Context: an optimization exercise on an open-source flow, tuned for small area. The choices shown serve that exercise and are no tape-out recipe. At most, simulation tests tie the RTL to the original design; equivalence was not proved. The series may have gaps, and a smaller design here may also do less where the tests do not look. The RTL of run 7 was laid out without a check of its function. Power figures rest on the tool's default switching activity, not on a simulated workload.

--- run.sh ---
#!/bin/bash
# synth_recipe.tcl (not shown) runs the flow's synth.tcl, then flattens the netlist and writes it again
# the make line also repeats each setting of config.mk as NAME=value (left out here)
make -C /OpenROAD-flow-scripts/flow DESIGN_CONFIG=/design/flow/config.mk WORK_HOME=/design/flow/orfs CLKGATE_MAP_FILE= SYNTH_SCRIPT=/design/flow/synth_recipe.tcl finish
--- config.mk ---
export PLATFORM = sky130hd
export DESIGN_NAME = mips_core
export DESIGN_NICKNAME = mips_core
export VERILOG_FILES = /design/flow/design.v
export SDC_FILE = /design/flow/constraint.sdc
export NUM_CORES = 4
export LEC_CHECK = 0
export CAP_MARGIN = 20
export CORE_MARGIN = 2
export CORE_UTILIZATION = 40
export SLEW_MARGIN = 20
--- constraint.sdc ---
create_clock -name core_clock -period 12.0 [get_ports {clk}]
set_input_delay 2.4000 -clock core_clock [delete_from_list [all_inputs] [get_ports {clk}]]
set_output_delay 2.4000 -clock core_clock [all_outputs]
set_load 0.01 [all_outputs]
--- design.v ---
module mips_core
	(
		input			clk,
		input			rst,			 
		input			is_forward,		 
		output	[31:0]	inst_addr,
		input	[31:0]	inst_data,
		output	[17:0]	sram_addr,
		output			sram_we_n,
		output	[15:0]	sram_dq_out,
		input	[15:0]	sram_dq_in,
		output			wb_en,
		output	[4:0]	wb_dest,
		output	[31:0]	wb_data
	);
	integer kr, ks, kt, kw, kv;
	reg  [31:2] pc;                  
	reg  [5:0]  id_op;               
	reg  [4:0]  id_s1, id_s2;
	reg  [15:0] id_imm;
	reg  [3:0]  ex_cmd;              
	reg         ex_rd, ex_wr, ex_wb;
	reg  [1:0]  ex_br;
	reg         ex_isimm;
	reg  [4:0]  ex_s1, ex_s2;
	reg  [15:0] ex_imm;
	reg         mem_wb, mem_rd, mem_wr;    
	reg  [31:0] mem_alu;
	reg  [31:0] mem_st;              
	reg  [4:0]  mem_dest;
	reg  [2:0]  count;               
	reg         we_n_r;
	reg  [17:0] sram_addr_r;
	reg         wb_en_r;             
	reg  [4:0]  wb_dest_r;
	reg  [31:0] wb_val;
	reg  [32*32-1:32] rf;             
	reg  [31:1] rf_valid;
	reg  [3:0] c_cmd;
	reg        c_rd, c_wr, c_wb, c_imm, c_ss;
	reg  [1:0] c_br;
	always @(*) begin
		c_cmd = 4'b0000; c_rd = 1'b0; c_wr = 1'b0; c_wb = 1'b0;
		c_imm = 1'b0; c_br = 2'b00; c_ss = 1'b0;
		case (id_op)
			6'd1:  begin c_wb = 1'b1; end
			6'd3:  begin c_wb = 1'b1; c_cmd = 4'b0010; end
			6'd5:  begin c_wb = 1'b1; c_cmd = 4'b0100; end
			6'd6:  begin c_wb = 1'b1; c_cmd = 4'b0101; end
			6'd7:  begin c_wb = 1'b1; c_cmd = 4'b0110; end
			6'd8:  begin c_wb = 1'b1; c_cmd = 4'b0111; end
			6'd9:  begin c_wb = 1'b1; c_cmd = 4'b1000; end
			6'd10: begin c_wb = 1'b1; c_cmd = 4'b1000; end
			6'd11: begin c_wb = 1'b1; c_cmd = 4'b1001; end
			6'd12: begin c_wb = 1'b1; c_cmd = 4'b1010; end
			6'd32: begin c_wb = 1'b1; c_imm = 1'b1; c_ss = 1'b1; end
			6'd33: begin c_wb = 1'b1; c_imm = 1'b1; c_ss = 1'b1; c_cmd = 4'b0010; end
			6'd36: begin c_rd = 1'b1; c_wb = 1'b1; c_imm = 1'b1; c_ss = 1'b1; end
			6'd37: begin c_wr = 1'b1; c_imm = 1'b1; end
			6'd40: begin c_imm = 1'b1; c_br = 2'b01; c_ss = 1'b1; end
			6'd41: begin c_imm = 1'b1; c_br = 2'b10; end
			6'd42: begin c_imm = 1'b1; c_br = 2'b11; c_ss = 1'b1; end
			default: ;
		endcase
	end
	wire [4:0] ex_dest = ex_isimm ? ex_s2 : ex_imm[15:11];
	wire e1 = (ex_dest == id_s1);
	wire e2 = (ex_dest == id_s2);
	wire m1 = (mem_dest == id_s1);
	wire m2 = (mem_dest == id_s2);
	wire haz_nf = c_ss ? ((e1 && ex_wb) || (m1 && mem_wb))
	                   : (((e1 || e2) && ex_wb) || ((m1 || m2) && mem_wb));
	wire haz_f  = (e1 || (e2 && !c_ss)) && (ex_dest != 5'd0) && ex_rd;
	wire hazard = is_forward ? haz_f : haz_nf;
	reg  [31:0] rf_a, rf_b;
	always @(*) begin
		rf_a = 32'b0;
		rf_b = 32'b0;
		for (kr = 1; kr < 32; kr = kr + 1) begin
			rf_a = rf_a | (rf[kr*32 +: 32] & {32{(ex_s1 == kr) && rf_valid[kr]}});
			rf_b = rf_b | (rf[kr*32 +: 32] & {32{(ex_s2 == kr) && rf_valid[kr]}});
		end
	end
	wire mem_fw = mem_wb && (mem_dest != 5'd0);
	wire wb_fw  = wb_en_r && (wb_dest_r != 5'd0);
	wire mem_h1 = mem_fw && (mem_dest == ex_s1);
	wire mem_h2 = mem_fw && (mem_dest == ex_s2);
	wire wb_h1  = wb_fw && (wb_dest_r == ex_s1);
	wire wb_h2  = wb_fw && (wb_dest_r == ex_s2);
	wire [31:0] sext = {{16{ex_imm[7]}}, ex_imm};
	wire [31:0] in_a = mem_h1 ? mem_alu : wb_h1 ? wb_val : rf_a;
	wire [31:0] in_b = (!ex_wr && mem_h2) ? mem_alu :
	                   (!ex_wr && wb_h2)  ? wb_val  :
	                   ex_isimm ? sext : rf_b;
	wire [31:0] src2_val = wb_h2 ? wb_val : mem_h2 ? mem_alu : rf_b;
	wire        sub   = ex_cmd[1];
	wire [31:0] sum   = in_a + (in_b ^ {32{sub}}) + {31'b0, sub};
	reg  [31:0] logic_r;
	always @(*) begin
		case (ex_cmd[1:0])
			2'b00: logic_r = in_a & in_b;
			2'b01: logic_r = in_a | in_b;
			2'b10: logic_r = ~(in_a | in_b);
			default: logic_r = in_a ^ in_b;
		endcase
	end
	wire        sh_left = ~ex_cmd[1] & ~ex_cmd[0];
	wire        sh_fill = ex_cmd[0] & in_a[31];
	reg  [31:0] sh_in, sh_rev;
	always @(*) begin
		for (ks = 0; ks < 32; ks = ks + 1) sh_in[ks] = sh_left ? in_a[31-ks] : in_a[ks];
	end
	wire [63:0] sh_ext = {{32{sh_fill}}, sh_in} >> in_b[4:0];
	wire [31:0] sh_out = (|in_b[31:5]) ? {32{sh_fill}} : sh_ext[31:0];
	always @(*) begin
		for (kt = 0; kt < 32; kt = kt + 1) sh_rev[kt] = sh_left ? sh_out[31-kt] : sh_out[kt];
	end
	wire [31:0] alu_out = ex_cmd[3] ? sh_rev : ex_cmd[2] ? logic_r : sum;
	wire br_taken = ((ex_br == 2'b01) && (in_a == 32'b0)) ||
	                ((ex_br == 2'b10) && (in_a != src2_val)) ||
	                (ex_br == 2'b11);
	wire [31:2] br_addr = pc + {{14{ex_imm[7]}}, ex_imm} - 30'd2;
	wire ready  = !(mem_rd || mem_wr) || (count == 3'd5);
	wire freeze = !ready;
	wire [2:0] count_nx = count + 3'd1;
	always @(posedge clk) begin
		if (rst) begin
			count <= 3'd0;
			we_n_r <= 1'b1;
			sram_addr_r <= 18'd0;
		end else if (mem_wr) begin
			count <= (count_nx == 3'd6) ? 3'd0 : count_nx;
			case (count_nx)
				3'd1: begin sram_addr_r <= {mem_alu[17:2], 2'd0}; we_n_r <= 1'b0; end
				3'd2: begin sram_addr_r <= {mem_alu[17:2], 2'd1}; we_n_r <= 1'b0; end
				3'd3: we_n_r <= 1'b1;
				default: ;
			endcase
		end else if (mem_rd) begin
			we_n_r <= 1'b1;
			count <= (count_nx == 3'd6) ? 3'd0 : count_nx;
			case (count_nx)
				3'd1: sram_addr_r <= {mem_alu[17:2], 2'd0};
				3'd2: sram_addr_r <= {mem_alu[17:2], 2'd1};
				default: ;
			endcase
		end
	end
	assign sram_addr   = sram_addr_r;
	assign sram_we_n   = we_n_r;
	assign sram_dq_out = count[1] ? mem_st[31:16] : mem_st[15:0];
	wire [31:2] pc_in = br_taken ? br_addr : pc;
	assign inst_addr = {pc_in, 2'b00};
	always @(posedge clk or posedge rst) begin
		if (rst)
			pc <= 30'd0;
		else if (freeze || hazard)
			pc <= pc_in;
		else
			pc <= pc_in + 30'd1;
	end
	always @(posedge clk or posedge rst) begin
		if (rst) begin
			id_op <= 6'd0;
			id_s1 <= 5'd0;
			id_s2 <= 5'd0;
		end else if (br_taken) begin
			id_op <= 6'd0;
			id_s1 <= 5'd0;
			id_s2 <= 5'd0;
		end else if (!hazard && !freeze) begin
			id_op <= inst_data[31:26];
			id_s1 <= inst_data[25:21];
			id_s2 <= inst_data[20:16];
		end
	end
	always @(posedge clk) begin
		if (!hazard && !freeze)
			id_imm <= inst_data[15:0];
	end
	always @(posedge clk or posedge rst) begin
		if (rst) begin
			ex_cmd <= 4'd0; ex_rd <= 1'b0; ex_wr <= 1'b0; ex_wb <= 1'b0; ex_br <= 2'd0;
		end else if (br_taken || (!freeze && hazard)) begin
			ex_cmd <= 4'd0; ex_rd <= 1'b0; ex_wr <= 1'b0; ex_wb <= 1'b0; ex_br <= 2'd0;
		end else if (!freeze) begin
			ex_cmd <= c_cmd; ex_rd <= c_rd; ex_wr <= c_wr; ex_wb <= c_wb; ex_br <= c_br;
		end
	end
	always @(posedge clk) begin
		if (!freeze) begin
			ex_isimm <= c_imm;
			ex_s1 <= id_s1;
			ex_s2 <= id_s2;
			ex_imm <= id_imm;
		end
	end
	always @(posedge clk or posedge rst) begin
		if (rst) begin
			mem_wb <= 1'b0; mem_rd <= 1'b0; mem_wr <= 1'b0;
		end else if (!freeze) begin
			mem_wb <= ex_wb; mem_rd <= ex_rd; mem_wr <= ex_wr;
		end
	end
	always @(posedge clk) begin
		if (!freeze) begin
			mem_alu <= alu_out;
			mem_dest <= ex_dest;
			mem_st <= src2_val;
		end else if (mem_rd && !mem_wr) begin
			if (count == 3'd1) mem_st[15:0]  <= sram_dq_in;
			if (count == 3'd2) mem_st[31:16] <= sram_dq_in;
		end
	end
	always @(posedge clk or posedge rst) begin
		if (rst)
			wb_en_r <= 1'b0;
		else if (ready)
			wb_en_r <= mem_wb;
	end
	always @(posedge clk) begin
		if (ready) begin
			wb_dest_r <= mem_dest;
			wb_val <= mem_rd ? mem_st : mem_alu;
		end
	end
	assign wb_en   = wb_en_r;
	assign wb_dest = wb_dest_r;
	assign wb_data = wb_val;
	always @(posedge clk) begin
		for (kw = 1; kw < 32; kw = kw + 1)
			if (wb_fw && (wb_dest_r == kw))
				rf[kw*32 +: 32] <= wb_val;
	end
	always @(posedge clk or posedge rst) begin
		if (rst)
			rf_valid <= 31'd0;
		else
			for (kv = 1; kv < 32; kv = kv + 1)
				if (wb_fw && (wb_dest_r == kv))
					rf_valid[kv] <= 1'b1;
	end
endmodule
Fig. 1: run 1, clock network drawn from the DEF
(1 px per um)
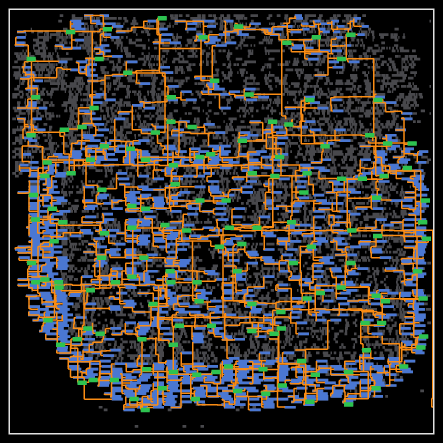
orange -> clock wires  # length 18000 um
blue -> flip-flops  # count 1252
green -> clock drivers  # count 145
routed clock nets = 146
flops lie = spread over the die

Fig. 2: run 1, drive-strength map
(1.5 px per um)
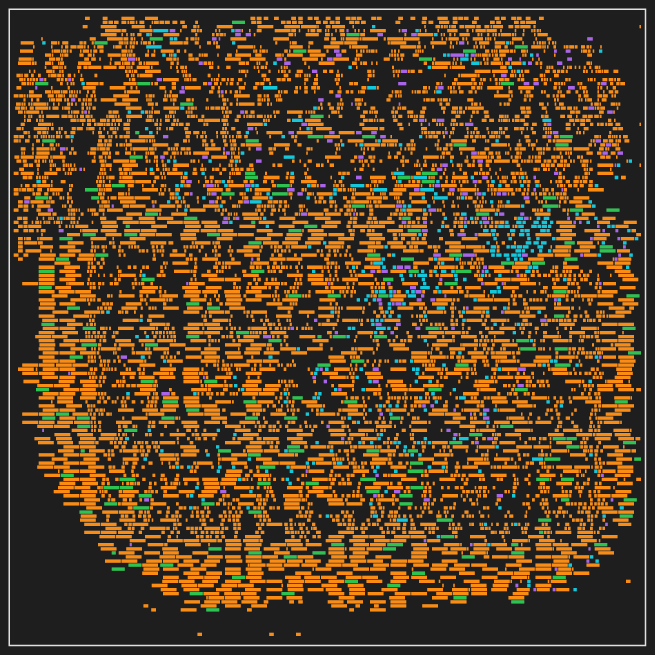
green -> _6 and larger  # cells 192, share 2.8%, most used clkbuf_16
purple -> _2 cells  # cells 240, share 3.5%, most used mux2_2
orange -> _0 and _1 cells  # cells 6002, share 88%, most used edfxtp_1
cyan -> _3 and _4 cells  # cells 419, share 6.1%, most used buf_4
Area Growth Syn to Fin: 14.6%
final worst slack: 0.796 ns

==> flow_summary.toml, run 1 <==
[status]
status = "finished clean"

[timing]
min_period_over_period_pct = 93.4
finalHoldViolations = 0
rsz0062_at_grt = "no"
slew_violations = 0
max_freq_mhz = 89.3
tns_ns = 0
max_slew_margin_pct = 5.49
fin_crit_ns = 11.20

[layout]
final-seq-area_sq_um = 36900
final_util_pct = 46.2
multi_input_area_share_pct = 38.1
nClkBuffers = 168
layout.nonclk_buf_share_pct = 5.16
clk_share_pct = 6.18
layout_commonest_cell = "edfxtp_1"

[route]
firstDrtPassIters = 17
drt_iter0_drc = 17000
ant_nets = 0
dr_total_vias = 70300
finalWirelength_um = 416000

[yosys]
yosysSeqAreaShare_pct = 52.6
synth_edf_count = 1141
syn_area_per_cell_sq_um = 10.5
synth_area_leaders = "edfxtp_1 (49%), nand4_1 (4.6%), nand3_1 (4.0%)"
ys.flop_type = "edfxtp_1"
synthCells = 6661
yosysTopAreaCellShare_pct = 48.8
synth-async-reset-ratio_pct = 7.19

[clocking]
cts_max_level = 4
clockBufferDepth = 3
tritoncts = "yes"
ctsResizeCount = 0
post_cts_buffers = 0
clock_latency_ns = 0.86

[critical_path]
critical_path_class = "flop to output port"
r2r_start = "ex_s2[2]"
max_stage_delay_ns = 0.82
startpoint_type = "flop"
endpoint_kind = "output port"
r2r_cells = 18

[hold_path]
holdCritPathClass = "flop to flop"

[pwr]
p_leak_nw = 28.5
peakVddDrop_v = 0.000182

[run]
cap_violations = 0

[place]
io_buffer_count = 152

[die]
start_util_pct = 40.3
ios = 156
die_h_um = 423

[global_routing]
grt_util_all_layers_pct = 44.9
grt_max_degree = 70
grt_pass1_wl_um = 552000
Fig. 3: run 1, the clock tree on the layout
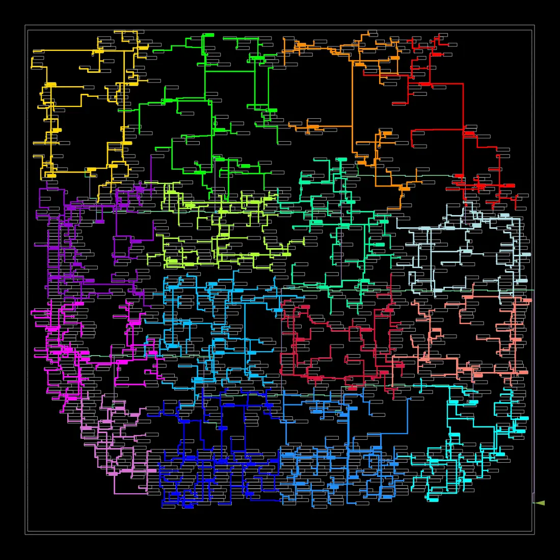
seq_cells: 1252
TritonCTS Buffers: 145
CTS Root Cell: clkbuf_16
clk sinks: 1252

## run 1: report_power, final
part           internal (mW)  leakage [nW]  switching (mW)
Sequential              6.09          11.7           0.819
Clock                   2.70          2.39            2.07
Combinational           4.45          14.4            11.3
Total                   13.2          28.5            14.1
## run 1: per-stage QoR
stage | cell area [sq um] | hold slack [ns] | cells | power (mW)
final | 80500 | 0.412 | 9204 | 27.4
after CTS | 80300 | 0.415 | 9174 | 26.2
after detailed placement | 75300 | 0.405 | 8907 | 21.5
after global placement | 75300 | 0.402 | 8907 | 21.5
after floorplan | 70300 | 0.400 | 6663 | 15.0
after global routing | 80400 | 0.425 | 9179 | 27.8
## run 1: metal layers
| layer | up-vias | share of wire (%) | GRT usage, % | routed length (um) |
|---|---|---|---|---|
| li1 | 26100 | - | - | - |
| met1 | 34000 | 36 | 56.9 | 148000 |
| met2 | 7921 | 37 | 58.2 | 155000 |
| met3 | 2301 | 18 | 23.5 | 74800 |
| met4 | 24 | 9.2 | 30.4 | 38500 |
| met5 | - | 0.064 | 0.538 | 267 |
## run 1: worst max-delay path by stage
stage                          from             to  slack (ns)  depth (start not counted)
final                      ex_s1[0]   inst_addr[7]        0.80                         19
after global routing       ex_s1[3]   inst_addr[7]        0.72                         19
after CTS                  ex_s1[3]   inst_addr[7]        1.17                         19
after detailed placement   ex_s1[3]   inst_addr[7]        2.05                         19
after global placement     ex_s1[3]   inst_addr[9]        2.15                         19
after floorplan           ex_imm[1]  inst_addr[31]        5.02                         22
## run 1: flip-flops by register name, indices dropped and copies added, names as in the netlist, 2 cells and up
signal and flops:
ex_imm 16, rf_valid 31, sram_addr_r 17, rf 992
id_op 6, ex_cmd 4, ex_s1 5, id_s1 5
ex_s2 5, wb_val 32, ex_br 2, count 3
mem_alu 32, id_s2 5, id_imm 16, mem_dest 5
wb_dest_r 5, pc 30, mem_st 32
## run 1: worst max-delay path, delay by kind of cell (launching register included)
family	cells	cell delay, ns
buf+inv	6	2.41
simple gates	8	3.21
compound gates	5	1.82
flops	1	0.40
## run 1: cell families after synthesis
kind of cell               share of synthesized area, %
AOI/OAI and AO/OA                                  14.0
DFF                                                52.6
xor gates and xnor gates                           2.64
adders and majority gates                          2.07
other                                           0.00534
and+or+nand+nor                                    20.4
muxes                                              3.64
buffers and inverters                              4.69
## Run 2: what changed since run 1
--- a/design.v
+++ b/design.v
@@ -74,9 +74,21 @@
 	wire hazard = is_forward ? haz_f : haz_nf;
+	reg  [31:1] sel_a, sel_b;
+	reg  [32*11-1:0] grp_a, grp_b;
 	reg  [31:0] rf_a, rf_b;
 	always @(*) begin
+		for (kr = 1; kr < 32; kr = kr + 1) begin
+			sel_a[kr] = (ex_s1 == kr) && rf_valid[kr];
+			sel_b[kr] = (ex_s2 == kr) && rf_valid[kr];
+		end
+		grp_a = {32*11{1'b0}};
+		grp_b = {32*11{1'b0}};
+		for (kr = 1; kr < 32; kr = kr + 1) begin
+			grp_a[(kr/3)*32 +: 32] = grp_a[(kr/3)*32 +: 32] | (rf[kr*32 +: 32] & {32{sel_a[kr]}});
+			grp_b[(kr/3)*32 +: 32] = grp_b[(kr/3)*32 +: 32] | (rf[kr*32 +: 32] & {32{sel_b[kr]}});
+		end
 		rf_a = 32'b0;
 		rf_b = 32'b0;
-		for (kr = 1; kr < 32; kr = kr + 1) begin
-			rf_a = rf_a | (rf[kr*32 +: 32] & {32{(ex_s1 == kr) && rf_valid[kr]}});
-			rf_b = rf_b | (rf[kr*32 +: 32] & {32{(ex_s2 == kr) && rf_valid[kr]}});
+		for (kr = 0; kr < 11; kr = kr + 1) begin
+			rf_a = rf_a | grp_a[kr*32 +: 32];
+			rf_b = rf_b | grp_b[kr*32 +: 32];
 		end
==> flow/run.sh (new file) <==
#!/bin/bash
# Own layout flow: the standard ORFS flow, with only ABC's combinational
# mapping script replaced by an area-oriented one (flow/abc_area_map.script).
# Registers are mapped by Yosys before ABC runs, so they are the standard
# synthesis's registers.
set -euo pipefail
here="$PWD"
rm -rf "$here/scripts_abc"
cp -r "$FLOW_HOME/scripts" "$here/scripts_abc"
cp "$here/flow/abc_area_map.script" "$here/scripts_abc/abc_speed.script"
bash standard.sh SCRIPTS_DIR="$here/scripts_abc" synth > "$here/synth.log" 2>&1
bash standard.sh SCRIPTS_DIR="$here/scripts_abc" finish > "$here/layout.log" 2>&1
==> flow/abc_area_map.script (new file) <==
&get -n
&st
&dch
&nf -R 1000
&put
buffer -c
topo
stime -c
upsize -c
dnsize -c
==> standard.sh (new file) <==
#!/bin/bash
# synth_recipe.tcl (not shown) runs the flow's synth.tcl, then flattens the netlist and writes it again
# the make line also repeats each setting of config.mk as NAME=value (left out here)
make -C /OpenROAD-flow-scripts/flow DESIGN_CONFIG=/design/flow/config.mk WORK_HOME=/design/flow/orfs CLKGATE_MAP_FILE= SYNTH_SCRIPT=/design/flow/synth_recipe.tcl "${@:-finish}"
removed: run.sh
Fig. 4: run 2, clock network drawn from the DEF
(1 px per um)
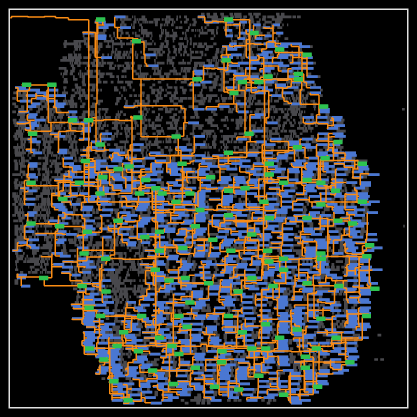
green -> clock drivers  # count 137
blue -> flip-flops  # count 1252
orange -> clock wires  # length 15500 um
flops lie = spread over the die
routed clock nets = 138
worst skew pair latency: 0.80 ns
Clock Power Share: 23.1%

Fig. 5: run 2, I/O nets highlighted
(1 px per um)
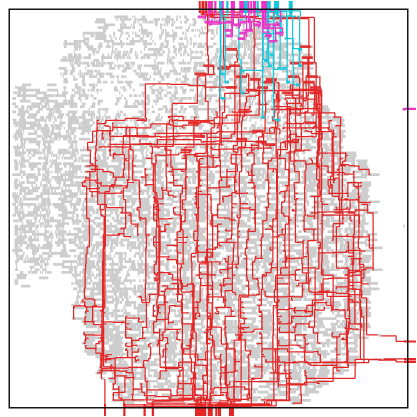
magenta -> sram_addr  # bits 18, direction output, end cells 18, wire 539 um
red -> wb_data  # bits 32, direction output, end cells 32, wire 19800 um
cyan -> sram_dq_out  # bits 16, direction output, end cells 16, wire 1330 um
Top-Level Pins: 156
IO Port Bufs: 152

==> flow_summary.toml, run 2 <==
[timing]
finalHoldViolations = 0
max_slew_margin_pct = 14.3
tns_ns = 0
slew_violations = 0
rsz0062_at_grt = "no"
fin_crit_ns = 10.44
fin_ws_ns = 1.56

[critical_path]
critPathCapture = "inst_addr[12]"
r2r_cells = 34
cp_num_cells = 18
critical_path_class = "flop to output port"
cp_top_family = "simple AND/OR/NAND/NOR gates"
r2r_start = "ex_s2[2]"
max_stage_delay_ns = 0.77
cp-startpoint = "ex_s2[2]"

[clocking]
cts-root-buf = "clkbuf_16"
cts_sinks = 1252
clockBufferDepth = 3
cts_max_level = 4
ctsResizeCount = 0
post_cts_buffers = 0

[yosys]
synthCells = 4996
syn_area_per_cell_sq_um = 12.4
synth_area_leaders = "edfxtp_1 (55%), a222oi_1 (9.2%), dfrtp_1 (3.6%)"
yosysSeqAreaShare_pct = 59.8
synth_edf_count = 1141

[route]
finalWirelength_um = 237000
dr_total_vias = 49100
firstDrtPassIters = 14
ant_nets = 0
drt_iter0_drc = 11000

[layout]
largest_reg_flops = 992
syn_to_final_growth_pct = 15.0
regMostFlops = "rf"
final_util_pct = 46.3
layout_commonest_cell = "edfxtp_1"

[die]
die_h_um = 397
start_util_pct = 40.2

[pwr]
p_int_mw = 10.8
seqPwrFrac_pct = 33.1
pwr-share-comb_pct = 43.9
p_leak_nw = 24.2
peakVddDrop_v = 0.000137
p_sw_mw = 7.81

[global_routing]
grt_pass1_wl_um = 336000
grt_util_all_layers_pct = 29.3

[place]
dpl-instance-area_sq_um = 66500

[hold_path]
holdCritPathClass = "flop to flop"

[status]
status = "finished clean"

[run]
cap_violations = 0
Fig. 6: run 2, clock wiring as the flow saved it
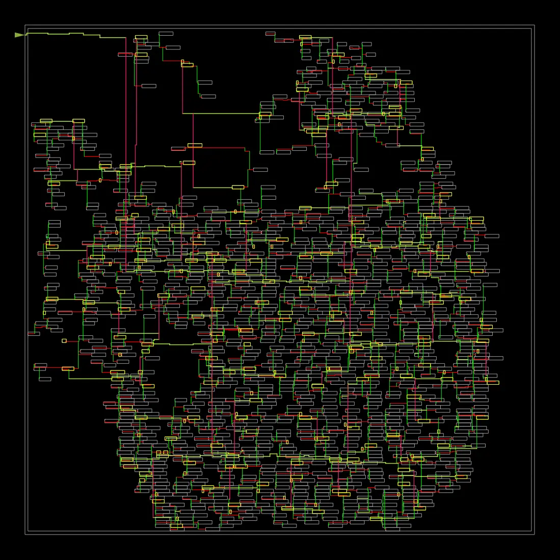
Clk power: 4.29 mW
total of clock buffers placed in the layout: 171
Clock Skew: 0.0599 ns
TritonCTS Buffers: 137

Fig. 7: run 2, routed metal per tile
(1 px per um) The die is cut into 40 by 40 equal tiles; black is low, pale yellow is high, scaled to the fullest tile. Values are wire area over tile area, all layers added.
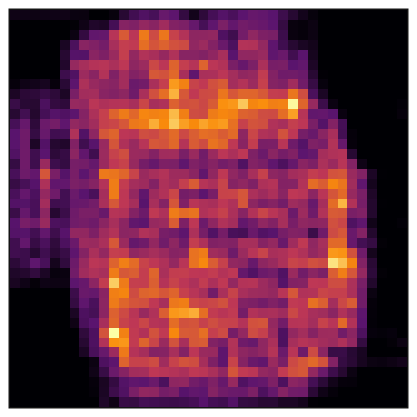
densest ninth of the die = top middle
tiles over half the peak = 20%
emptiest ninth of the die = top right

run 2: worst register-to-register path, delay by kind of cell, from the launching register on:
kind	cells	cell delay, ns
simple gates	10	1.99
buf+inv	3	0.76
fa+ha+maj	1	0.46
flops	1	0.62
xor+xnor	2	0.40
compound gates	18	4.66
run 2: power by group through the flow:
stage               Sequential (mW)  Clock, mW  Combinational (mW)
detailed placement             6.22          0                7.89
floorplan                      6.10          0                4.77
global route                   6.18       4.51                8.69
global placement               6.22          0                7.90
finish                         6.16       4.29                8.17
CTS                            6.13       4.33                7.94
run 2: final cells by class:
class | instances | area, sq um
Antenna cell | 3 | 7.51
Clock buffer | 171 | 3650
Clock inverter | 76 | 901
Fill cell | 13700 | 82600
Inverter | 216 | 816
Multi-Input combinational cell | 3147 | 23100
Sequential cell | 1252 | 36900
Tap cell | 2044 | 2560
Timing Repair Buffer | 371 | 3190
run 2: logic make-up (layout without fill, tap and decap cells):
logic type	count (synthesis)	after routing	share of synthesized area, %
multiplexers	157	157	2.66
AND/OR/NAND/NOR	1256	1256	9.96
adder cells (fa/ha/maj)	165	165	3.36
flip-flops	1252	1252	59.8
XOR/XNOR	186	186	2.64
other	1	6	0.00607
buffers and inverters	599	834	3.90
AO/OA/AOI/OAI	1380	1380	17.7
run 2: layer usage:
layer | wire, um | vias up | part of all wire, % | track usage, %
li1 | - | 20500 | - | -
met1 | 90500 | 24300 | 38 | 39.5
met2 | 104000 | 3697 | 44 | 43.8
met3 | 30200 | 560 | 13 | 7.61
met4 | 12800 | 12 | 5.4 | 14.2
met5 | 82 | - | 0.035 | 0
run 2: worst min-delay path by stage:
stage / to / slack [ns] / cells past startpoint
2_1_floorplan: ex_imm[0] / 0.40 / 0
3_3_place_gp: ex_imm[14] / 0.40 / 0
3_5_place_dp: ex_imm[11] / 0.41 / 0
4_1_cts: ex_imm[15] / 0.40 / 0
5_1_grt: ex_imm[15] / 0.41 / 0
6_report: ex_imm[15] / 0.41 / 0
run 2: per-stage QoR:
step / power, mW / std cells / hold slack, ns
floorplan: 10.9 / 4998 / 0.400
CTS: 18.4 / 7276 / 0.403
global placement: 14.1 / 7028 / 0.400
detailed placement: 14.1 / 7029 / 0.405
global route: 19.4 / 7277 / 0.414
finish: 18.6 / 7280 / 0.414
## Run 3: files that changed since run 2, shown whole
==> design.v <==
module mips_core
	(
		input			clk,
		input			rst,			 
		input			is_forward,		 
		output	[31:0]	inst_addr,
		input	[31:0]	inst_data,
		output	[17:0]	sram_addr,
		output			sram_we_n,
		output	[15:0]	sram_dq_out,
		input	[15:0]	sram_dq_in,
		output			wb_en,
		output	[4:0]	wb_dest,
		output	[31:0]	wb_data
	);
	integer kr, ks, kt, kw, kv, ka, la, kb, lb, kc;
	reg  [31:2] pc;                  
	reg  [5:0]  id_op;               
	reg  [4:0]  id_s1, id_s2;
	reg  [15:0] id_imm;
	reg  [3:0]  ex_cmd;              
	reg         ex_rd, ex_wr, ex_wb;
	reg  [1:0]  ex_br;
	reg         ex_isimm;
	reg  [4:0]  ex_s1, ex_s2;
	reg  [15:0] ex_imm;
	reg         mem_wb, mem_rd, mem_wr;    
	reg  [31:0] mem_alu;
	reg  [31:0] mem_st;              
	reg  [4:0]  mem_dest;
	reg  [2:0]  count;               
	reg         we_n_r;
	reg  [17:0] sram_addr_r;
	reg         wb_en_r;             
	reg  [4:0]  wb_dest_r;
	reg  [31:0] wb_val;
	reg  [32*32-1:32] rf;             
	reg  [31:1] rf_valid;
	reg  [3:0] c_cmd;
	reg        c_rd, c_wr, c_wb, c_imm, c_ss;
	reg  [1:0] c_br;
	always @(*) begin
		c_cmd = 4'b0000; c_rd = 1'b0; c_wr = 1'b0; c_wb = 1'b0;
		c_imm = 1'b0; c_br = 2'b00; c_ss = 1'b0;
		case (id_op)
			6'd1:  begin c_wb = 1'b1; end
			6'd3:  begin c_wb = 1'b1; c_cmd = 4'b0001; end
			6'd5:  begin c_wb = 1'b1; c_cmd = 4'b0100; end
			6'd6:  begin c_wb = 1'b1; c_cmd = 4'b0101; end
			6'd7:  begin c_wb = 1'b1; c_cmd = 4'b0110; end
			6'd8:  begin c_wb = 1'b1; c_cmd = 4'b0111; end
			6'd9:  begin c_wb = 1'b1; c_cmd = 4'b1000; end
			6'd10: begin c_wb = 1'b1; c_cmd = 4'b1000; end
			6'd11: begin c_wb = 1'b1; c_cmd = 4'b1001; end
			6'd12: begin c_wb = 1'b1; c_cmd = 4'b1010; end
			6'd32: begin c_wb = 1'b1; c_imm = 1'b1; c_ss = 1'b1; end
			6'd33: begin c_wb = 1'b1; c_imm = 1'b1; c_ss = 1'b1; c_cmd = 4'b0001; end
			6'd36: begin c_rd = 1'b1; c_wb = 1'b1; c_imm = 1'b1; c_ss = 1'b1; end
			6'd37: begin c_wr = 1'b1; c_imm = 1'b1; end
			6'd40: begin c_imm = 1'b1; c_br = 2'b01; c_ss = 1'b1; end
			6'd41: begin c_imm = 1'b1; c_br = 2'b10; end
			6'd42: begin c_imm = 1'b1; c_br = 2'b11; c_ss = 1'b1; end
			default: ;
		endcase
	end
	wire [4:0] ex_dest = ex_isimm ? ex_s2 : ex_imm[15:11];
	wire e1 = (ex_dest == id_s1);
	wire e2 = (ex_dest == id_s2);
	wire m1 = (mem_dest == id_s1);
	wire m2 = (mem_dest == id_s2);
	wire haz_nf = c_ss ? ((e1 && ex_wb) || (m1 && mem_wb))
	                   : (((e1 || e2) && ex_wb) || ((m1 || m2) && mem_wb));
	wire haz_f  = (e1 || (e2 && !c_ss)) && (ex_dest != 5'd0) && ex_rd;
	wire hazard = is_forward ? haz_f : haz_nf;
	wire mem_fw = mem_wb && (mem_dest != 5'd0);
	wire wb_fw  = wb_en_r && (wb_dest_r != 5'd0);
	wire mem_h1 = mem_fw && (mem_dest == ex_s1);
	wire mem_h2 = mem_fw && (mem_dest == ex_s2);
	wire wb_h1  = wb_fw && (wb_dest_r == ex_s1);
	wire wb_h2  = wb_fw && (wb_dest_r == ex_s2);
	wire older  = ex_wr || (ex_br == 2'b10);
	reg  [32:0] sel_a, sel_b;
	reg  [32*11-1:0] grp_a, grp_b;
	reg  [31:0] in_a, fwd_b;
	always @(*) begin
		sel_a[0] = 1'b0;
		sel_b[0] = 1'b0;
		for (kr = 1; kr < 32; kr = kr + 1) begin
			sel_a[kr] = (ex_s1 == kr) && rf_valid[kr] && !mem_h1 && !wb_h1;
			sel_b[kr] = (ex_s2 == kr) && rf_valid[kr] && !mem_h2 && !wb_h2;
		end
		sel_a[32] = wb_h1 && !mem_h1;
		sel_b[32] = wb_h2 && !(mem_h2 && !older);
		grp_a = {32*11{1'b0}};
		grp_b = {32*11{1'b0}};
		for (kr = 1; kr < 32; kr = kr + 1) begin
			grp_a[(kr/3)*32 +: 32] = grp_a[(kr/3)*32 +: 32] | (rf[kr*32 +: 32] & {32{sel_a[kr]}});
			grp_b[(kr/3)*32 +: 32] = grp_b[(kr/3)*32 +: 32] | (rf[kr*32 +: 32] & {32{sel_b[kr]}});
		end
		grp_a[10*32 +: 32] = grp_a[10*32 +: 32] | (wb_val & {32{sel_a[32]}})
		                                        | (mem_alu & {32{mem_h1}});
		grp_b[10*32 +: 32] = grp_b[10*32 +: 32] | (wb_val & {32{sel_b[32]}})
		                                        | (mem_alu & {32{mem_h2 && !(wb_h2 && older)}});
		in_a  = 32'b0;
		fwd_b = 32'b0;
		for (kr = 0; kr < 11; kr = kr + 1) begin
			in_a  = in_a  | grp_a[kr*32 +: 32];
			fwd_b = fwd_b | grp_b[kr*32 +: 32];
		end
	end
	wire [31:0] sext = {{16{ex_imm[7]}}, ex_imm};
	wire [31:0] in_b = (ex_wr || (ex_isimm && !mem_h2 && !wb_h2)) ? sext : fwd_b;
	wire [31:0] src2_val = fwd_b;
	wire        sub   = ~ex_cmd[3] & ~ex_cmd[2] & ex_cmd[0];
	wire [31:0] add_b = in_b ^ {32{sub}};
	wire [31:0] bit_g = in_a & add_b;      
	wire [31:0] bit_p = in_a ^ add_b;      
	reg  [31:0] add_g, add_p, sum;
	always @(*) begin
		add_g = bit_g;
		add_p = bit_p;
		add_g[0] = add_g[0] | (add_p[0] & sub);
		for (la = 1; la < 32; la = la * 2)
			for (ka = 2*la - 1; ka < 32; ka = ka + 2*la) begin
				add_g[ka] = add_g[ka] | (add_p[ka] & add_g[ka-la]);
				add_p[ka] = add_p[ka] & add_p[ka-la];
			end
		for (la = 8; la >= 1; la = la / 2)
			for (ka = 3*la - 1; ka < 32; ka = ka + 2*la) begin
				add_g[ka] = add_g[ka] | (add_p[ka] & add_g[ka-la]);
				add_p[ka] = add_p[ka] & add_p[ka-la];
			end
		sum = bit_p ^ {add_g[30:0], sub};
	end
	reg  [31:0] logic_r;
	always @(*) begin
		case (ex_cmd[1:0])
			2'b00: logic_r = bit_g;
			2'b01: logic_r = bit_g | bit_p;
			2'b10: logic_r = ~(bit_g | bit_p);
			default: logic_r = bit_p;
		endcase
	end
	wire        sh_left = ~ex_cmd[1] & ~ex_cmd[0];
	wire        sh_fill = ex_cmd[0] & in_a[31];
	reg  [31:0] sh_in, sh_rev;
	always @(*) begin
		for (ks = 0; ks < 32; ks = ks + 1) sh_in[ks] = sh_left ? in_a[31-ks] : in_a[ks];
	end
	wire [63:0] sh_ext = {{32{sh_fill}}, sh_in} >> in_b[4:0];
	wire [31:0] sh_out = (|in_b[31:5]) ? {32{sh_fill}} : sh_ext[31:0];
	always @(*) begin
		for (kt = 0; kt < 32; kt = kt + 1) sh_rev[kt] = sh_left ? sh_out[31-kt] : sh_out[kt];
	end
	wire [31:0] alu_out = ex_cmd[3] ? sh_rev : ex_cmd[2] ? logic_r : sum;
	wire br_taken = ((ex_br == 2'b01) && (in_a == 32'b0)) ||
	                ((ex_br == 2'b10) && (in_a != src2_val)) ||
	                (ex_br == 2'b11);
	reg  [15:0] imm_m2;
	reg         imm_bw;
	always @(*) begin
		imm_bw = 1'b1;
		imm_m2[0] = ex_imm[0];
		for (kc = 1; kc < 16; kc = kc + 1) begin
			imm_m2[kc] = ex_imm[kc] ^ imm_bw;
			imm_bw = imm_bw & !ex_imm[kc];
		end
	end
	wire [29:0] br_off = {{14{ex_imm[7] | imm_bw}}, imm_m2};
	reg  [29:0] bra_g, bra_p, bra_s;
	always @(*) begin
		bra_g = pc & br_off;
		bra_p = pc ^ br_off;
		for (lb = 1; lb < 30; lb = lb * 2)
			for (kb = 2*lb - 1; kb < 30; kb = kb + 2*lb) begin
				bra_g[kb] = bra_g[kb] | (bra_p[kb] & bra_g[kb-lb]);
				bra_p[kb] = bra_p[kb] & bra_p[kb-lb];
			end
		for (lb = 8; lb >= 1; lb = lb / 2)
			for (kb = 3*lb - 1; kb < 30; kb = kb + 2*lb) begin
				bra_g[kb] = bra_g[kb] | (bra_p[kb] & bra_g[kb-lb]);
				bra_p[kb] = bra_p[kb] & bra_p[kb-lb];
			end
		bra_s = (pc ^ br_off) ^ {bra_g[28:0], 1'b0};
	end
	wire [31:2] br_addr = bra_s;
	wire ready  = !(mem_rd || mem_wr) || (count == 3'd5);
	wire freeze = !ready;
	wire [2:0] count_nx = count + 3'd1;
	always @(posedge clk) begin
		if (rst) begin
			count <= 3'd0;
			we_n_r <= 1'b1;
			sram_addr_r <= 18'd0;
		end else if (mem_wr) begin
			count <= (count_nx == 3'd6) ? 3'd0 : count_nx;
			case (count_nx)
				3'd1: begin sram_addr_r <= {mem_alu[17:2], 2'd0}; we_n_r <= 1'b0; end
				3'd2: begin sram_addr_r <= {mem_alu[17:2], 2'd1}; we_n_r <= 1'b0; end
				3'd3: we_n_r <= 1'b1;
				default: ;
			endcase
		end else if (mem_rd) begin
			we_n_r <= 1'b1;
			count <= (count_nx == 3'd6) ? 3'd0 : count_nx;
			case (count_nx)
				3'd1: sram_addr_r <= {mem_alu[17:2], 2'd0};
				3'd2: sram_addr_r <= {mem_alu[17:2], 2'd1};
				default: ;
			endcase
		end
	end
	assign sram_addr   = sram_addr_r;
	assign sram_we_n   = we_n_r;
	assign sram_dq_out = count[1] ? mem_st[31:16] : mem_st[15:0];
	wire [31:2] pc_in = br_taken ? br_addr : pc;
	assign inst_addr = {pc_in, 2'b00};
	always @(posedge clk or posedge rst) begin
		if (rst)
			pc <= 30'd0;
		else if (freeze || hazard)
			pc <= pc_in;
		else
			pc <= pc_in + 30'd1;
	end
	always @(posedge clk or posedge rst) begin
		if (rst) begin
			id_op <= 6'd0;
			id_s1 <= 5'd0;
			id_s2 <= 5'd0;
		end else if (br_taken) begin
			id_op <= 6'd0;
			id_s1 <= 5'd0;
			id_s2 <= 5'd0;
		end else if (!hazard && !freeze) begin
			id_op <= inst_data[31:26];
			id_s1 <= inst_data[25:21];
			id_s2 <= inst_data[20:16];
		end
	end
	always @(posedge clk) begin
		if (!hazard && !freeze)
			id_imm <= inst_data[15:0];
	end
	always @(posedge clk or posedge rst) begin
		if (rst) begin
			ex_rd <= 1'b0; ex_wr <= 1'b0; ex_wb <= 1'b0; ex_br <= 2'd0;
		end else if (br_taken || (!freeze && hazard)) begin
			ex_rd <= 1'b0; ex_wr <= 1'b0; ex_wb <= 1'b0; ex_br <= 2'd0;
		end else if (!freeze) begin
			ex_rd <= c_rd; ex_wr <= c_wr; ex_wb <= c_wb; ex_br <= c_br;
		end
	end
	always @(posedge clk) begin
		if (!freeze) begin
			ex_cmd <= c_cmd;    
			ex_isimm <= c_imm;
			ex_s1 <= id_s1;
			ex_s2 <= id_s2;
			ex_imm <= id_imm;
		end
	end
	always @(posedge clk or posedge rst) begin
		if (rst) begin
			mem_wb <= 1'b0; mem_rd <= 1'b0; mem_wr <= 1'b0;
		end else if (!freeze) begin
			mem_wb <= ex_wb; mem_rd <= ex_rd; mem_wr <= ex_wr;
		end
	end
	always @(posedge clk) begin
		if (!freeze) begin
			mem_alu <= alu_out;
			mem_dest <= ex_dest;
			mem_st <= src2_val;
		end else if (mem_rd && !mem_wr) begin
			if (count == 3'd1) mem_st[15:0]  <= sram_dq_in;
			if (count == 3'd2) mem_st[31:16] <= sram_dq_in;
		end
	end
	always @(posedge clk or posedge rst) begin
		if (rst)
			wb_en_r <= 1'b0;
		else if (ready)
			wb_en_r <= mem_wb;
	end
	always @(posedge clk) begin
		if (ready) begin
			wb_dest_r <= mem_dest;
			wb_val <= mem_rd ? mem_st : mem_alu;
		end
	end
	assign wb_en   = wb_en_r;
	assign wb_dest = wb_dest_r;
	assign wb_data = wb_val;
	always @(posedge clk) begin
		for (kw = 1; kw < 32; kw = kw + 1)
			if (wb_fw && (wb_dest_r == kw))
				rf[kw*32 +: 32] <= wb_val;
	end
	always @(posedge clk or posedge rst) begin
		if (rst)
			rf_valid <= 31'd0;
		else
			for (kv = 1; kv < 32; kv = kv + 1)
				if (wb_fw && (wb_dest_r == kv))
					rf_valid[kv] <= 1'b1;
	end
endmodule
==> flow/run.sh <==
#!/bin/bash
# Own layout flow: the standard ORFS flow (standard.sh) with
#  * ABC's combinational mapping script replaced by an area-oriented one
#    (flow/abc_area_map.script); registers are mapped by Yosys before ABC
#    runs, so they are the standard synthesis's registers;
#  * clock tree: larger sink clusters and no dummy loads;
#  * port buffers: the smallest buffer (every port still gets one).
set -euo pipefail
here="$PWD"
rm -rf "$here/scripts_abc"
cp -r "$FLOW_HOME/scripts" "$here/scripts_abc"
cp "$here/flow/abc_area_map.script" "$here/scripts_abc/abc_speed.script"
export CTS_ARGS="-sink_clustering_enable -repair_clock_nets -dont_use_dummy_load -sink_clustering_size 25 -sink_clustering_max_diameter 80"
export BUFFER_PORTS_ARGS="-buffer_cell sky130_fd_sc_hd__buf_1"
bash standard.sh SCRIPTS_DIR="$here/scripts_abc" synth > "$here/synth.log" 2>&1
bash standard.sh SCRIPTS_DIR="$here/scripts_abc" finish > "$here/layout.log" 2>&1
==> flow/abc_area_map.script <==
&get -n
&st
&dch
&nf -R 1000nf -R 1000 -p
&put
buffer -c
topo
stime -c
upsize -c
dnsize -c
==> config.mk <==
export PLATFORM = sky130hd
export DESIGN_NAME = mips_core
export DESIGN_NICKNAME = mips_core
export VERILOG_FILES = /design/flow/design.v
export SDC_FILE = /design/flow/constraint.sdc
export NUM_CORES = 4
export LEC_CHECK = 0
export CAP_MARGIN = 20
export CORE_MARGIN = 2
export CORE_UTILIZATION = 50
export SLEW_MARGIN = 20
Fig. 8: run 3, routed metal per tile
(1 px per um) The die is cut into 35 by 35 equal tiles; black is low, pale yellow is high, scaled to the fullest tile. Values are wire area over tile area, all layers added.
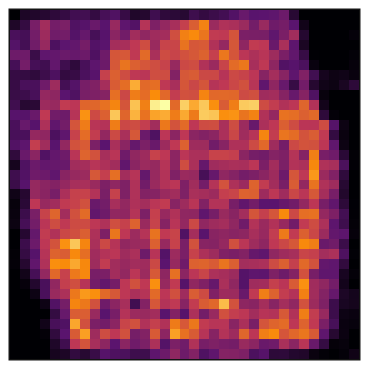
tiles over half the peak = 29%
nearly empty tiles = 7.8%
densest ninth of the die = top middle
fullest tile = 0.74
emptiest ninth of the die = top right
mean over tiles = 0.28

Fig. 9: run 3, I/O nets highlighted
(1.5 px per um)
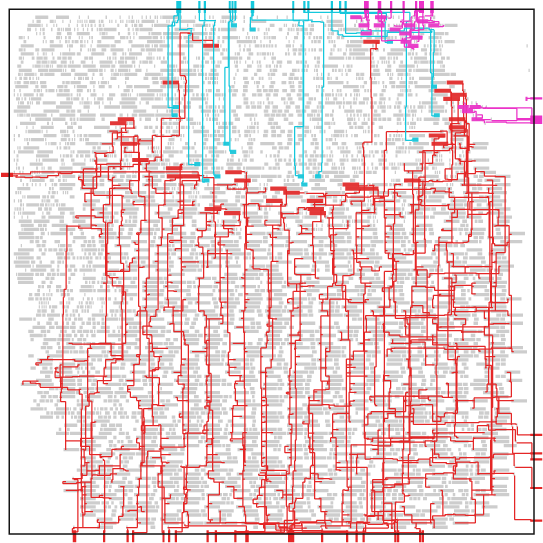
cyan -> sram_dq_out  # bits 16, direction output, end cells 16, wire 1610 um
red -> wb_data  # bits 32, direction output, end cells 32, wire 15800 um
magenta -> sram_addr  # bits 18, direction output, end cells 18, wire 491 um

==> flow_summary.toml, run 3 <==
[status]
status = "finished clean"

[timing]
min_period_over_period_pct = 92.2
fin_skew_ns = 0.0816
max_freq_mhz = 90.4
rsz0062_at_grt = "no"
max_slew_margin_pct = 27.1
finalHoldViolations = 0
fin_ws_ns = 0.936
tns_ns = 0

[run]
cap_violations = 0

[pwr]
peakVddDrop_v = 0.000177
power_mw = 16.9
p_clk_share_pct = 13.8
p_int_mw = 9.53
p_leak_nw = 21.3
pwr-share-comb_pct = 48.1
p_sw_mw = 7.32
seqPwrFrac_pct = 38.1

[yosys]
synthAdderAreaFrac_pct = 3.48
synthCells = 4487
synth_edf_count = 1145
syn_area_per_cell_sq_um = 13.3
synth_compound_area_share_pct = 15.7
yosysTopAreaCellShare_pct = 57.8
ys.flop_type = "edfxtp_1"
synth.area.mux_share_pct = 3.04
yosysSeqAreaShare_pct = 62.1
synth_area_leaders = "edfxtp_1 (58%), a222oi_1 (11%), dfrtp_1 (3.6%)"
synth_simple_gate_area_share_pct = 9.93
synth-async-reset-ratio_pct = 6.87
synth_top_family_by_area = "compound AO/OA/AOI/OAI gates"

[die]
die_h_um = 349
start_util_pct = 50.4
ios = 156

[clocking]
tritoncts = "yes"
clk_pin_slew_ns = 0.10
clockBufferDepth = 3
cts_buffers = 66
post_cts_buffers = 0
ctsResizeCount = 0
cts_sinks = 1252

[route]
dr_total_vias = 43800
finalWirelength_um = 202000
ant_nets = 0

[critical_path]
r2r_cells = 42
path_max_fanout = 12
r2r_start = "wb_dest_r[2]"
critical_path_class = "flop to output port"
cp_top_family = "adder cells"
worstPathBufferInverterCount = 3
max_stage_delay_ns = 0.74

[global_routing]
grt_max_degree = 68
grt_pass1_wl_um = 290000

[layout]
layout_commonest_cell = "edfxtp_1"
regMostFlops = "rf"
largest_reg_flops = 992

[place]
io_buffer_count = 152

[hold_path]
whs_path_depth = 0
Fig. 10: run 3, drive-strength map
(1.5 px per um)
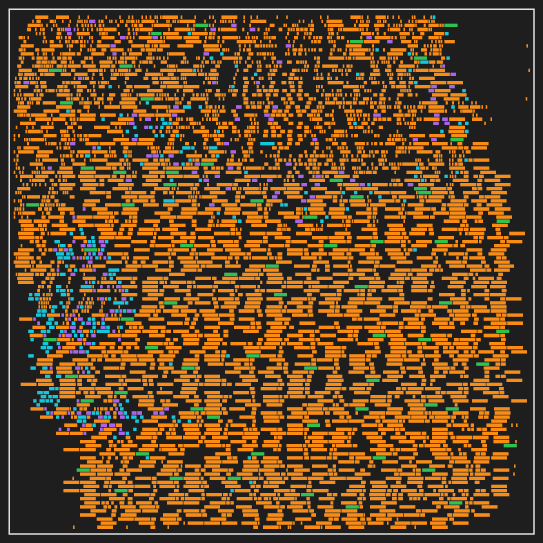
orange -> _0 and _1 cells  # cells 4075, share 90%, most used edfxtp_1
purple -> _2 cells  # cells 170, share 3.7%, most used mux2_2
green -> _6 and larger  # cells 67, share 1.5%, most used clkbuf_16
cyan -> _3 and _4 cells  # cells 224, share 4.9%, most used buf_4
count of non-CTS buffers in the layout: 327
final instance area: 64100 sq um

Fig. 11: run 3, clock wiring as the flow saved it
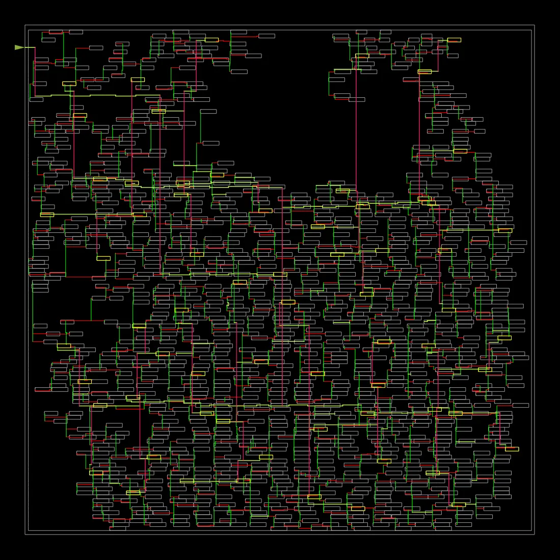
total of clock buffers placed in the layout: 66
worst skew pair latency: 0.67 ns

[run 3: power groups by stage]
| stage | Clock, mW | Combinational, mW | Sequential (mW) |
|---|---|---|---|
| after floorplan | 0 | 4.94 | 6.49 |
| after global placement | 0 | 7.85 | 6.50 |
| after detailed placement | 0 | 7.88 | 6.50 |
| after CTS | 2.36 | 7.92 | 6.41 |
| after global routing | 2.49 | 8.70 | 6.47 |
| final | 2.32 | 8.10 | 6.43 |
[run 3: through the flow]
stage / area [sq um] / hold WS [ns] / util [%] / cells
after floorplan: 59500 / 0.400 / - / 4489
after global placement: 62400 / 0.404 / 52.9 / 6005
after detailed placement: 62400 / 0.405 / 52.9 / 6005
after CTS: 64100 / 0.421 / 54.3 / 6071
after global routing: 64100 / 0.428 / 54.3 / 6072
final: 64100 / 0.413 / 54.3 / 6074
[run 3: worst max-delay path by stage]
stage	start	to	depth (start not counted)
3_5_place_dp	ex_imm[1]	inst_addr[30]	32
3_3_place_gp	ex_imm[1]	inst_addr[30]	32
6_report	ex_imm[1]	inst_addr[30]	32
5_1_grt	ex_imm[1]	inst_addr[30]	32
2_1_floorplan	ex_imm[1]	inst_addr[30]	31
4_1_cts	ex_imm[1]	inst_addr[30]	32
[run 3: logic make-up after synthesis]
logic type,count (synthesis)
buffers and inverters,495
multiplexers,173
AO/OA/AOI/OAI,1138
XOR/XNOR,160
adder cells (fa/ha/maj),147
AND/OR/NAND/NOR,1121
other,1
flip-flops,1252
[run 3: area by class of cell]
cell class / count / area (sq um)
diodes: 2 / 5.00
multi-input cells: 2742 / 21100
clock buffers: 66 / 1650
flip-flops and latches: 1252 / 37000
fillers: 9748 / 54000
inverters: 149 / 564
repair buffers: 327 / 1900
well taps: 1536 / 1920
[run 3: layer usage]
layer	routed length (um)	global-route usage [%]	vias up
li1	-	-	18500
met1	79200	46.5	21800
met2	91100	50.0	3108
met3	22900	4.98	375
met4	8800	12.3	6
met5	39	0	-
## Run 4: what changed since run 3
==> flow/abc_area_map.script (replaced) <==
&get -n
&st
&dch
&nf -R 1000 -p
&put
buffer -c
topo
stime -c
upsize -c
dnsize -c
--- a/config.mk
+++ b/config.mk
@@ -9,3 +9,3 @@
 export CORE_MARGIN = 2
-export CORE_UTILIZATION = 50
+export CORE_UTILIZATION = 65
 export SLEW_MARGIN = 20
Fig. 12: run 4, the clock tree on the layout
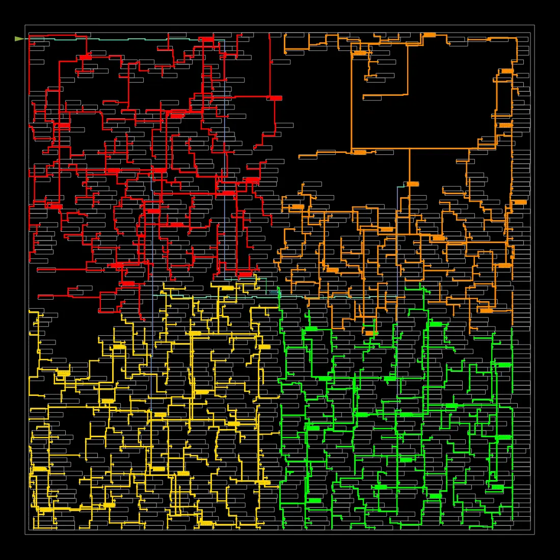
H-tree lvl count: 2
TritonCTS Buffers: 61

Fig. 13: run 4, clock network drawn from the DEF
(1.5 px per um)
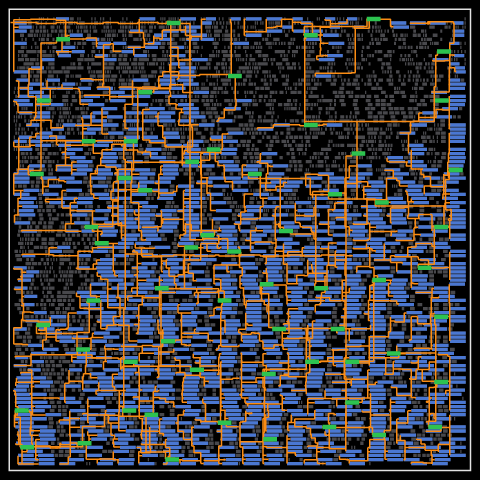
orange -> clock wires  # length 12300 um
blue -> flip-flops  # count 1252
green -> clock drivers  # count 61
flops lie = spread over the die
routed clock nets = 62
worst skew pair latency: 0.72 ns
Clk power: 2.21 mW
Clock Skew: 0.0630 ns
Clock Power Share: 13.2%

==> flow_summary.toml, run 4 <==
[timing]
slew_violations = 0
min_period_over_period_pct = 88.1
max_freq_mhz = 94.6
rsz0062_at_grt = "no"

[yosys]
yosysTopAreaCellShare_pct = 57.8
yosysSeqAreaShare_pct = 62.1
synth_edf_count = 1145
syn_area_per_cell_sq_um = 13.3
synthCells = 4487
synth-async-reset-ratio_pct = 6.87

[clocking]
cts_sinks = 1252

[layout]
fill_cells = 6326
layout_commonest_cell = "edfxtp_1"
syn_to_final_growth_pct = 6.68
largest_reg_flops = 992

[run]
cap_violations = 0

[route]
ant_nets = 0
finalWirelength_um = 192000

[place]
io_buffer_count = 152

[critical_path]
cp_top_family = "simple AND/OR/NAND/NOR gates"
critical_path_class = "flop to output port"
worstPathBufferInverterCount = 4
startpoint_type = "flop"
path_max_fanout = 45

[status]
status = "finished clean"

[global_routing]
grt_pass1_wl_um = 277000
grt_max_degree = 66

[hold_path]
holdCritPathClass = "flop to flop"

[pwr]
p_leak_nw = 21.2
Fig. 14: run 4, drive-strength map
(2 px per um)
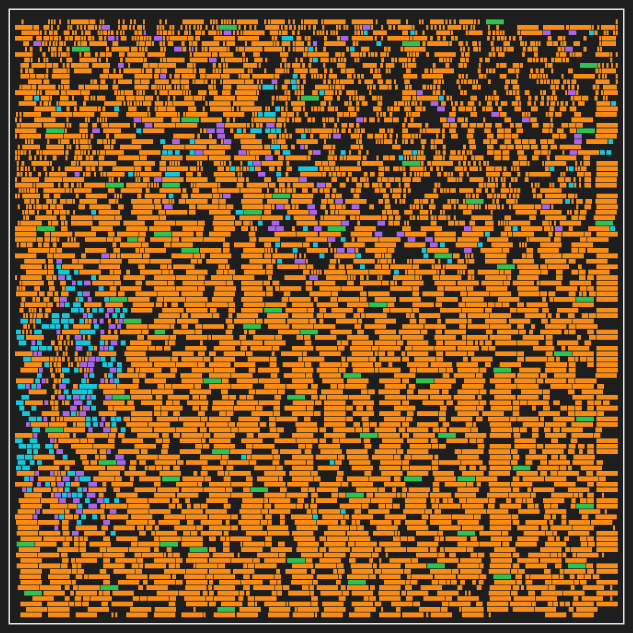
purple -> _2 cells  # cells 168, share 3.7%, most used mux2_2
cyan -> _3 and _4 cells  # cells 211, share 4.7%, most used buf_4
green -> _6 and larger  # cells 63, share 1.4%, most used clkbuf_16
orange -> _0 and _1 cells  # cells 4077, share 90%, most used edfxtp_1
count of non-CTS buffers in the layout: 315
final instance area: 63500 sq um

Fig. 15: run 4, clock wiring as the flow saved it
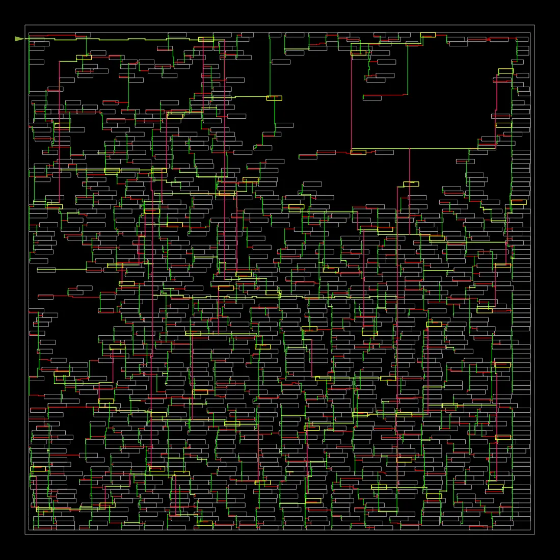
total of clock buffers placed in the layout: 61

==> run 4: final timing paths <==
| check | end | startpoint | cells after the start | slack, ns |
|---|---|---|---|---|
| min in group asynchronous | pc[10] | rst | 2 | 1.90 |
| max in group asynchronous | rf_valid[25] | rst | 3 | 8.82 |
| hold reg to reg | ex_imm[12] | id_imm[12] | 0 | 0.41 |
| setup / recovery | inst_addr[16] | wb_dest_r[0] | 22 | 1.43 |
| setup reg to reg | mem_alu[31] | wb_dest_r[0] | 42 | 1.78 |
| hold / removal | ex_imm[12] | id_imm[12] | 0 | 0.41 |
==> run 4: per-stage QoR <==
step                      hold slack, ns  total power, mW  utilization (%)  cells  area [sq um]
after floorplan                    0.400             11.4                -   4489         59500
after global placement             0.401             14.1             68.6   5632         61900
after detailed placement           0.405             14.2             68.6   5633         61900
after global routing               0.432             17.4             70.3   5695         63500
after CTS                          0.415             16.4             70.3   5694         63400
final                              0.414             16.7             70.3   5696         63500
==> run 4: report_power, final <==
group,internal (mW),total [mW],switching (mW)
logic,2.62,8.05,5.43
clock network,0.901,2.21,1.30
registers,5.90,6.40,0.498
total,9.42,16.7,7.23
==> run 4: cells by family after synthesis <==
| kind of cell | after synthesis | share of synthesized area, % |
|---|---|---|
| XOR/XNOR | 160 | 2.36 |
| flip-flops | 1252 | 62.1 |
| AO/OA/AOI/OAI | 1138 | 15.7 |
| multiplexers | 173 | 3.04 |
| buffers and inverters | 495 | 3.33 |
| other | 1 | 0.00630 |
| AND/OR/NAND/NOR | 1121 | 9.93 |
| adder cells (fa/ha/maj) | 147 | 3.48 |
==> run 4: final cells by class <==
class	count	area, sq um	area share, %
Multi-Input combinational cell	2742	21100	33.3
Tap cell	1176	1470	2.32
Sequential cell	1252	37000	58.2
Timing Repair Buffer	315	1810	2.85
Antenna cell	1	2.50	0.00394
Inverter	149	564	0.889
Clock buffer	61	1530	2.41
==> run 4: routing by layer <==
layer	wire, um	vias up	GRT usage (%)
met4	10800	2	19.3
met1	68400	21600	57.7
li1	-	18500	-
met5	13	-	0
met3	28500	530	8.15
met2	83900	3940	58.6
## Run 5: what changed since run 4
--- a/flow/run.sh
+++ b/flow/run.sh
@@ -12,3 +12,3 @@
 cp "$here/flow/abc_area_map.script" "$here/scripts_abc/abc_speed.script"
-export CTS_ARGS="-sink_clustering_enable -repair_clock_nets -dont_use_dummy_load -sink_clustering_size 25 -sink_clustering_max_diameter 80"
+export CTS_ARGS="-sink_clustering_enable -repair_clock_nets -dont_use_dummy_load -sink_clustering_size 25 -sink_clustering_max_diameter 100"
 export BUFFER_PORTS_ARGS="-buffer_cell sky130_fd_sc_hd__buf_1"
--- a/config.mk
+++ b/config.mk
@@ -9,3 +9,3 @@
 export CORE_MARGIN = 2
-export CORE_UTILIZATION = 65
+export CORE_UTILIZATION = 70
 export SLEW_MARGIN = 20
Fig. 16: run 5, clock wiring as the flow saved it
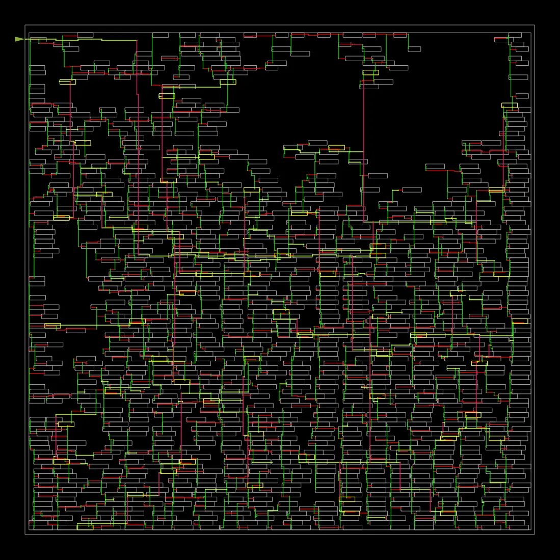
worst skew pair latency: 0.70 ns
total of clock buffers placed in the layout: 57

Fig. 17: run 5, the clock tree on the layout
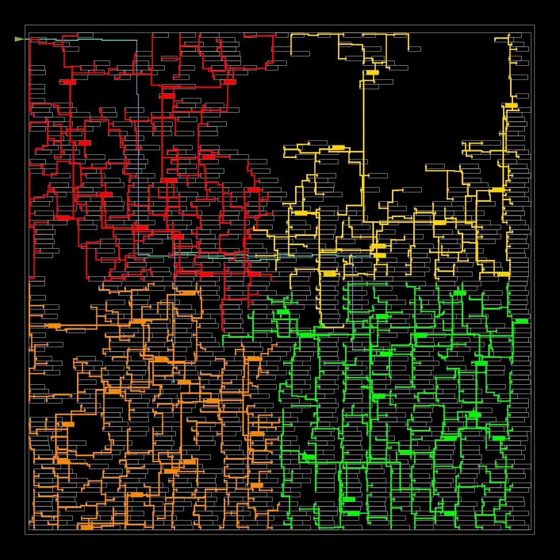
TritonCTS Buffers: 57

==> flow_summary.toml, run 5 <==
[status]
status = "finished clean"

[route]
wl_met3_um = 30000
wl_met1_um = 65000
highest_layer = "met5"
finalWirelength_um = 189000
drt_iter0_drc = 13200

[die]
ios = 156
die_h_um = 296

[yosys]
synth_area_leaders = "edfxtp_1 (58%), a222oi_1 (11%), dfrtp_1 (3.6%)"
synth_compound_area_share_pct = 15.7
synth_simple_gate_area_share_pct = 9.93
synth_top_family_by_area = "compound AO/OA/AOI/OAI gates"
synth_edf_count = 1145
synthXorXnorAreaFrac_pct = 2.36
synth.area.mux_share_pct = 3.04

[timing]
max_slew_margin_pct = 21.0

[critical_path]
startpoint_type = "flop"

[pwr]
peakVddDrop_v = 0.000195

[layout]
final-seq-area_sq_um = 37000
fill_cells = 5221

[clocking]
clk_pin_slew_ns = 0.10
post_cts_buffers = 0
cts_max_level = 2
ctsResizeCount = 0
cts_sinks = 1252

[run]
cap_violations = 0

[place]
io_buffer_count = 152

[hold_path]
whs_path_depth = 0
Fig. 18: run 5, drive-strength map
(2 px per um)
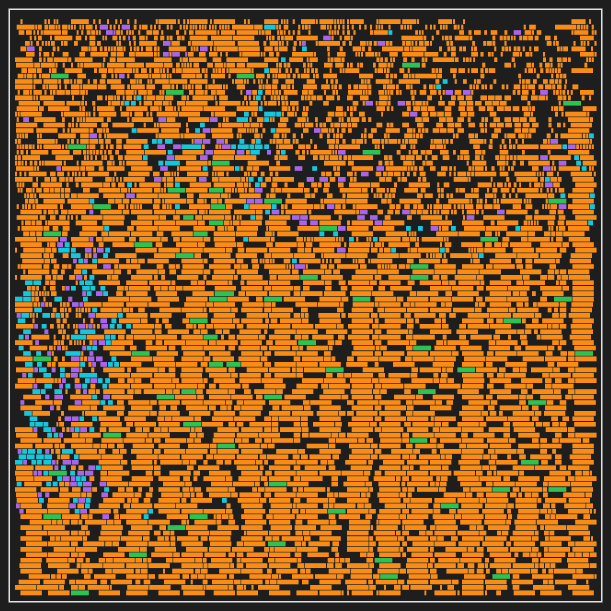
orange -> _0 and _1 cells  # cells 4077, share 90%, most used edfxtp_1
green -> _6 and larger  # cells 67, share 1.5%, most used clkbuf_16
purple -> _2 cells  # cells 169, share 3.7%, most used mux2_2
cyan -> _3 and _4 cells  # cells 198, share 4.4%, most used buf_4

Fig. 19: run 5, routed metal per tile
(1 px per um) The die is cut into 30 by 30 equal tiles; black is low, pale yellow is high, scaled to the fullest tile. Values are wire area over tile area, all layers added.
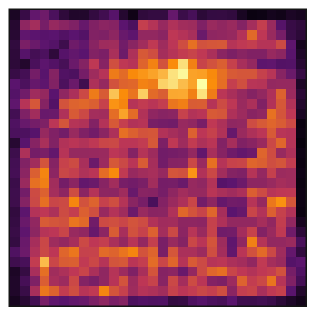
mean over tiles = 0.40
emptiest ninth of the die = top left
tiles over half the peak = 32%

-- run 5: cell counts after synthesis --
Identical to the previous run, type by type.
-- run 5: final cells by class --
class | count | area share, %
antenna | 3 | 0.0118
tap | 1134 | 2.24
multi-input combinational | 2742 | 33.3
sequential | 1252 | 58.3
timing repair buffer | 311 | 2.98
clock buffer | 57 | 2.25
inverter | 149 | 0.890
-- run 5: path summary, 6_finish.rpt --
check	start	to
min	id_imm[10]	ex_imm[10]
max reg2reg	wb_dest_r[1]	mem_alu[31]
max in group asynchronous	rst	rf_valid[28]
min reg2reg	id_imm[10]	ex_imm[10]
min in group asynchronous	rst	mem_wr
max	wb_dest_r[1]	inst_addr[23]
-- run 5: critical path, delay by kind of cell, from the launching register on --
family,cells,cell delay (ns)
buf+inv,4,1.22
xor+xnor,1,0.35
simple gates,14,4.24
compound gates,4,1.22
flops,1,0.58
-- run 5: per-stage QoR --
stage | instances | hold WS (ns) | util (%) | worst slack, ns | instance area [sq um]
final | 5648 | 0.427 | 75.5 | 1.27 | 63400
after global routing | 5646 | 0.440 | 75.5 | 0.754 | 63400
after CTS | 5636 | 0.428 | 75.3 | 1.34 | 63200
after detailed placement | 5579 | 0.405 | 73.6 | 1.83 | 61800
after global placement | 5578 | 0.402 | 73.5 | 2.11 | 61700
after floorplan | 4489 | 0.400 | - | 2.50 | 59500
-- run 5: cell families (layout without fill, tap and decap cells) --
kind of cell | after synthesis | in the layout
adders and majority gates | 147 | 147
other | 1 | 6
buffers and inverters | 495 | 517
muxes | 173 | 173
AOI/OAI and AO/OA | 1138 | 1138
DFF | 1252 | 1252
xor gates and xnor gates | 160 | 160
and+or+nand+nor | 1121 | 1121
-- run 5: layer usage --
metal / vias up / track usage, %
li1: 18500 / -
met1: 21500 / 61.0
met2: 4537 / 62.5
met3: 661 / 9.25
met4: 16 / 20.1
met5: - / 1.66
-- run 5: report_power, final --
part	total, mW	internal (mW)	switching (mW)	leakage [nW]
clock network	2.11	0.846	1.27	0.702
logic	8.11	2.63	5.48	8.47
registers	6.41	5.90	0.511	11.9
total	16.6	9.38	7.26	21.1
## Run 6: what changed since run 5
--- a/design.v
+++ b/design.v
@@ -117,3 +117,3 @@
 	wire [31:0] bit_p = in_a ^ add_b;      
-	reg  [31:0] add_g, add_p, sum;
+	reg  [31:0] add_g, add_p, add_x, sum;
 	always @(*) begin
@@ -132,12 +132,10 @@
 			end
-		sum = bit_p ^ {add_g[30:0], sub};
-	end
-	reg  [31:0] logic_r;
-	always @(*) begin
-		case (ex_cmd[1:0])
-			2'b00: logic_r = bit_g;
-			2'b01: logic_r = bit_g | bit_p;
-			2'b10: logic_r = ~(bit_g | bit_p);
-			default: logic_r = bit_p;
+		case (ex_cmd[2:0])
+			3'b100: add_x = bit_p | bit_g;
+			3'b101: add_x = bit_g;
+			3'b110: add_x = ~bit_g;
+			3'b111: add_x = 32'b0;
+			default: add_x = {add_g[30:0], sub};
 		endcase
+		sum = bit_p ^ add_x;
 	end
@@ -154,3 +152,3 @@
 	end
-	wire [31:0] alu_out = ex_cmd[3] ? sh_rev : ex_cmd[2] ? logic_r : sum;
+	wire [31:0] alu_out = ex_cmd[3] ? sh_rev : sum;
 	wire br_taken = ((ex_br == 2'b01) && (in_a == 32'b0)) ||
Fig. 20: run 6, routed metal per tile
(1 px per um) The die is cut into 30 by 30 equal tiles; black is low, pale yellow is high, scaled to the fullest tile. Values are wire area over tile area, all layers added.
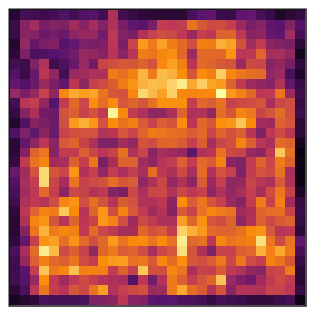
fullest tile = 0.81
tiles over half the peak = 55%
emptiest ninth of the die = top left
mean over tiles = 0.41

Fig. 21: run 6, the clock tree on the layout
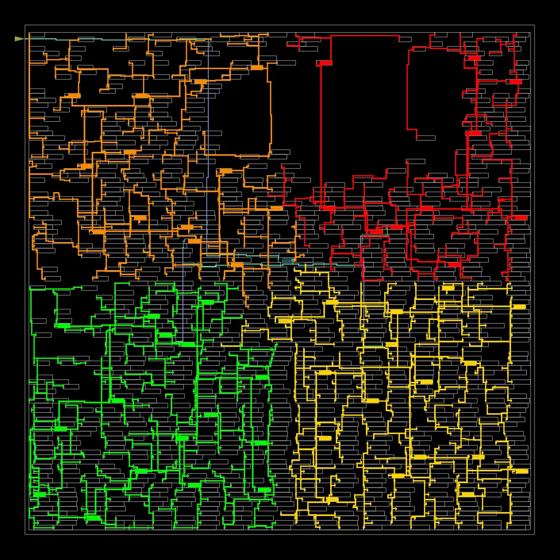

==> flow_summary.toml, run 6 <==
[layout]
fin_area_sq_um = 62900
regMostFlops = "rf"
fill_cells = 5485

[yosys]
yosysSeqAreaShare_pct = 62.2
synth-async-reset-ratio_pct = 6.87
synthCells = 4470
synth_area_leaders = "edfxtp_1 (58%), a222oi_1 (11%), dfrtp_1 (3.6%)"
yosysTopAreaCellShare_pct = 57.9
syn_area_per_cell_sq_um = 13.3

[place]
io_buffer_count = 152
place_ws_ns = 2.16

[clocking]
clockBufferDepth = 3
cts_max_level = 2
clk_pin_slew_ns = 0.09
clock_latency_ns = 0.70
ctsResizeCount = 0
cts_buffers = 57

[global_routing]
grt_pass1_wl_um = 279000

[run]
cap_violations = 0

[route]
drt_iter0_drc = 12600
finalWirelength_um = 194000

[hold_path]
whs_path_depth = 0

[timing]
max_slew_margin_pct = 23.8

[pwr]
p_leak_nw = 21.2

[critical_path]
endpoint_kind = "output port"

[status]
status = "finished clean"
Fig. 22: run 6, clock wiring as the flow saved it
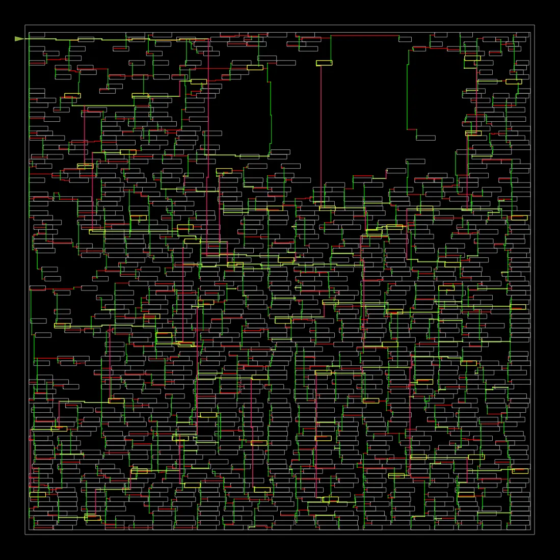
Clk power: 2.12 mW
Clock Skew: 0.134 ns

Fig. 23: run 6, clock network drawn from the DEF
(1.5 px per um)
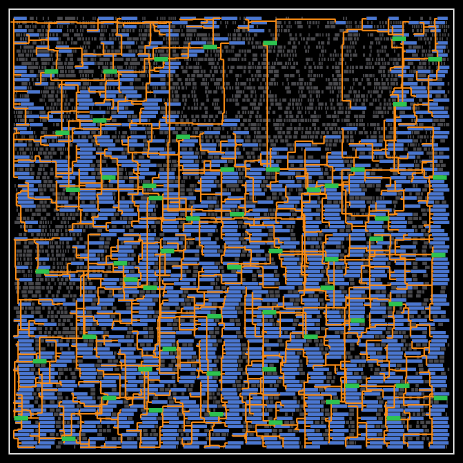
green -> clock drivers  # count 57
blue -> flip-flops  # count 1252
orange -> clock wires  # length 11700 um
flops lie = spread over the die
routed clock nets = 58
Clock Power Share: 14.8%

==> run 6: area by class of cell <==
| cell class | count | share of cell area (%) |
|---|---|---|
| multi-input combinational | 2701 | 32.8 |
| clock buffer | 57 | 2.27 |
| tap | 1134 | 2.26 |
| antenna | 4 | 0.0159 |
| inverter | 149 | 0.899 |
| sequential | 1252 | 58.8 |
| timing repair buffer | 316 | 2.97 |
==> run 6: through the flow <==
stage	utilization (%)	hold WS (ns)	cells	total power [mW]
5_1_grt	75.0	0.434	5609	14.8
3_3_place_gp	73.2	0.402	5547	11.9
4_1_cts	74.9	0.423	5605	14.0
3_5_place_dp	73.2	0.405	5548	12.0
2_1_floorplan	-	0.400	4472	9.97
6_report	75.0	0.423	5613	14.3
==> run 6: power breakdown <==
| part | switching (mW) | internal [mW] | total [mW] |
|---|---|---|---|
| clock network | 1.27 | 0.846 | 2.12 |
| logic | 3.98 | 1.93 | 5.91 |
| registers | 0.475 | 5.80 | 6.28 |
| total | 5.73 | 8.58 | 14.3 |
==> run 6: layer usage <==
layer	vias up	global-route usage [%]	wire, um
li1	18300	-	-
met1	21700	60.0	65300
met2	4486	64.9	84900
met3	696	12.7	32200
met4	12	21.1	11500
met5	-	0	105
==> run 6: critical path: cells and delay by family (launching register included) <==
kind	cells	cell delay, ns
AO/OA/AOI/OAI	4	2.17
XOR/XNOR	2	0.38
buffers and inverters	4	0.88
flip-flops	1	0.97
AND/OR/NAND/NOR	8	3.11
==> run 6: final timing paths <==
check | from | endpoint | slack (ns)
max in group asynchronous | rst | rf_valid[27] | 8.79
worst min register to register | id_imm[5] | ex_imm[5] | 0.42
min in group asynchronous | rst | mem_wr | 2.03
worst min-delay path | id_imm[5] | ex_imm[5] | 0.42
worst max register to register | ex_s2[4] | mem_alu[30] | 2.37
worst max-delay path | ex_s2[4] | inst_addr[18] | 1.36
==> run 6: kinds of logic (layout without fill, tap and decap cells) <==
logic type,count (synthesis),count (layout),synth area share [%]
muxes,144,144,2.56
AOI/OAI and AO/OA,1197,1197,16.3
other,1,7,0.00631
xor gates and xnor gates,177,177,2.61
DFF,1252,1252,62.2
and+or+nand+nor,1049,1049,9.54
adders and majority gates,131,131,2.95
buffers and inverters,519,522,3.82
## Run 7: large edit since run 6, in outline
design.v: 306 -> 1055 lines; modules unchanged: 0
  MUX2TO1: new, 8 lines
  MUX3TO1: new, 8 lines
  MUX5: new, 7 lines
  Sign_Extend: new, 7 lines
  ALU: new, 24 lines
  Condition_Check: new, 12 lines
  Control_Unit: new, 203 lines
  Registers_File: new, 26 lines
  Hazard_Detection_Unit: new, 21 lines
  Forwarding_Unit: new, 21 lines
  IF_Stage: new, 29 lines
  IF_Stage_reg: new, 30 lines
  ID_Stage: new, 96 lines
  ID_Stage_reg: new, 78 lines
  EXE_Stage: new, 55 lines
  EXE_Stage_reg: new, 39 lines
  SRAM_Controller: new, 97 lines
  MEM_Stage: new, 36 lines
  MEM_Stage_reg: new, 35 lines
  WB_Stage: new, 21 lines
  mips_core: edited, 306 -> 202 lines
==> module mips_core as of run 7 <==
module mips_core
	(
		input			clk,
		input			rst,			 
		input			is_forward,		 
		output	[31:0]	inst_addr,
		input	[31:0]	inst_data,
		output	[17:0]	sram_addr,
		output			sram_we_n,
		output	[15:0]	sram_dq_out,
		input	[15:0]	sram_dq_in,
		output			wb_en,
		output	[4:0]	wb_dest,
		output	[31:0]	wb_data
	);
wire [31:0] PC, BrAddress, instruction, PCf, instruction_out, Result_WB_Value, val1_ID, val2_ID, Reg2_ID, Reg2, val1, val2, PC_ID_OUT;
wire [31:0] ALU_res_MEM, ALU_result_toReg, BrAddress_EXE, ST_Val, Data, ALU_Result_WBin, memreadval;
wire MEM_W_EN_EXE, MEM_R_EN_EXE, WB_EN_EXE, WB_EN_MEM, MEM_R_EN_MEM, MEM_W_EN_MEM, MEM_R_EN_WB;
wire Br_taken_IF, WB_EN, WB_en_output, WB_EN_input, Br_taken, MEM_R_EN_ID, MEM_W_EN_ID, WB_EN_ID;
wire [4:0] Dest_WB, Dest_ID, Dest_MEM, Dest_out, WBdestAddress;
wire [1:0] Br_type_ID, Br_type;
wire [3:0 ] EXE_CMD_Sig, EXECMD;
wire hazard_freeze, freeze , wb_out;
wire [1:0] frwA , frwB , stSelect ;
wire [4:0] src1 , src2 ;
wire [31:0] st_val_out ,st_val_in ;
wire isFrw;
assign isFrw = is_forward;
IF_Stage if_stage (
	.clk 					(clk),
	.rst 					(rst),
	.PC 					(PC),
	.hazard_freeze			(hazard_freeze),
	.freeze 				(freeze),
	.Br_taken 				(Br_taken_IF),
	.Br_Addr 				(BrAddress_EXE),
	.Inst_Addr 				(inst_addr)
);
assign instruction = inst_data;
IF_Stage_reg if_stage_reg (
	.clk 					(clk),
	.rst 					(rst),
	.PC_in 					(PC),
	.hazard_freeze			(hazard_freeze),
	.freeze 				(freeze),
	.Instruction_in 		(instruction),
	.flush 					(Br_taken_IF),
	.PC 					(PCf),
	.Instruction 			(instruction_out)
);
wire [4:0] source1, source2;
ID_Stage id_stage (
	.is_forward 			(isFrw),
	.clk 					(clk),
	.rst 					(rst),
	.Instruction 			(instruction_out),
	.WB_Data 				(Result_WB_Value),
	.WB_Dest 				(Dest_WB),
	.WB_Write_Enable 		(WB_en_output),
  	.MEM_R_EN_regout 		(MEM_R_EN_EXE),
	.EXE_Dest				(Dest_MEM),
	.Exe_WB_EN				(WB_EN_EXE),
	.MEM_Dest				(Dest_out),
	.MEM_WB_EN				(WB_EN_MEM),
	.Val1 					(val1_ID), 
	.Val2 					(val2_ID),
	.Reg2 					(Reg2_ID), 
	.Dest 					(Dest_ID), 
	.Branch_Type 			(Br_type_ID),  
	.Br_Taken 				(Br_taken), 
	.EXE_CMD 				(EXE_CMD_Sig),
	.MEM_R_EN 				(MEM_R_EN_ID),
	.MEM_W_EN 				(MEM_W_EN_ID),
	.WB_EN 					(WB_EN_ID),
	.Hazard_Detected_Signal	(hazard_freeze),
	.src1 					(source1),
	.src2 					(source2)
);
ID_Stage_reg id_stage_reg	(
	.clk 					(clk),
	.rst 					(rst),
	.freeze 				(freeze),
	.flush 					(Br_taken_IF),
	.src1_in  				(source1),
	.src2_in  				(source2),
	.Dest_in 				(Dest_ID),
	.Reg2_in 				(Reg2_ID),
	.Val2_in 				(val2_ID),
	.Val1_in				(val1_ID),
	.PC_in 					(PCf),
	.Br_type_in				(Br_type_ID),
	.EXE_CMD_in 			(EXE_CMD_Sig),
	.MEM_R_EN_in 			(MEM_R_EN_ID),
	.MEM_W_EN_in 			(MEM_W_EN_ID),
    .WB_EN_in 				(WB_EN_ID),
    .Dest 					(Dest_MEM),
	.Reg2 					(Reg2),
	.Val2 					(val2),
	.Val1 					(val1),
	.PC_out 				(PC_ID_OUT),
	.Br_type 				(Br_type),
	.EXE_CMD 				(EXECMD),
	.MEM_R_EN 				(MEM_R_EN_EXE),
	.MEM_W_EN 				(MEM_W_EN_EXE),
	.WB_EN 					(WB_EN_EXE),
	.src1_out  				(src1),
	.src2_out  				(src2)
);
Forwarding_Unit forwardingUnit(
    .ID_reg_out_dest 		(Dest_MEM),
    .ID_reg_out_src1 		(src1),
    .ID_reg_out_src2 		(src2),
    .EXE_reg_out_WBEN 		(WB_EN_MEM),
    .EXE_reg_out_DEST 		(Dest_out),
    .MEM_reg_out_DEST 		(WBdestAddress),
    .MEM_reg_out_WBEN  		(WB_EN_input),
  	.ID_reg_out_MEM_W  		(MEM_W_EN_EXE),
    .forward_a_select 		(frwA),
    .forward_b_select  		(frwB),
    .st_val_select 			(stSelect)
);
EXE_Stage exe_stage (
    .clk 					(clk),
    .sel_A   				(frwA),
    .sel_B   				(frwB),
    .sel_ST 				(stSelect),
    .reg_2  				(Reg2),
	.EXE_CMD 				(EXECMD),
	.val1 					(val1),
	.val2 					(val2),
	.PC 					(PC_ID_OUT),
	.Br_type 				(Br_type),
	.MEM_ALU_result		 	(ALU_res_MEM),
	.WB_ALU_result 			(Result_WB_Value),
	.ALU_result 			(ALU_result_toReg),
	.Br_Addr 				(BrAddress_EXE),
	.Br_taken 				(Br_taken_IF),
	.Src2_Val 				(st_val_in)	
);
EXE_Stage_reg exe_stage_reg (
	.clk 					(clk),
	.rst 					(rst),
	.freeze 				(freeze),
	.WB_en_in 				(WB_EN_EXE),
	.MEM_R_EN_in 			(MEM_R_EN_EXE),
	.MEM_W_EN_in 			(MEM_W_EN_EXE),
	.ALU_result_in 			(ALU_result_toReg),
	.ST_val_in 				(st_val_in),
	.Dest_in 				(Dest_MEM),
	.WB_en 					(WB_EN_MEM),
	.MEM_R_EN 				(MEM_R_EN_MEM),
	.MEM_W_EN 				(MEM_W_EN_MEM),
	.ALU_result 			(ALU_res_MEM),
	.ST_Val 				(st_val_out),
	.Dest 					(Dest_out)
);	
MEM_Stage mem_stage (
	.clk 					(clk),
	.rst 					(rst),
	.MEM_R_EN_in 			(MEM_R_EN_MEM),
	.MEM_W_EN_in 			(MEM_W_EN_MEM),
	.ALU_result_in 			(ALU_res_MEM),
	.ST_val 				(st_val_out),
	.MEM_read_value 		(Data),
	.SRAM_DQ_in				(sram_dq_in),
	.SRAM_DQ_out			(sram_dq_out),
	.SRAM_ADDR				(sram_addr),
	.SRAM_WE_N 				(sram_we_n),
	.wb_en_mem_in			(WB_EN_MEM),
	.MEM_WB_EN_MUX  		(wb_out),
	.freeze 				(freeze)
);
MEM_Stage_reg mem_stage_reg (
	.clk 					(clk),
	.rst 					(rst),
	.freeze 				(freeze),
	.WB_en_in 				(wb_out),
	.MEM_R_EN_in 			(MEM_R_EN_MEM),
	.ALU_result_in 			(ALU_res_MEM),
	.Mem_read_value_in 		(Data),
	.Dest_in 				(Dest_out),
	.WB_en 					(WB_EN_input),
	.MEM_R_EN 				(MEM_R_EN_WB),
	.ALU_result 			(ALU_Result_WBin),
	.Mem_read_value 		(memreadval),
	.Dest 					(WBdestAddress)
);
WB_Stage wb_stage (
	.clk 					(clk),
	.WB_en_in 				(WB_EN_input),
	.MEM_R_EN 				(MEM_R_EN_WB),
	.ALU_result 			(ALU_Result_WBin),
	.Mem_read_value 		(memreadval),
	.Dest_in 				(WBdestAddress),
	.WB_en 					(WB_en_output),
    .Write_value			(Result_WB_Value),
    .Dest 					(Dest_WB)
);
assign wb_en   = WB_en_output;
assign wb_dest = Dest_WB;
assign wb_data = Result_WB_Value;
endmodule
==> module Forwarding_Unit as of run 7 <==
module Forwarding_Unit
  (
    input [4:0] ID_reg_out_dest,
    input [4:0] ID_reg_out_src1,
    input [4:0] ID_reg_out_src2,
    input EXE_reg_out_WBEN ,
    input [4:0] EXE_reg_out_DEST ,
    input [4:0] MEM_reg_out_DEST ,
    input MEM_reg_out_WBEN,
    input ID_reg_out_MEM_W, 
    output  [1:0]forward_a_select,
    output  [1:0]forward_b_select,
    output  [1:0]st_val_select
    );
  assign forward_a_select = ((ID_reg_out_src1 == EXE_reg_out_DEST) && EXE_reg_out_WBEN == 1'b1 && EXE_reg_out_DEST != 5'b0) ? 2'b01 :
      ((ID_reg_out_src1 == MEM_reg_out_DEST) && MEM_reg_out_WBEN == 1'b1 && MEM_reg_out_DEST != 5'b0) ? 2'b10 : 2'b00;
  assign forward_b_select = (!ID_reg_out_MEM_W && (ID_reg_out_src2 == EXE_reg_out_DEST) && EXE_reg_out_WBEN == 1'b1 && EXE_reg_out_DEST != 5'b0) ? 2'b01 :
      (!ID_reg_out_MEM_W && (ID_reg_out_src2 == MEM_reg_out_DEST) && MEM_reg_out_WBEN == 1'b1 && MEM_reg_out_DEST != 5'b0) ? 2'b10 : 2'b00;
  assign st_val_select = (MEM_reg_out_WBEN && (MEM_reg_out_DEST == ID_reg_out_dest) &&  MEM_reg_out_DEST != 5'b0)? 2'b10 : 
      (EXE_reg_out_WBEN && (EXE_reg_out_DEST == ID_reg_out_src2) &&  EXE_reg_out_DEST != 5'b0)? 2'b01 : 2'b00;
endmodule
==> module MUX3TO1 as of run 7 <==
module MUX3TO1
	(
		input[31:0] a, b,c , 
		input [1:0]sel,
		output [31:0] res
	);
	assign res = (sel== 2'b00) ? a : (sel == 2'b01) ? b : (sel == 2'b10) ? c  : 32'b0 ;
endmodule
==> module IF_Stage_reg as of run 7 <==
module IF_Stage_reg
	(
		input clk, 
		input rst,
		input flush,
		input hazard_freeze,
		input [31:0] PC_in, 
		input [31:0] Instruction_in,
		input freeze,
		output reg [31:0] PC, 
		output reg [31:0] Instruction
	);
	always@(posedge clk or posedge rst)
	begin
		if(rst)
		begin
			PC <= 32'b0;
			Instruction <= 32'b0;
		end
		else if (flush)
		  begin
		    Instruction <=32'b0 ;
		    end
		else if(!hazard_freeze && !freeze) 
		begin
			Instruction <= Instruction_in;
			PC <= PC_in;
		end
	end
endmodule
==> module MUX5 as of run 7 <==
module MUX5
(
	input[4:0] a, b, 
	input sel,
	output [4:0] res);
assign res = sel ? a : b ;
endmodule
==> module MEM_Stage as of run 7 <==
module MEM_Stage
	(
		input clk,
		input rst ,
		input MEM_R_EN_in,
		input MEM_W_EN_in,
		input [31:0] ALU_result_in,
		input [31:0] ST_val,
    	input wb_en_mem_in ,
		output [31:0] MEM_read_value,
		output MEM_WB_EN_MUX,  
		input [15:0] SRAM_DQ_in,	 
		output [15:0] SRAM_DQ_out,	 
		output [17:0] SRAM_ADDR,	 
		output SRAM_WE_N,			 
		output freeze
	);
	wire [31:0] Address;
	wire ready;
	SRAM_Controller SRAM_Controller (
		.clk 					(clk),
		.rst  					(rst),
		.wr_en 					(MEM_W_EN_in),
		.rd_en 					(MEM_R_EN_in), 
		.address 				(ALU_result_in),
		.writeData 				(ST_val),
   		.readData 				(MEM_read_value),
		.ready 					(ready),
		.SRAM_DQ_in				(SRAM_DQ_in),
		.SRAM_DQ_out			(SRAM_DQ_out),
		.SRAM_ADDR 				(SRAM_ADDR),
		.SRAM_WE_N 				(SRAM_WE_N)
	);
	assign MEM_WB_EN_MUX = ready? wb_en_mem_in : 0;
	assign freeze = ~ready;
endmodule
==> module Registers_File as of run 7 <==
module Registers_File
    (
        input clk,
        input rst,
        input [4:0] src1,
        input [4:0] src2,
        input [4:0] dest,
        input [31:0] Write_Val,
        input Write_EN,
        output [31:0] reg1,
        output [31:0] reg2
    );
    reg [31:0] Reg [0:31];
    integer i;
    always @(negedge clk or posedge rst) begin
        if (rst) begin
            for (i = 0; i < 32; i = i + 1)
                Reg[i] <= 32'b0;
        end
        else if ((Write_EN) && (dest != 5'b0)) begin
            Reg[dest] <= Write_Val;
        end
    end
    assign reg1 = Reg[src1];
    assign reg2 = Reg[src2];
endmodule
==> module IF_Stage as of run 7 <==
module IF_Stage
	(
		input clk, 
		input rst,
		input Br_taken,
		input hazard_freeze,
		input [31:0] Br_Addr,
		input freeze,
		output reg[31:0] PC,
		output [31:0] Inst_Addr
	);
wire [31:0] PC_in;
	always @(posedge clk or posedge rst)
	begin
		if(rst)
			PC <= 32'b0;
		else if(freeze || hazard_freeze)
			PC <= PC_in;
		else
			PC <= PC_in + 32'd4;
	end
	MUX2TO1 pc_mux (
		.a				(Br_Addr),
		.b 				(PC),
		.sel 			(Br_taken),
		.res 			(PC_in)
	);
	assign Inst_Addr = PC_in;
endmodule
==> run.sh (new file) <==
#!/bin/bash
# synth_recipe.tcl (not shown) runs the flow's synth.tcl, then flattens the netlist and writes it again
# the make line also repeats each setting of config.mk as NAME=value (left out here)
make -C /OpenROAD-flow-scripts/flow DESIGN_CONFIG=/design/flow/config.mk WORK_HOME=/design/flow/orfs CLKGATE_MAP_FILE= SYNTH_SCRIPT=/design/flow/synth_recipe.tcl finish
--- a/config.mk
+++ b/config.mk
@@ -8,4 +8,4 @@
 export CAP_MARGIN = 20
 export CORE_MARGIN = 2
-export CORE_UTILIZATION = 70
+export CORE_UTILIZATION = 40
 export SLEW_MARGIN = 20
removed: flow/run.sh
removed: flow/abc_area_map.script
removed: standard.sh
Fig. 24: run 7, clock wiring as the flow saved it
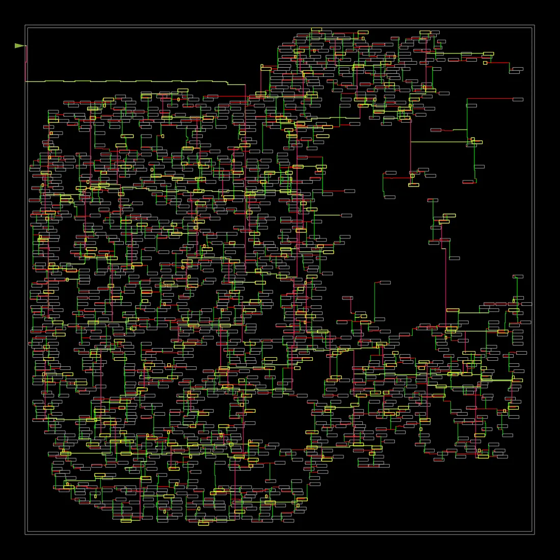
TritonCTS Buffers: 165
worst skew pair latency: 0.87 ns
Clk power: 5.50 mW
clk sinks: 1484

Fig. 25: run 7, routed metal per tile
The die is cut into 23 by 23 equal tiles; black is low, pale yellow is high, scaled to the fullest tile. Values are wire area over tile area, all layers added.
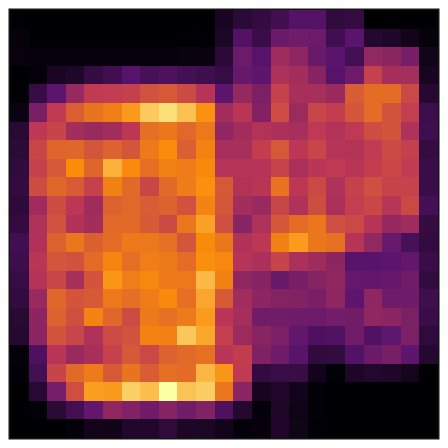
tiles over half the peak = 38%
fullest tile = 1.0
nearly empty tiles = 14%

==> flow_summary.toml, run 7 <==
[status]
status = "finished clean"

[yosys]
synth_area_leaders = "dfrtn_1 (32%), dfrtp_1 (12%), a21oi_1 (6.5%)"
syn_area_per_cell_sq_um = 8.84
synth_top_family_by_area = "compound AO/OA/AOI/OAI gates"
synthAdderAreaFrac_pct = 2.15
synthXorXnorAreaFrac_pct = 1.99
yosysTopAreaCellShare_pct = 31.6
synth.area.mux_share_pct = 3.69

[timing]
tns_ns = 0
whs_ns = 0.352
finalHoldViolations = 0
max_slew_margin_pct = 8.81
fin_ws_ns = 1.97

[clocking]
tritoncts = "yes"
clockBufferDepth = 3

[critical_path]
worstPathBufferInverterCount = 5
critical_path_class = "flop to output port"
cp_top_family = "buffers and inverters"

[route]
ant_nets = 0
firstDrtPassIters = 11

[layout]
largest_reg_flops = 1024
fin_area_sq_um = 92200
syn_to_final_growth_pct = 13.8
layout_commonest_cell = "nand2_1"
regMostFlops = "id_stage.registers_file.Reg"

[pwr]
p_leak_nw = 39.0
peakVddDrop_v = 0.000251

[place]
dpl-instance-area_sq_um = 86100
place_inst = 11400

[global_routing]
busiest_layer = "met2"
grt_pass1_wl_um = 591000
grt_max_degree = 148

[die]
start_util_pct = 40.2
Fig. 26: run 7, the clock tree on the layout
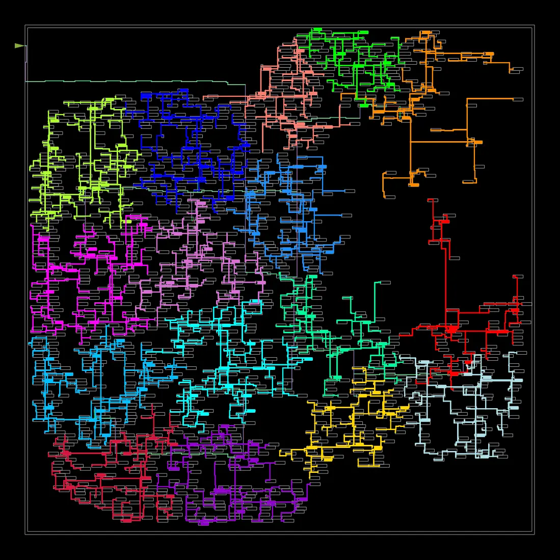
H-tree lvl count: 4
seq_cells: 1484

Fig. 27: run 7, I/O nets highlighted
(1 px per um)
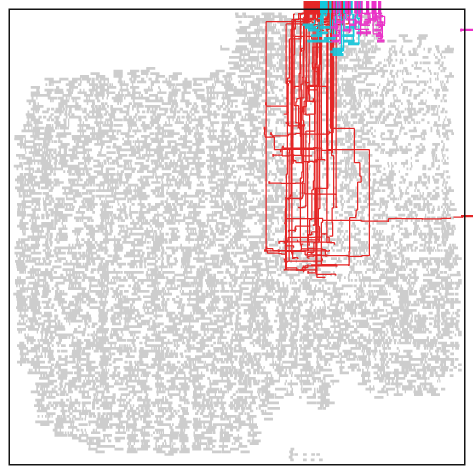
red -> wb_data  # bits 32, direction output, end cells 32, wire 8220 um
magenta -> sram_addr  # bits 18, direction output, end cells 18, wire 521 um
cyan -> sram_dq_out  # bits 16, direction output, end cells 16, wire 483 um
IO Port Bufs: 154

==> run 7: cell families (layout without fill, tap and decap cells) <==
logic type               Yosys count  count (layout)
AO/OA/AOI/OAI                   3161            3161
XOR/XNOR                         184             184
adder cells (fa/ha/maj)          138             138
other                              1              28
multiplexers                     284             284
AND/OR/NAND/NOR                 2911            2911
flip-flops                      1484            1484
buffers and inverters           1006             887
==> run 7: where the power goes <==
part | total, mW | internal, mW | switching [mW] | leakage (nW)
logic | 13.6 | 4.17 | 9.47 | 16.8
clock network | 5.50 | 3.21 | 2.29 | 2.87
registers | 9.08 | 6.96 | 2.12 | 19.4
==> run 7: routing by layer <==
| metal | up-vias | routed length (um) |
|---|---|---|
| met2 | 6908 | 171000 |
| met4 | 30 | 42500 |
| met5 | - | 402 |
| li1 | 32900 | - |
| met1 | 39700 | 151000 |
| met3 | 2300 | 61900 |
==> run 7: final timing paths <==
path                                                             to  slack (ns)                               from  depth (start not counted)
max in group asynchronous       id_stage.registers_file.Reg[10][20]        2.52                                rst                          4
worst max register to register  id_stage.registers_file.Reg[13][28]        2.42              mem_stage_reg.Dest[1]                          5
worst min-delay path              id_stage.registers_file.Reg[0][4]        0.35  id_stage.registers_file.Reg[0][4]                          0
worst max-delay path                                   inst_addr[1]        1.97             mem_stage_reg.MEM_R_EN                         13
worst min register to register    id_stage.registers_file.Reg[0][4]        0.35  id_stage.registers_file.Reg[0][4]                          0
min in group asynchronous                     id_stage_reg.Val1[30]        2.88                                rst                          4
==> run 7: final cells by class <==
type                       instances  area [sq um]
antenna                           27          67.6
clock buffer                     229          4770
clock inverter                    73          1040
fill                           19300        110000
inverter                         139           531
multi-input combinational       6679         41000
sequential                      1484         37300
tap                             2672          3340
timing repair buffer             446          4130

==> gallery <==
Clock network drawn from the DEF.
Plate I
(1.5 px per um)
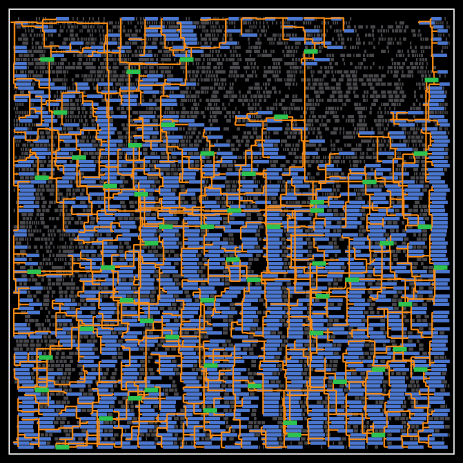
Plate II
(1 px per um)
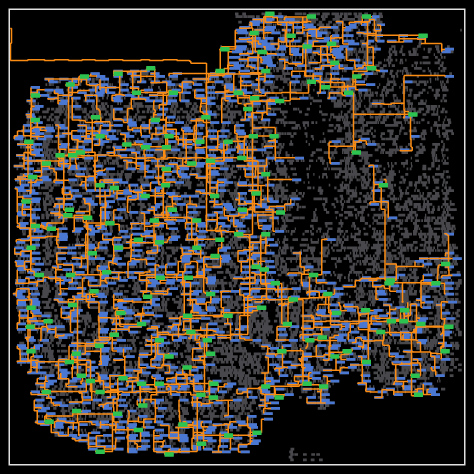
Plate III
(1.5 px per um)
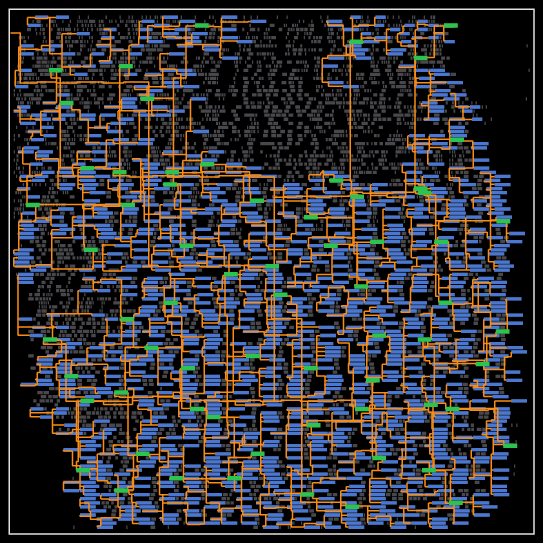
| from | picture |
|---|---|
| run 7 | Plate II |
| run 5 | Plate I |
| run 3 | Plate III |


==> gallery <==
I/O nets highlighted.
image #1
(1 px per um)
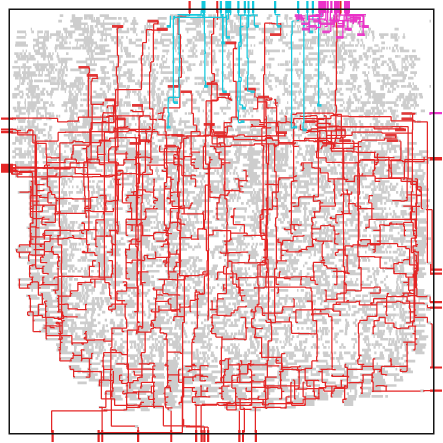
image #2
(1.5 px per um)
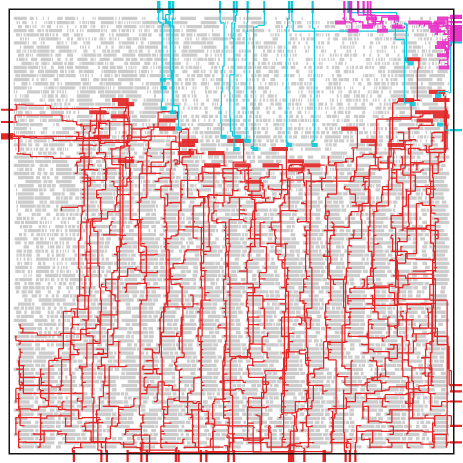
- most cells: image #1
- largest die: image #1
Image #1 comes from run 1.
Image #2 comes from run 6.

Key to image #2:
cyan -> sram_dq_out  # bits 16, direction output, end cells 16, wire 1290 um
magenta -> sram_addr  # bits 18, direction output, end cells 18, wire 414 um
red -> wb_data  # bits 32, direction output, end cells 32, wire 13700 um

[port drivers added, routing unchanged]
In the flow no input, the clock included, has a driving cell. The finished layouts below were timed again as built, in two steps.
Step 1 sets driving cells, clkbuf_16 on the clock port and buf_2 on the other inputs (assumed; they add their load-dependent delay and slew).
Step 2 adds t to the input delays and takes it off the output delays; t is the mean of the earliest and latest rising clock arrival at the registers after step 1. Input paths then give back, and output paths get back, about the clock's delay inside the block.
Slacks: ideal ports / drivers / drivers and shift; pairs: ideal ports / drivers.
| run | t (ns) | setup slack, ns | worst setup path at the end | latest minus earliest clock arrival (ns) |
|---|---|---|---|---|
| run 1 | 0.918 | 0.796 / 0.711 / 1.629 | register to output | 0.062 / 0.062 |
| run 2 | 0.857 | 1.558 / 1.472 / 2.329 | register to output | 0.060 / 0.060 |
| run 3 | 0.712 | 0.936 / 0.856 / 1.568 | register to output | 0.082 / 0.082 |
| run 4 | 0.769 | 1.434 / 1.358 / 1.784 | register to register | 0.063 / 0.062 |
| run 5 | 0.720 | 1.271 / 1.199 / 1.650 | register to register | 0.097 / 0.097 |
| run 6 | 0.710 | 1.358 / 1.286 / 1.996 | register to output | 0.134 / 0.134 |
After both steps setup and hold are still met in every run listed.
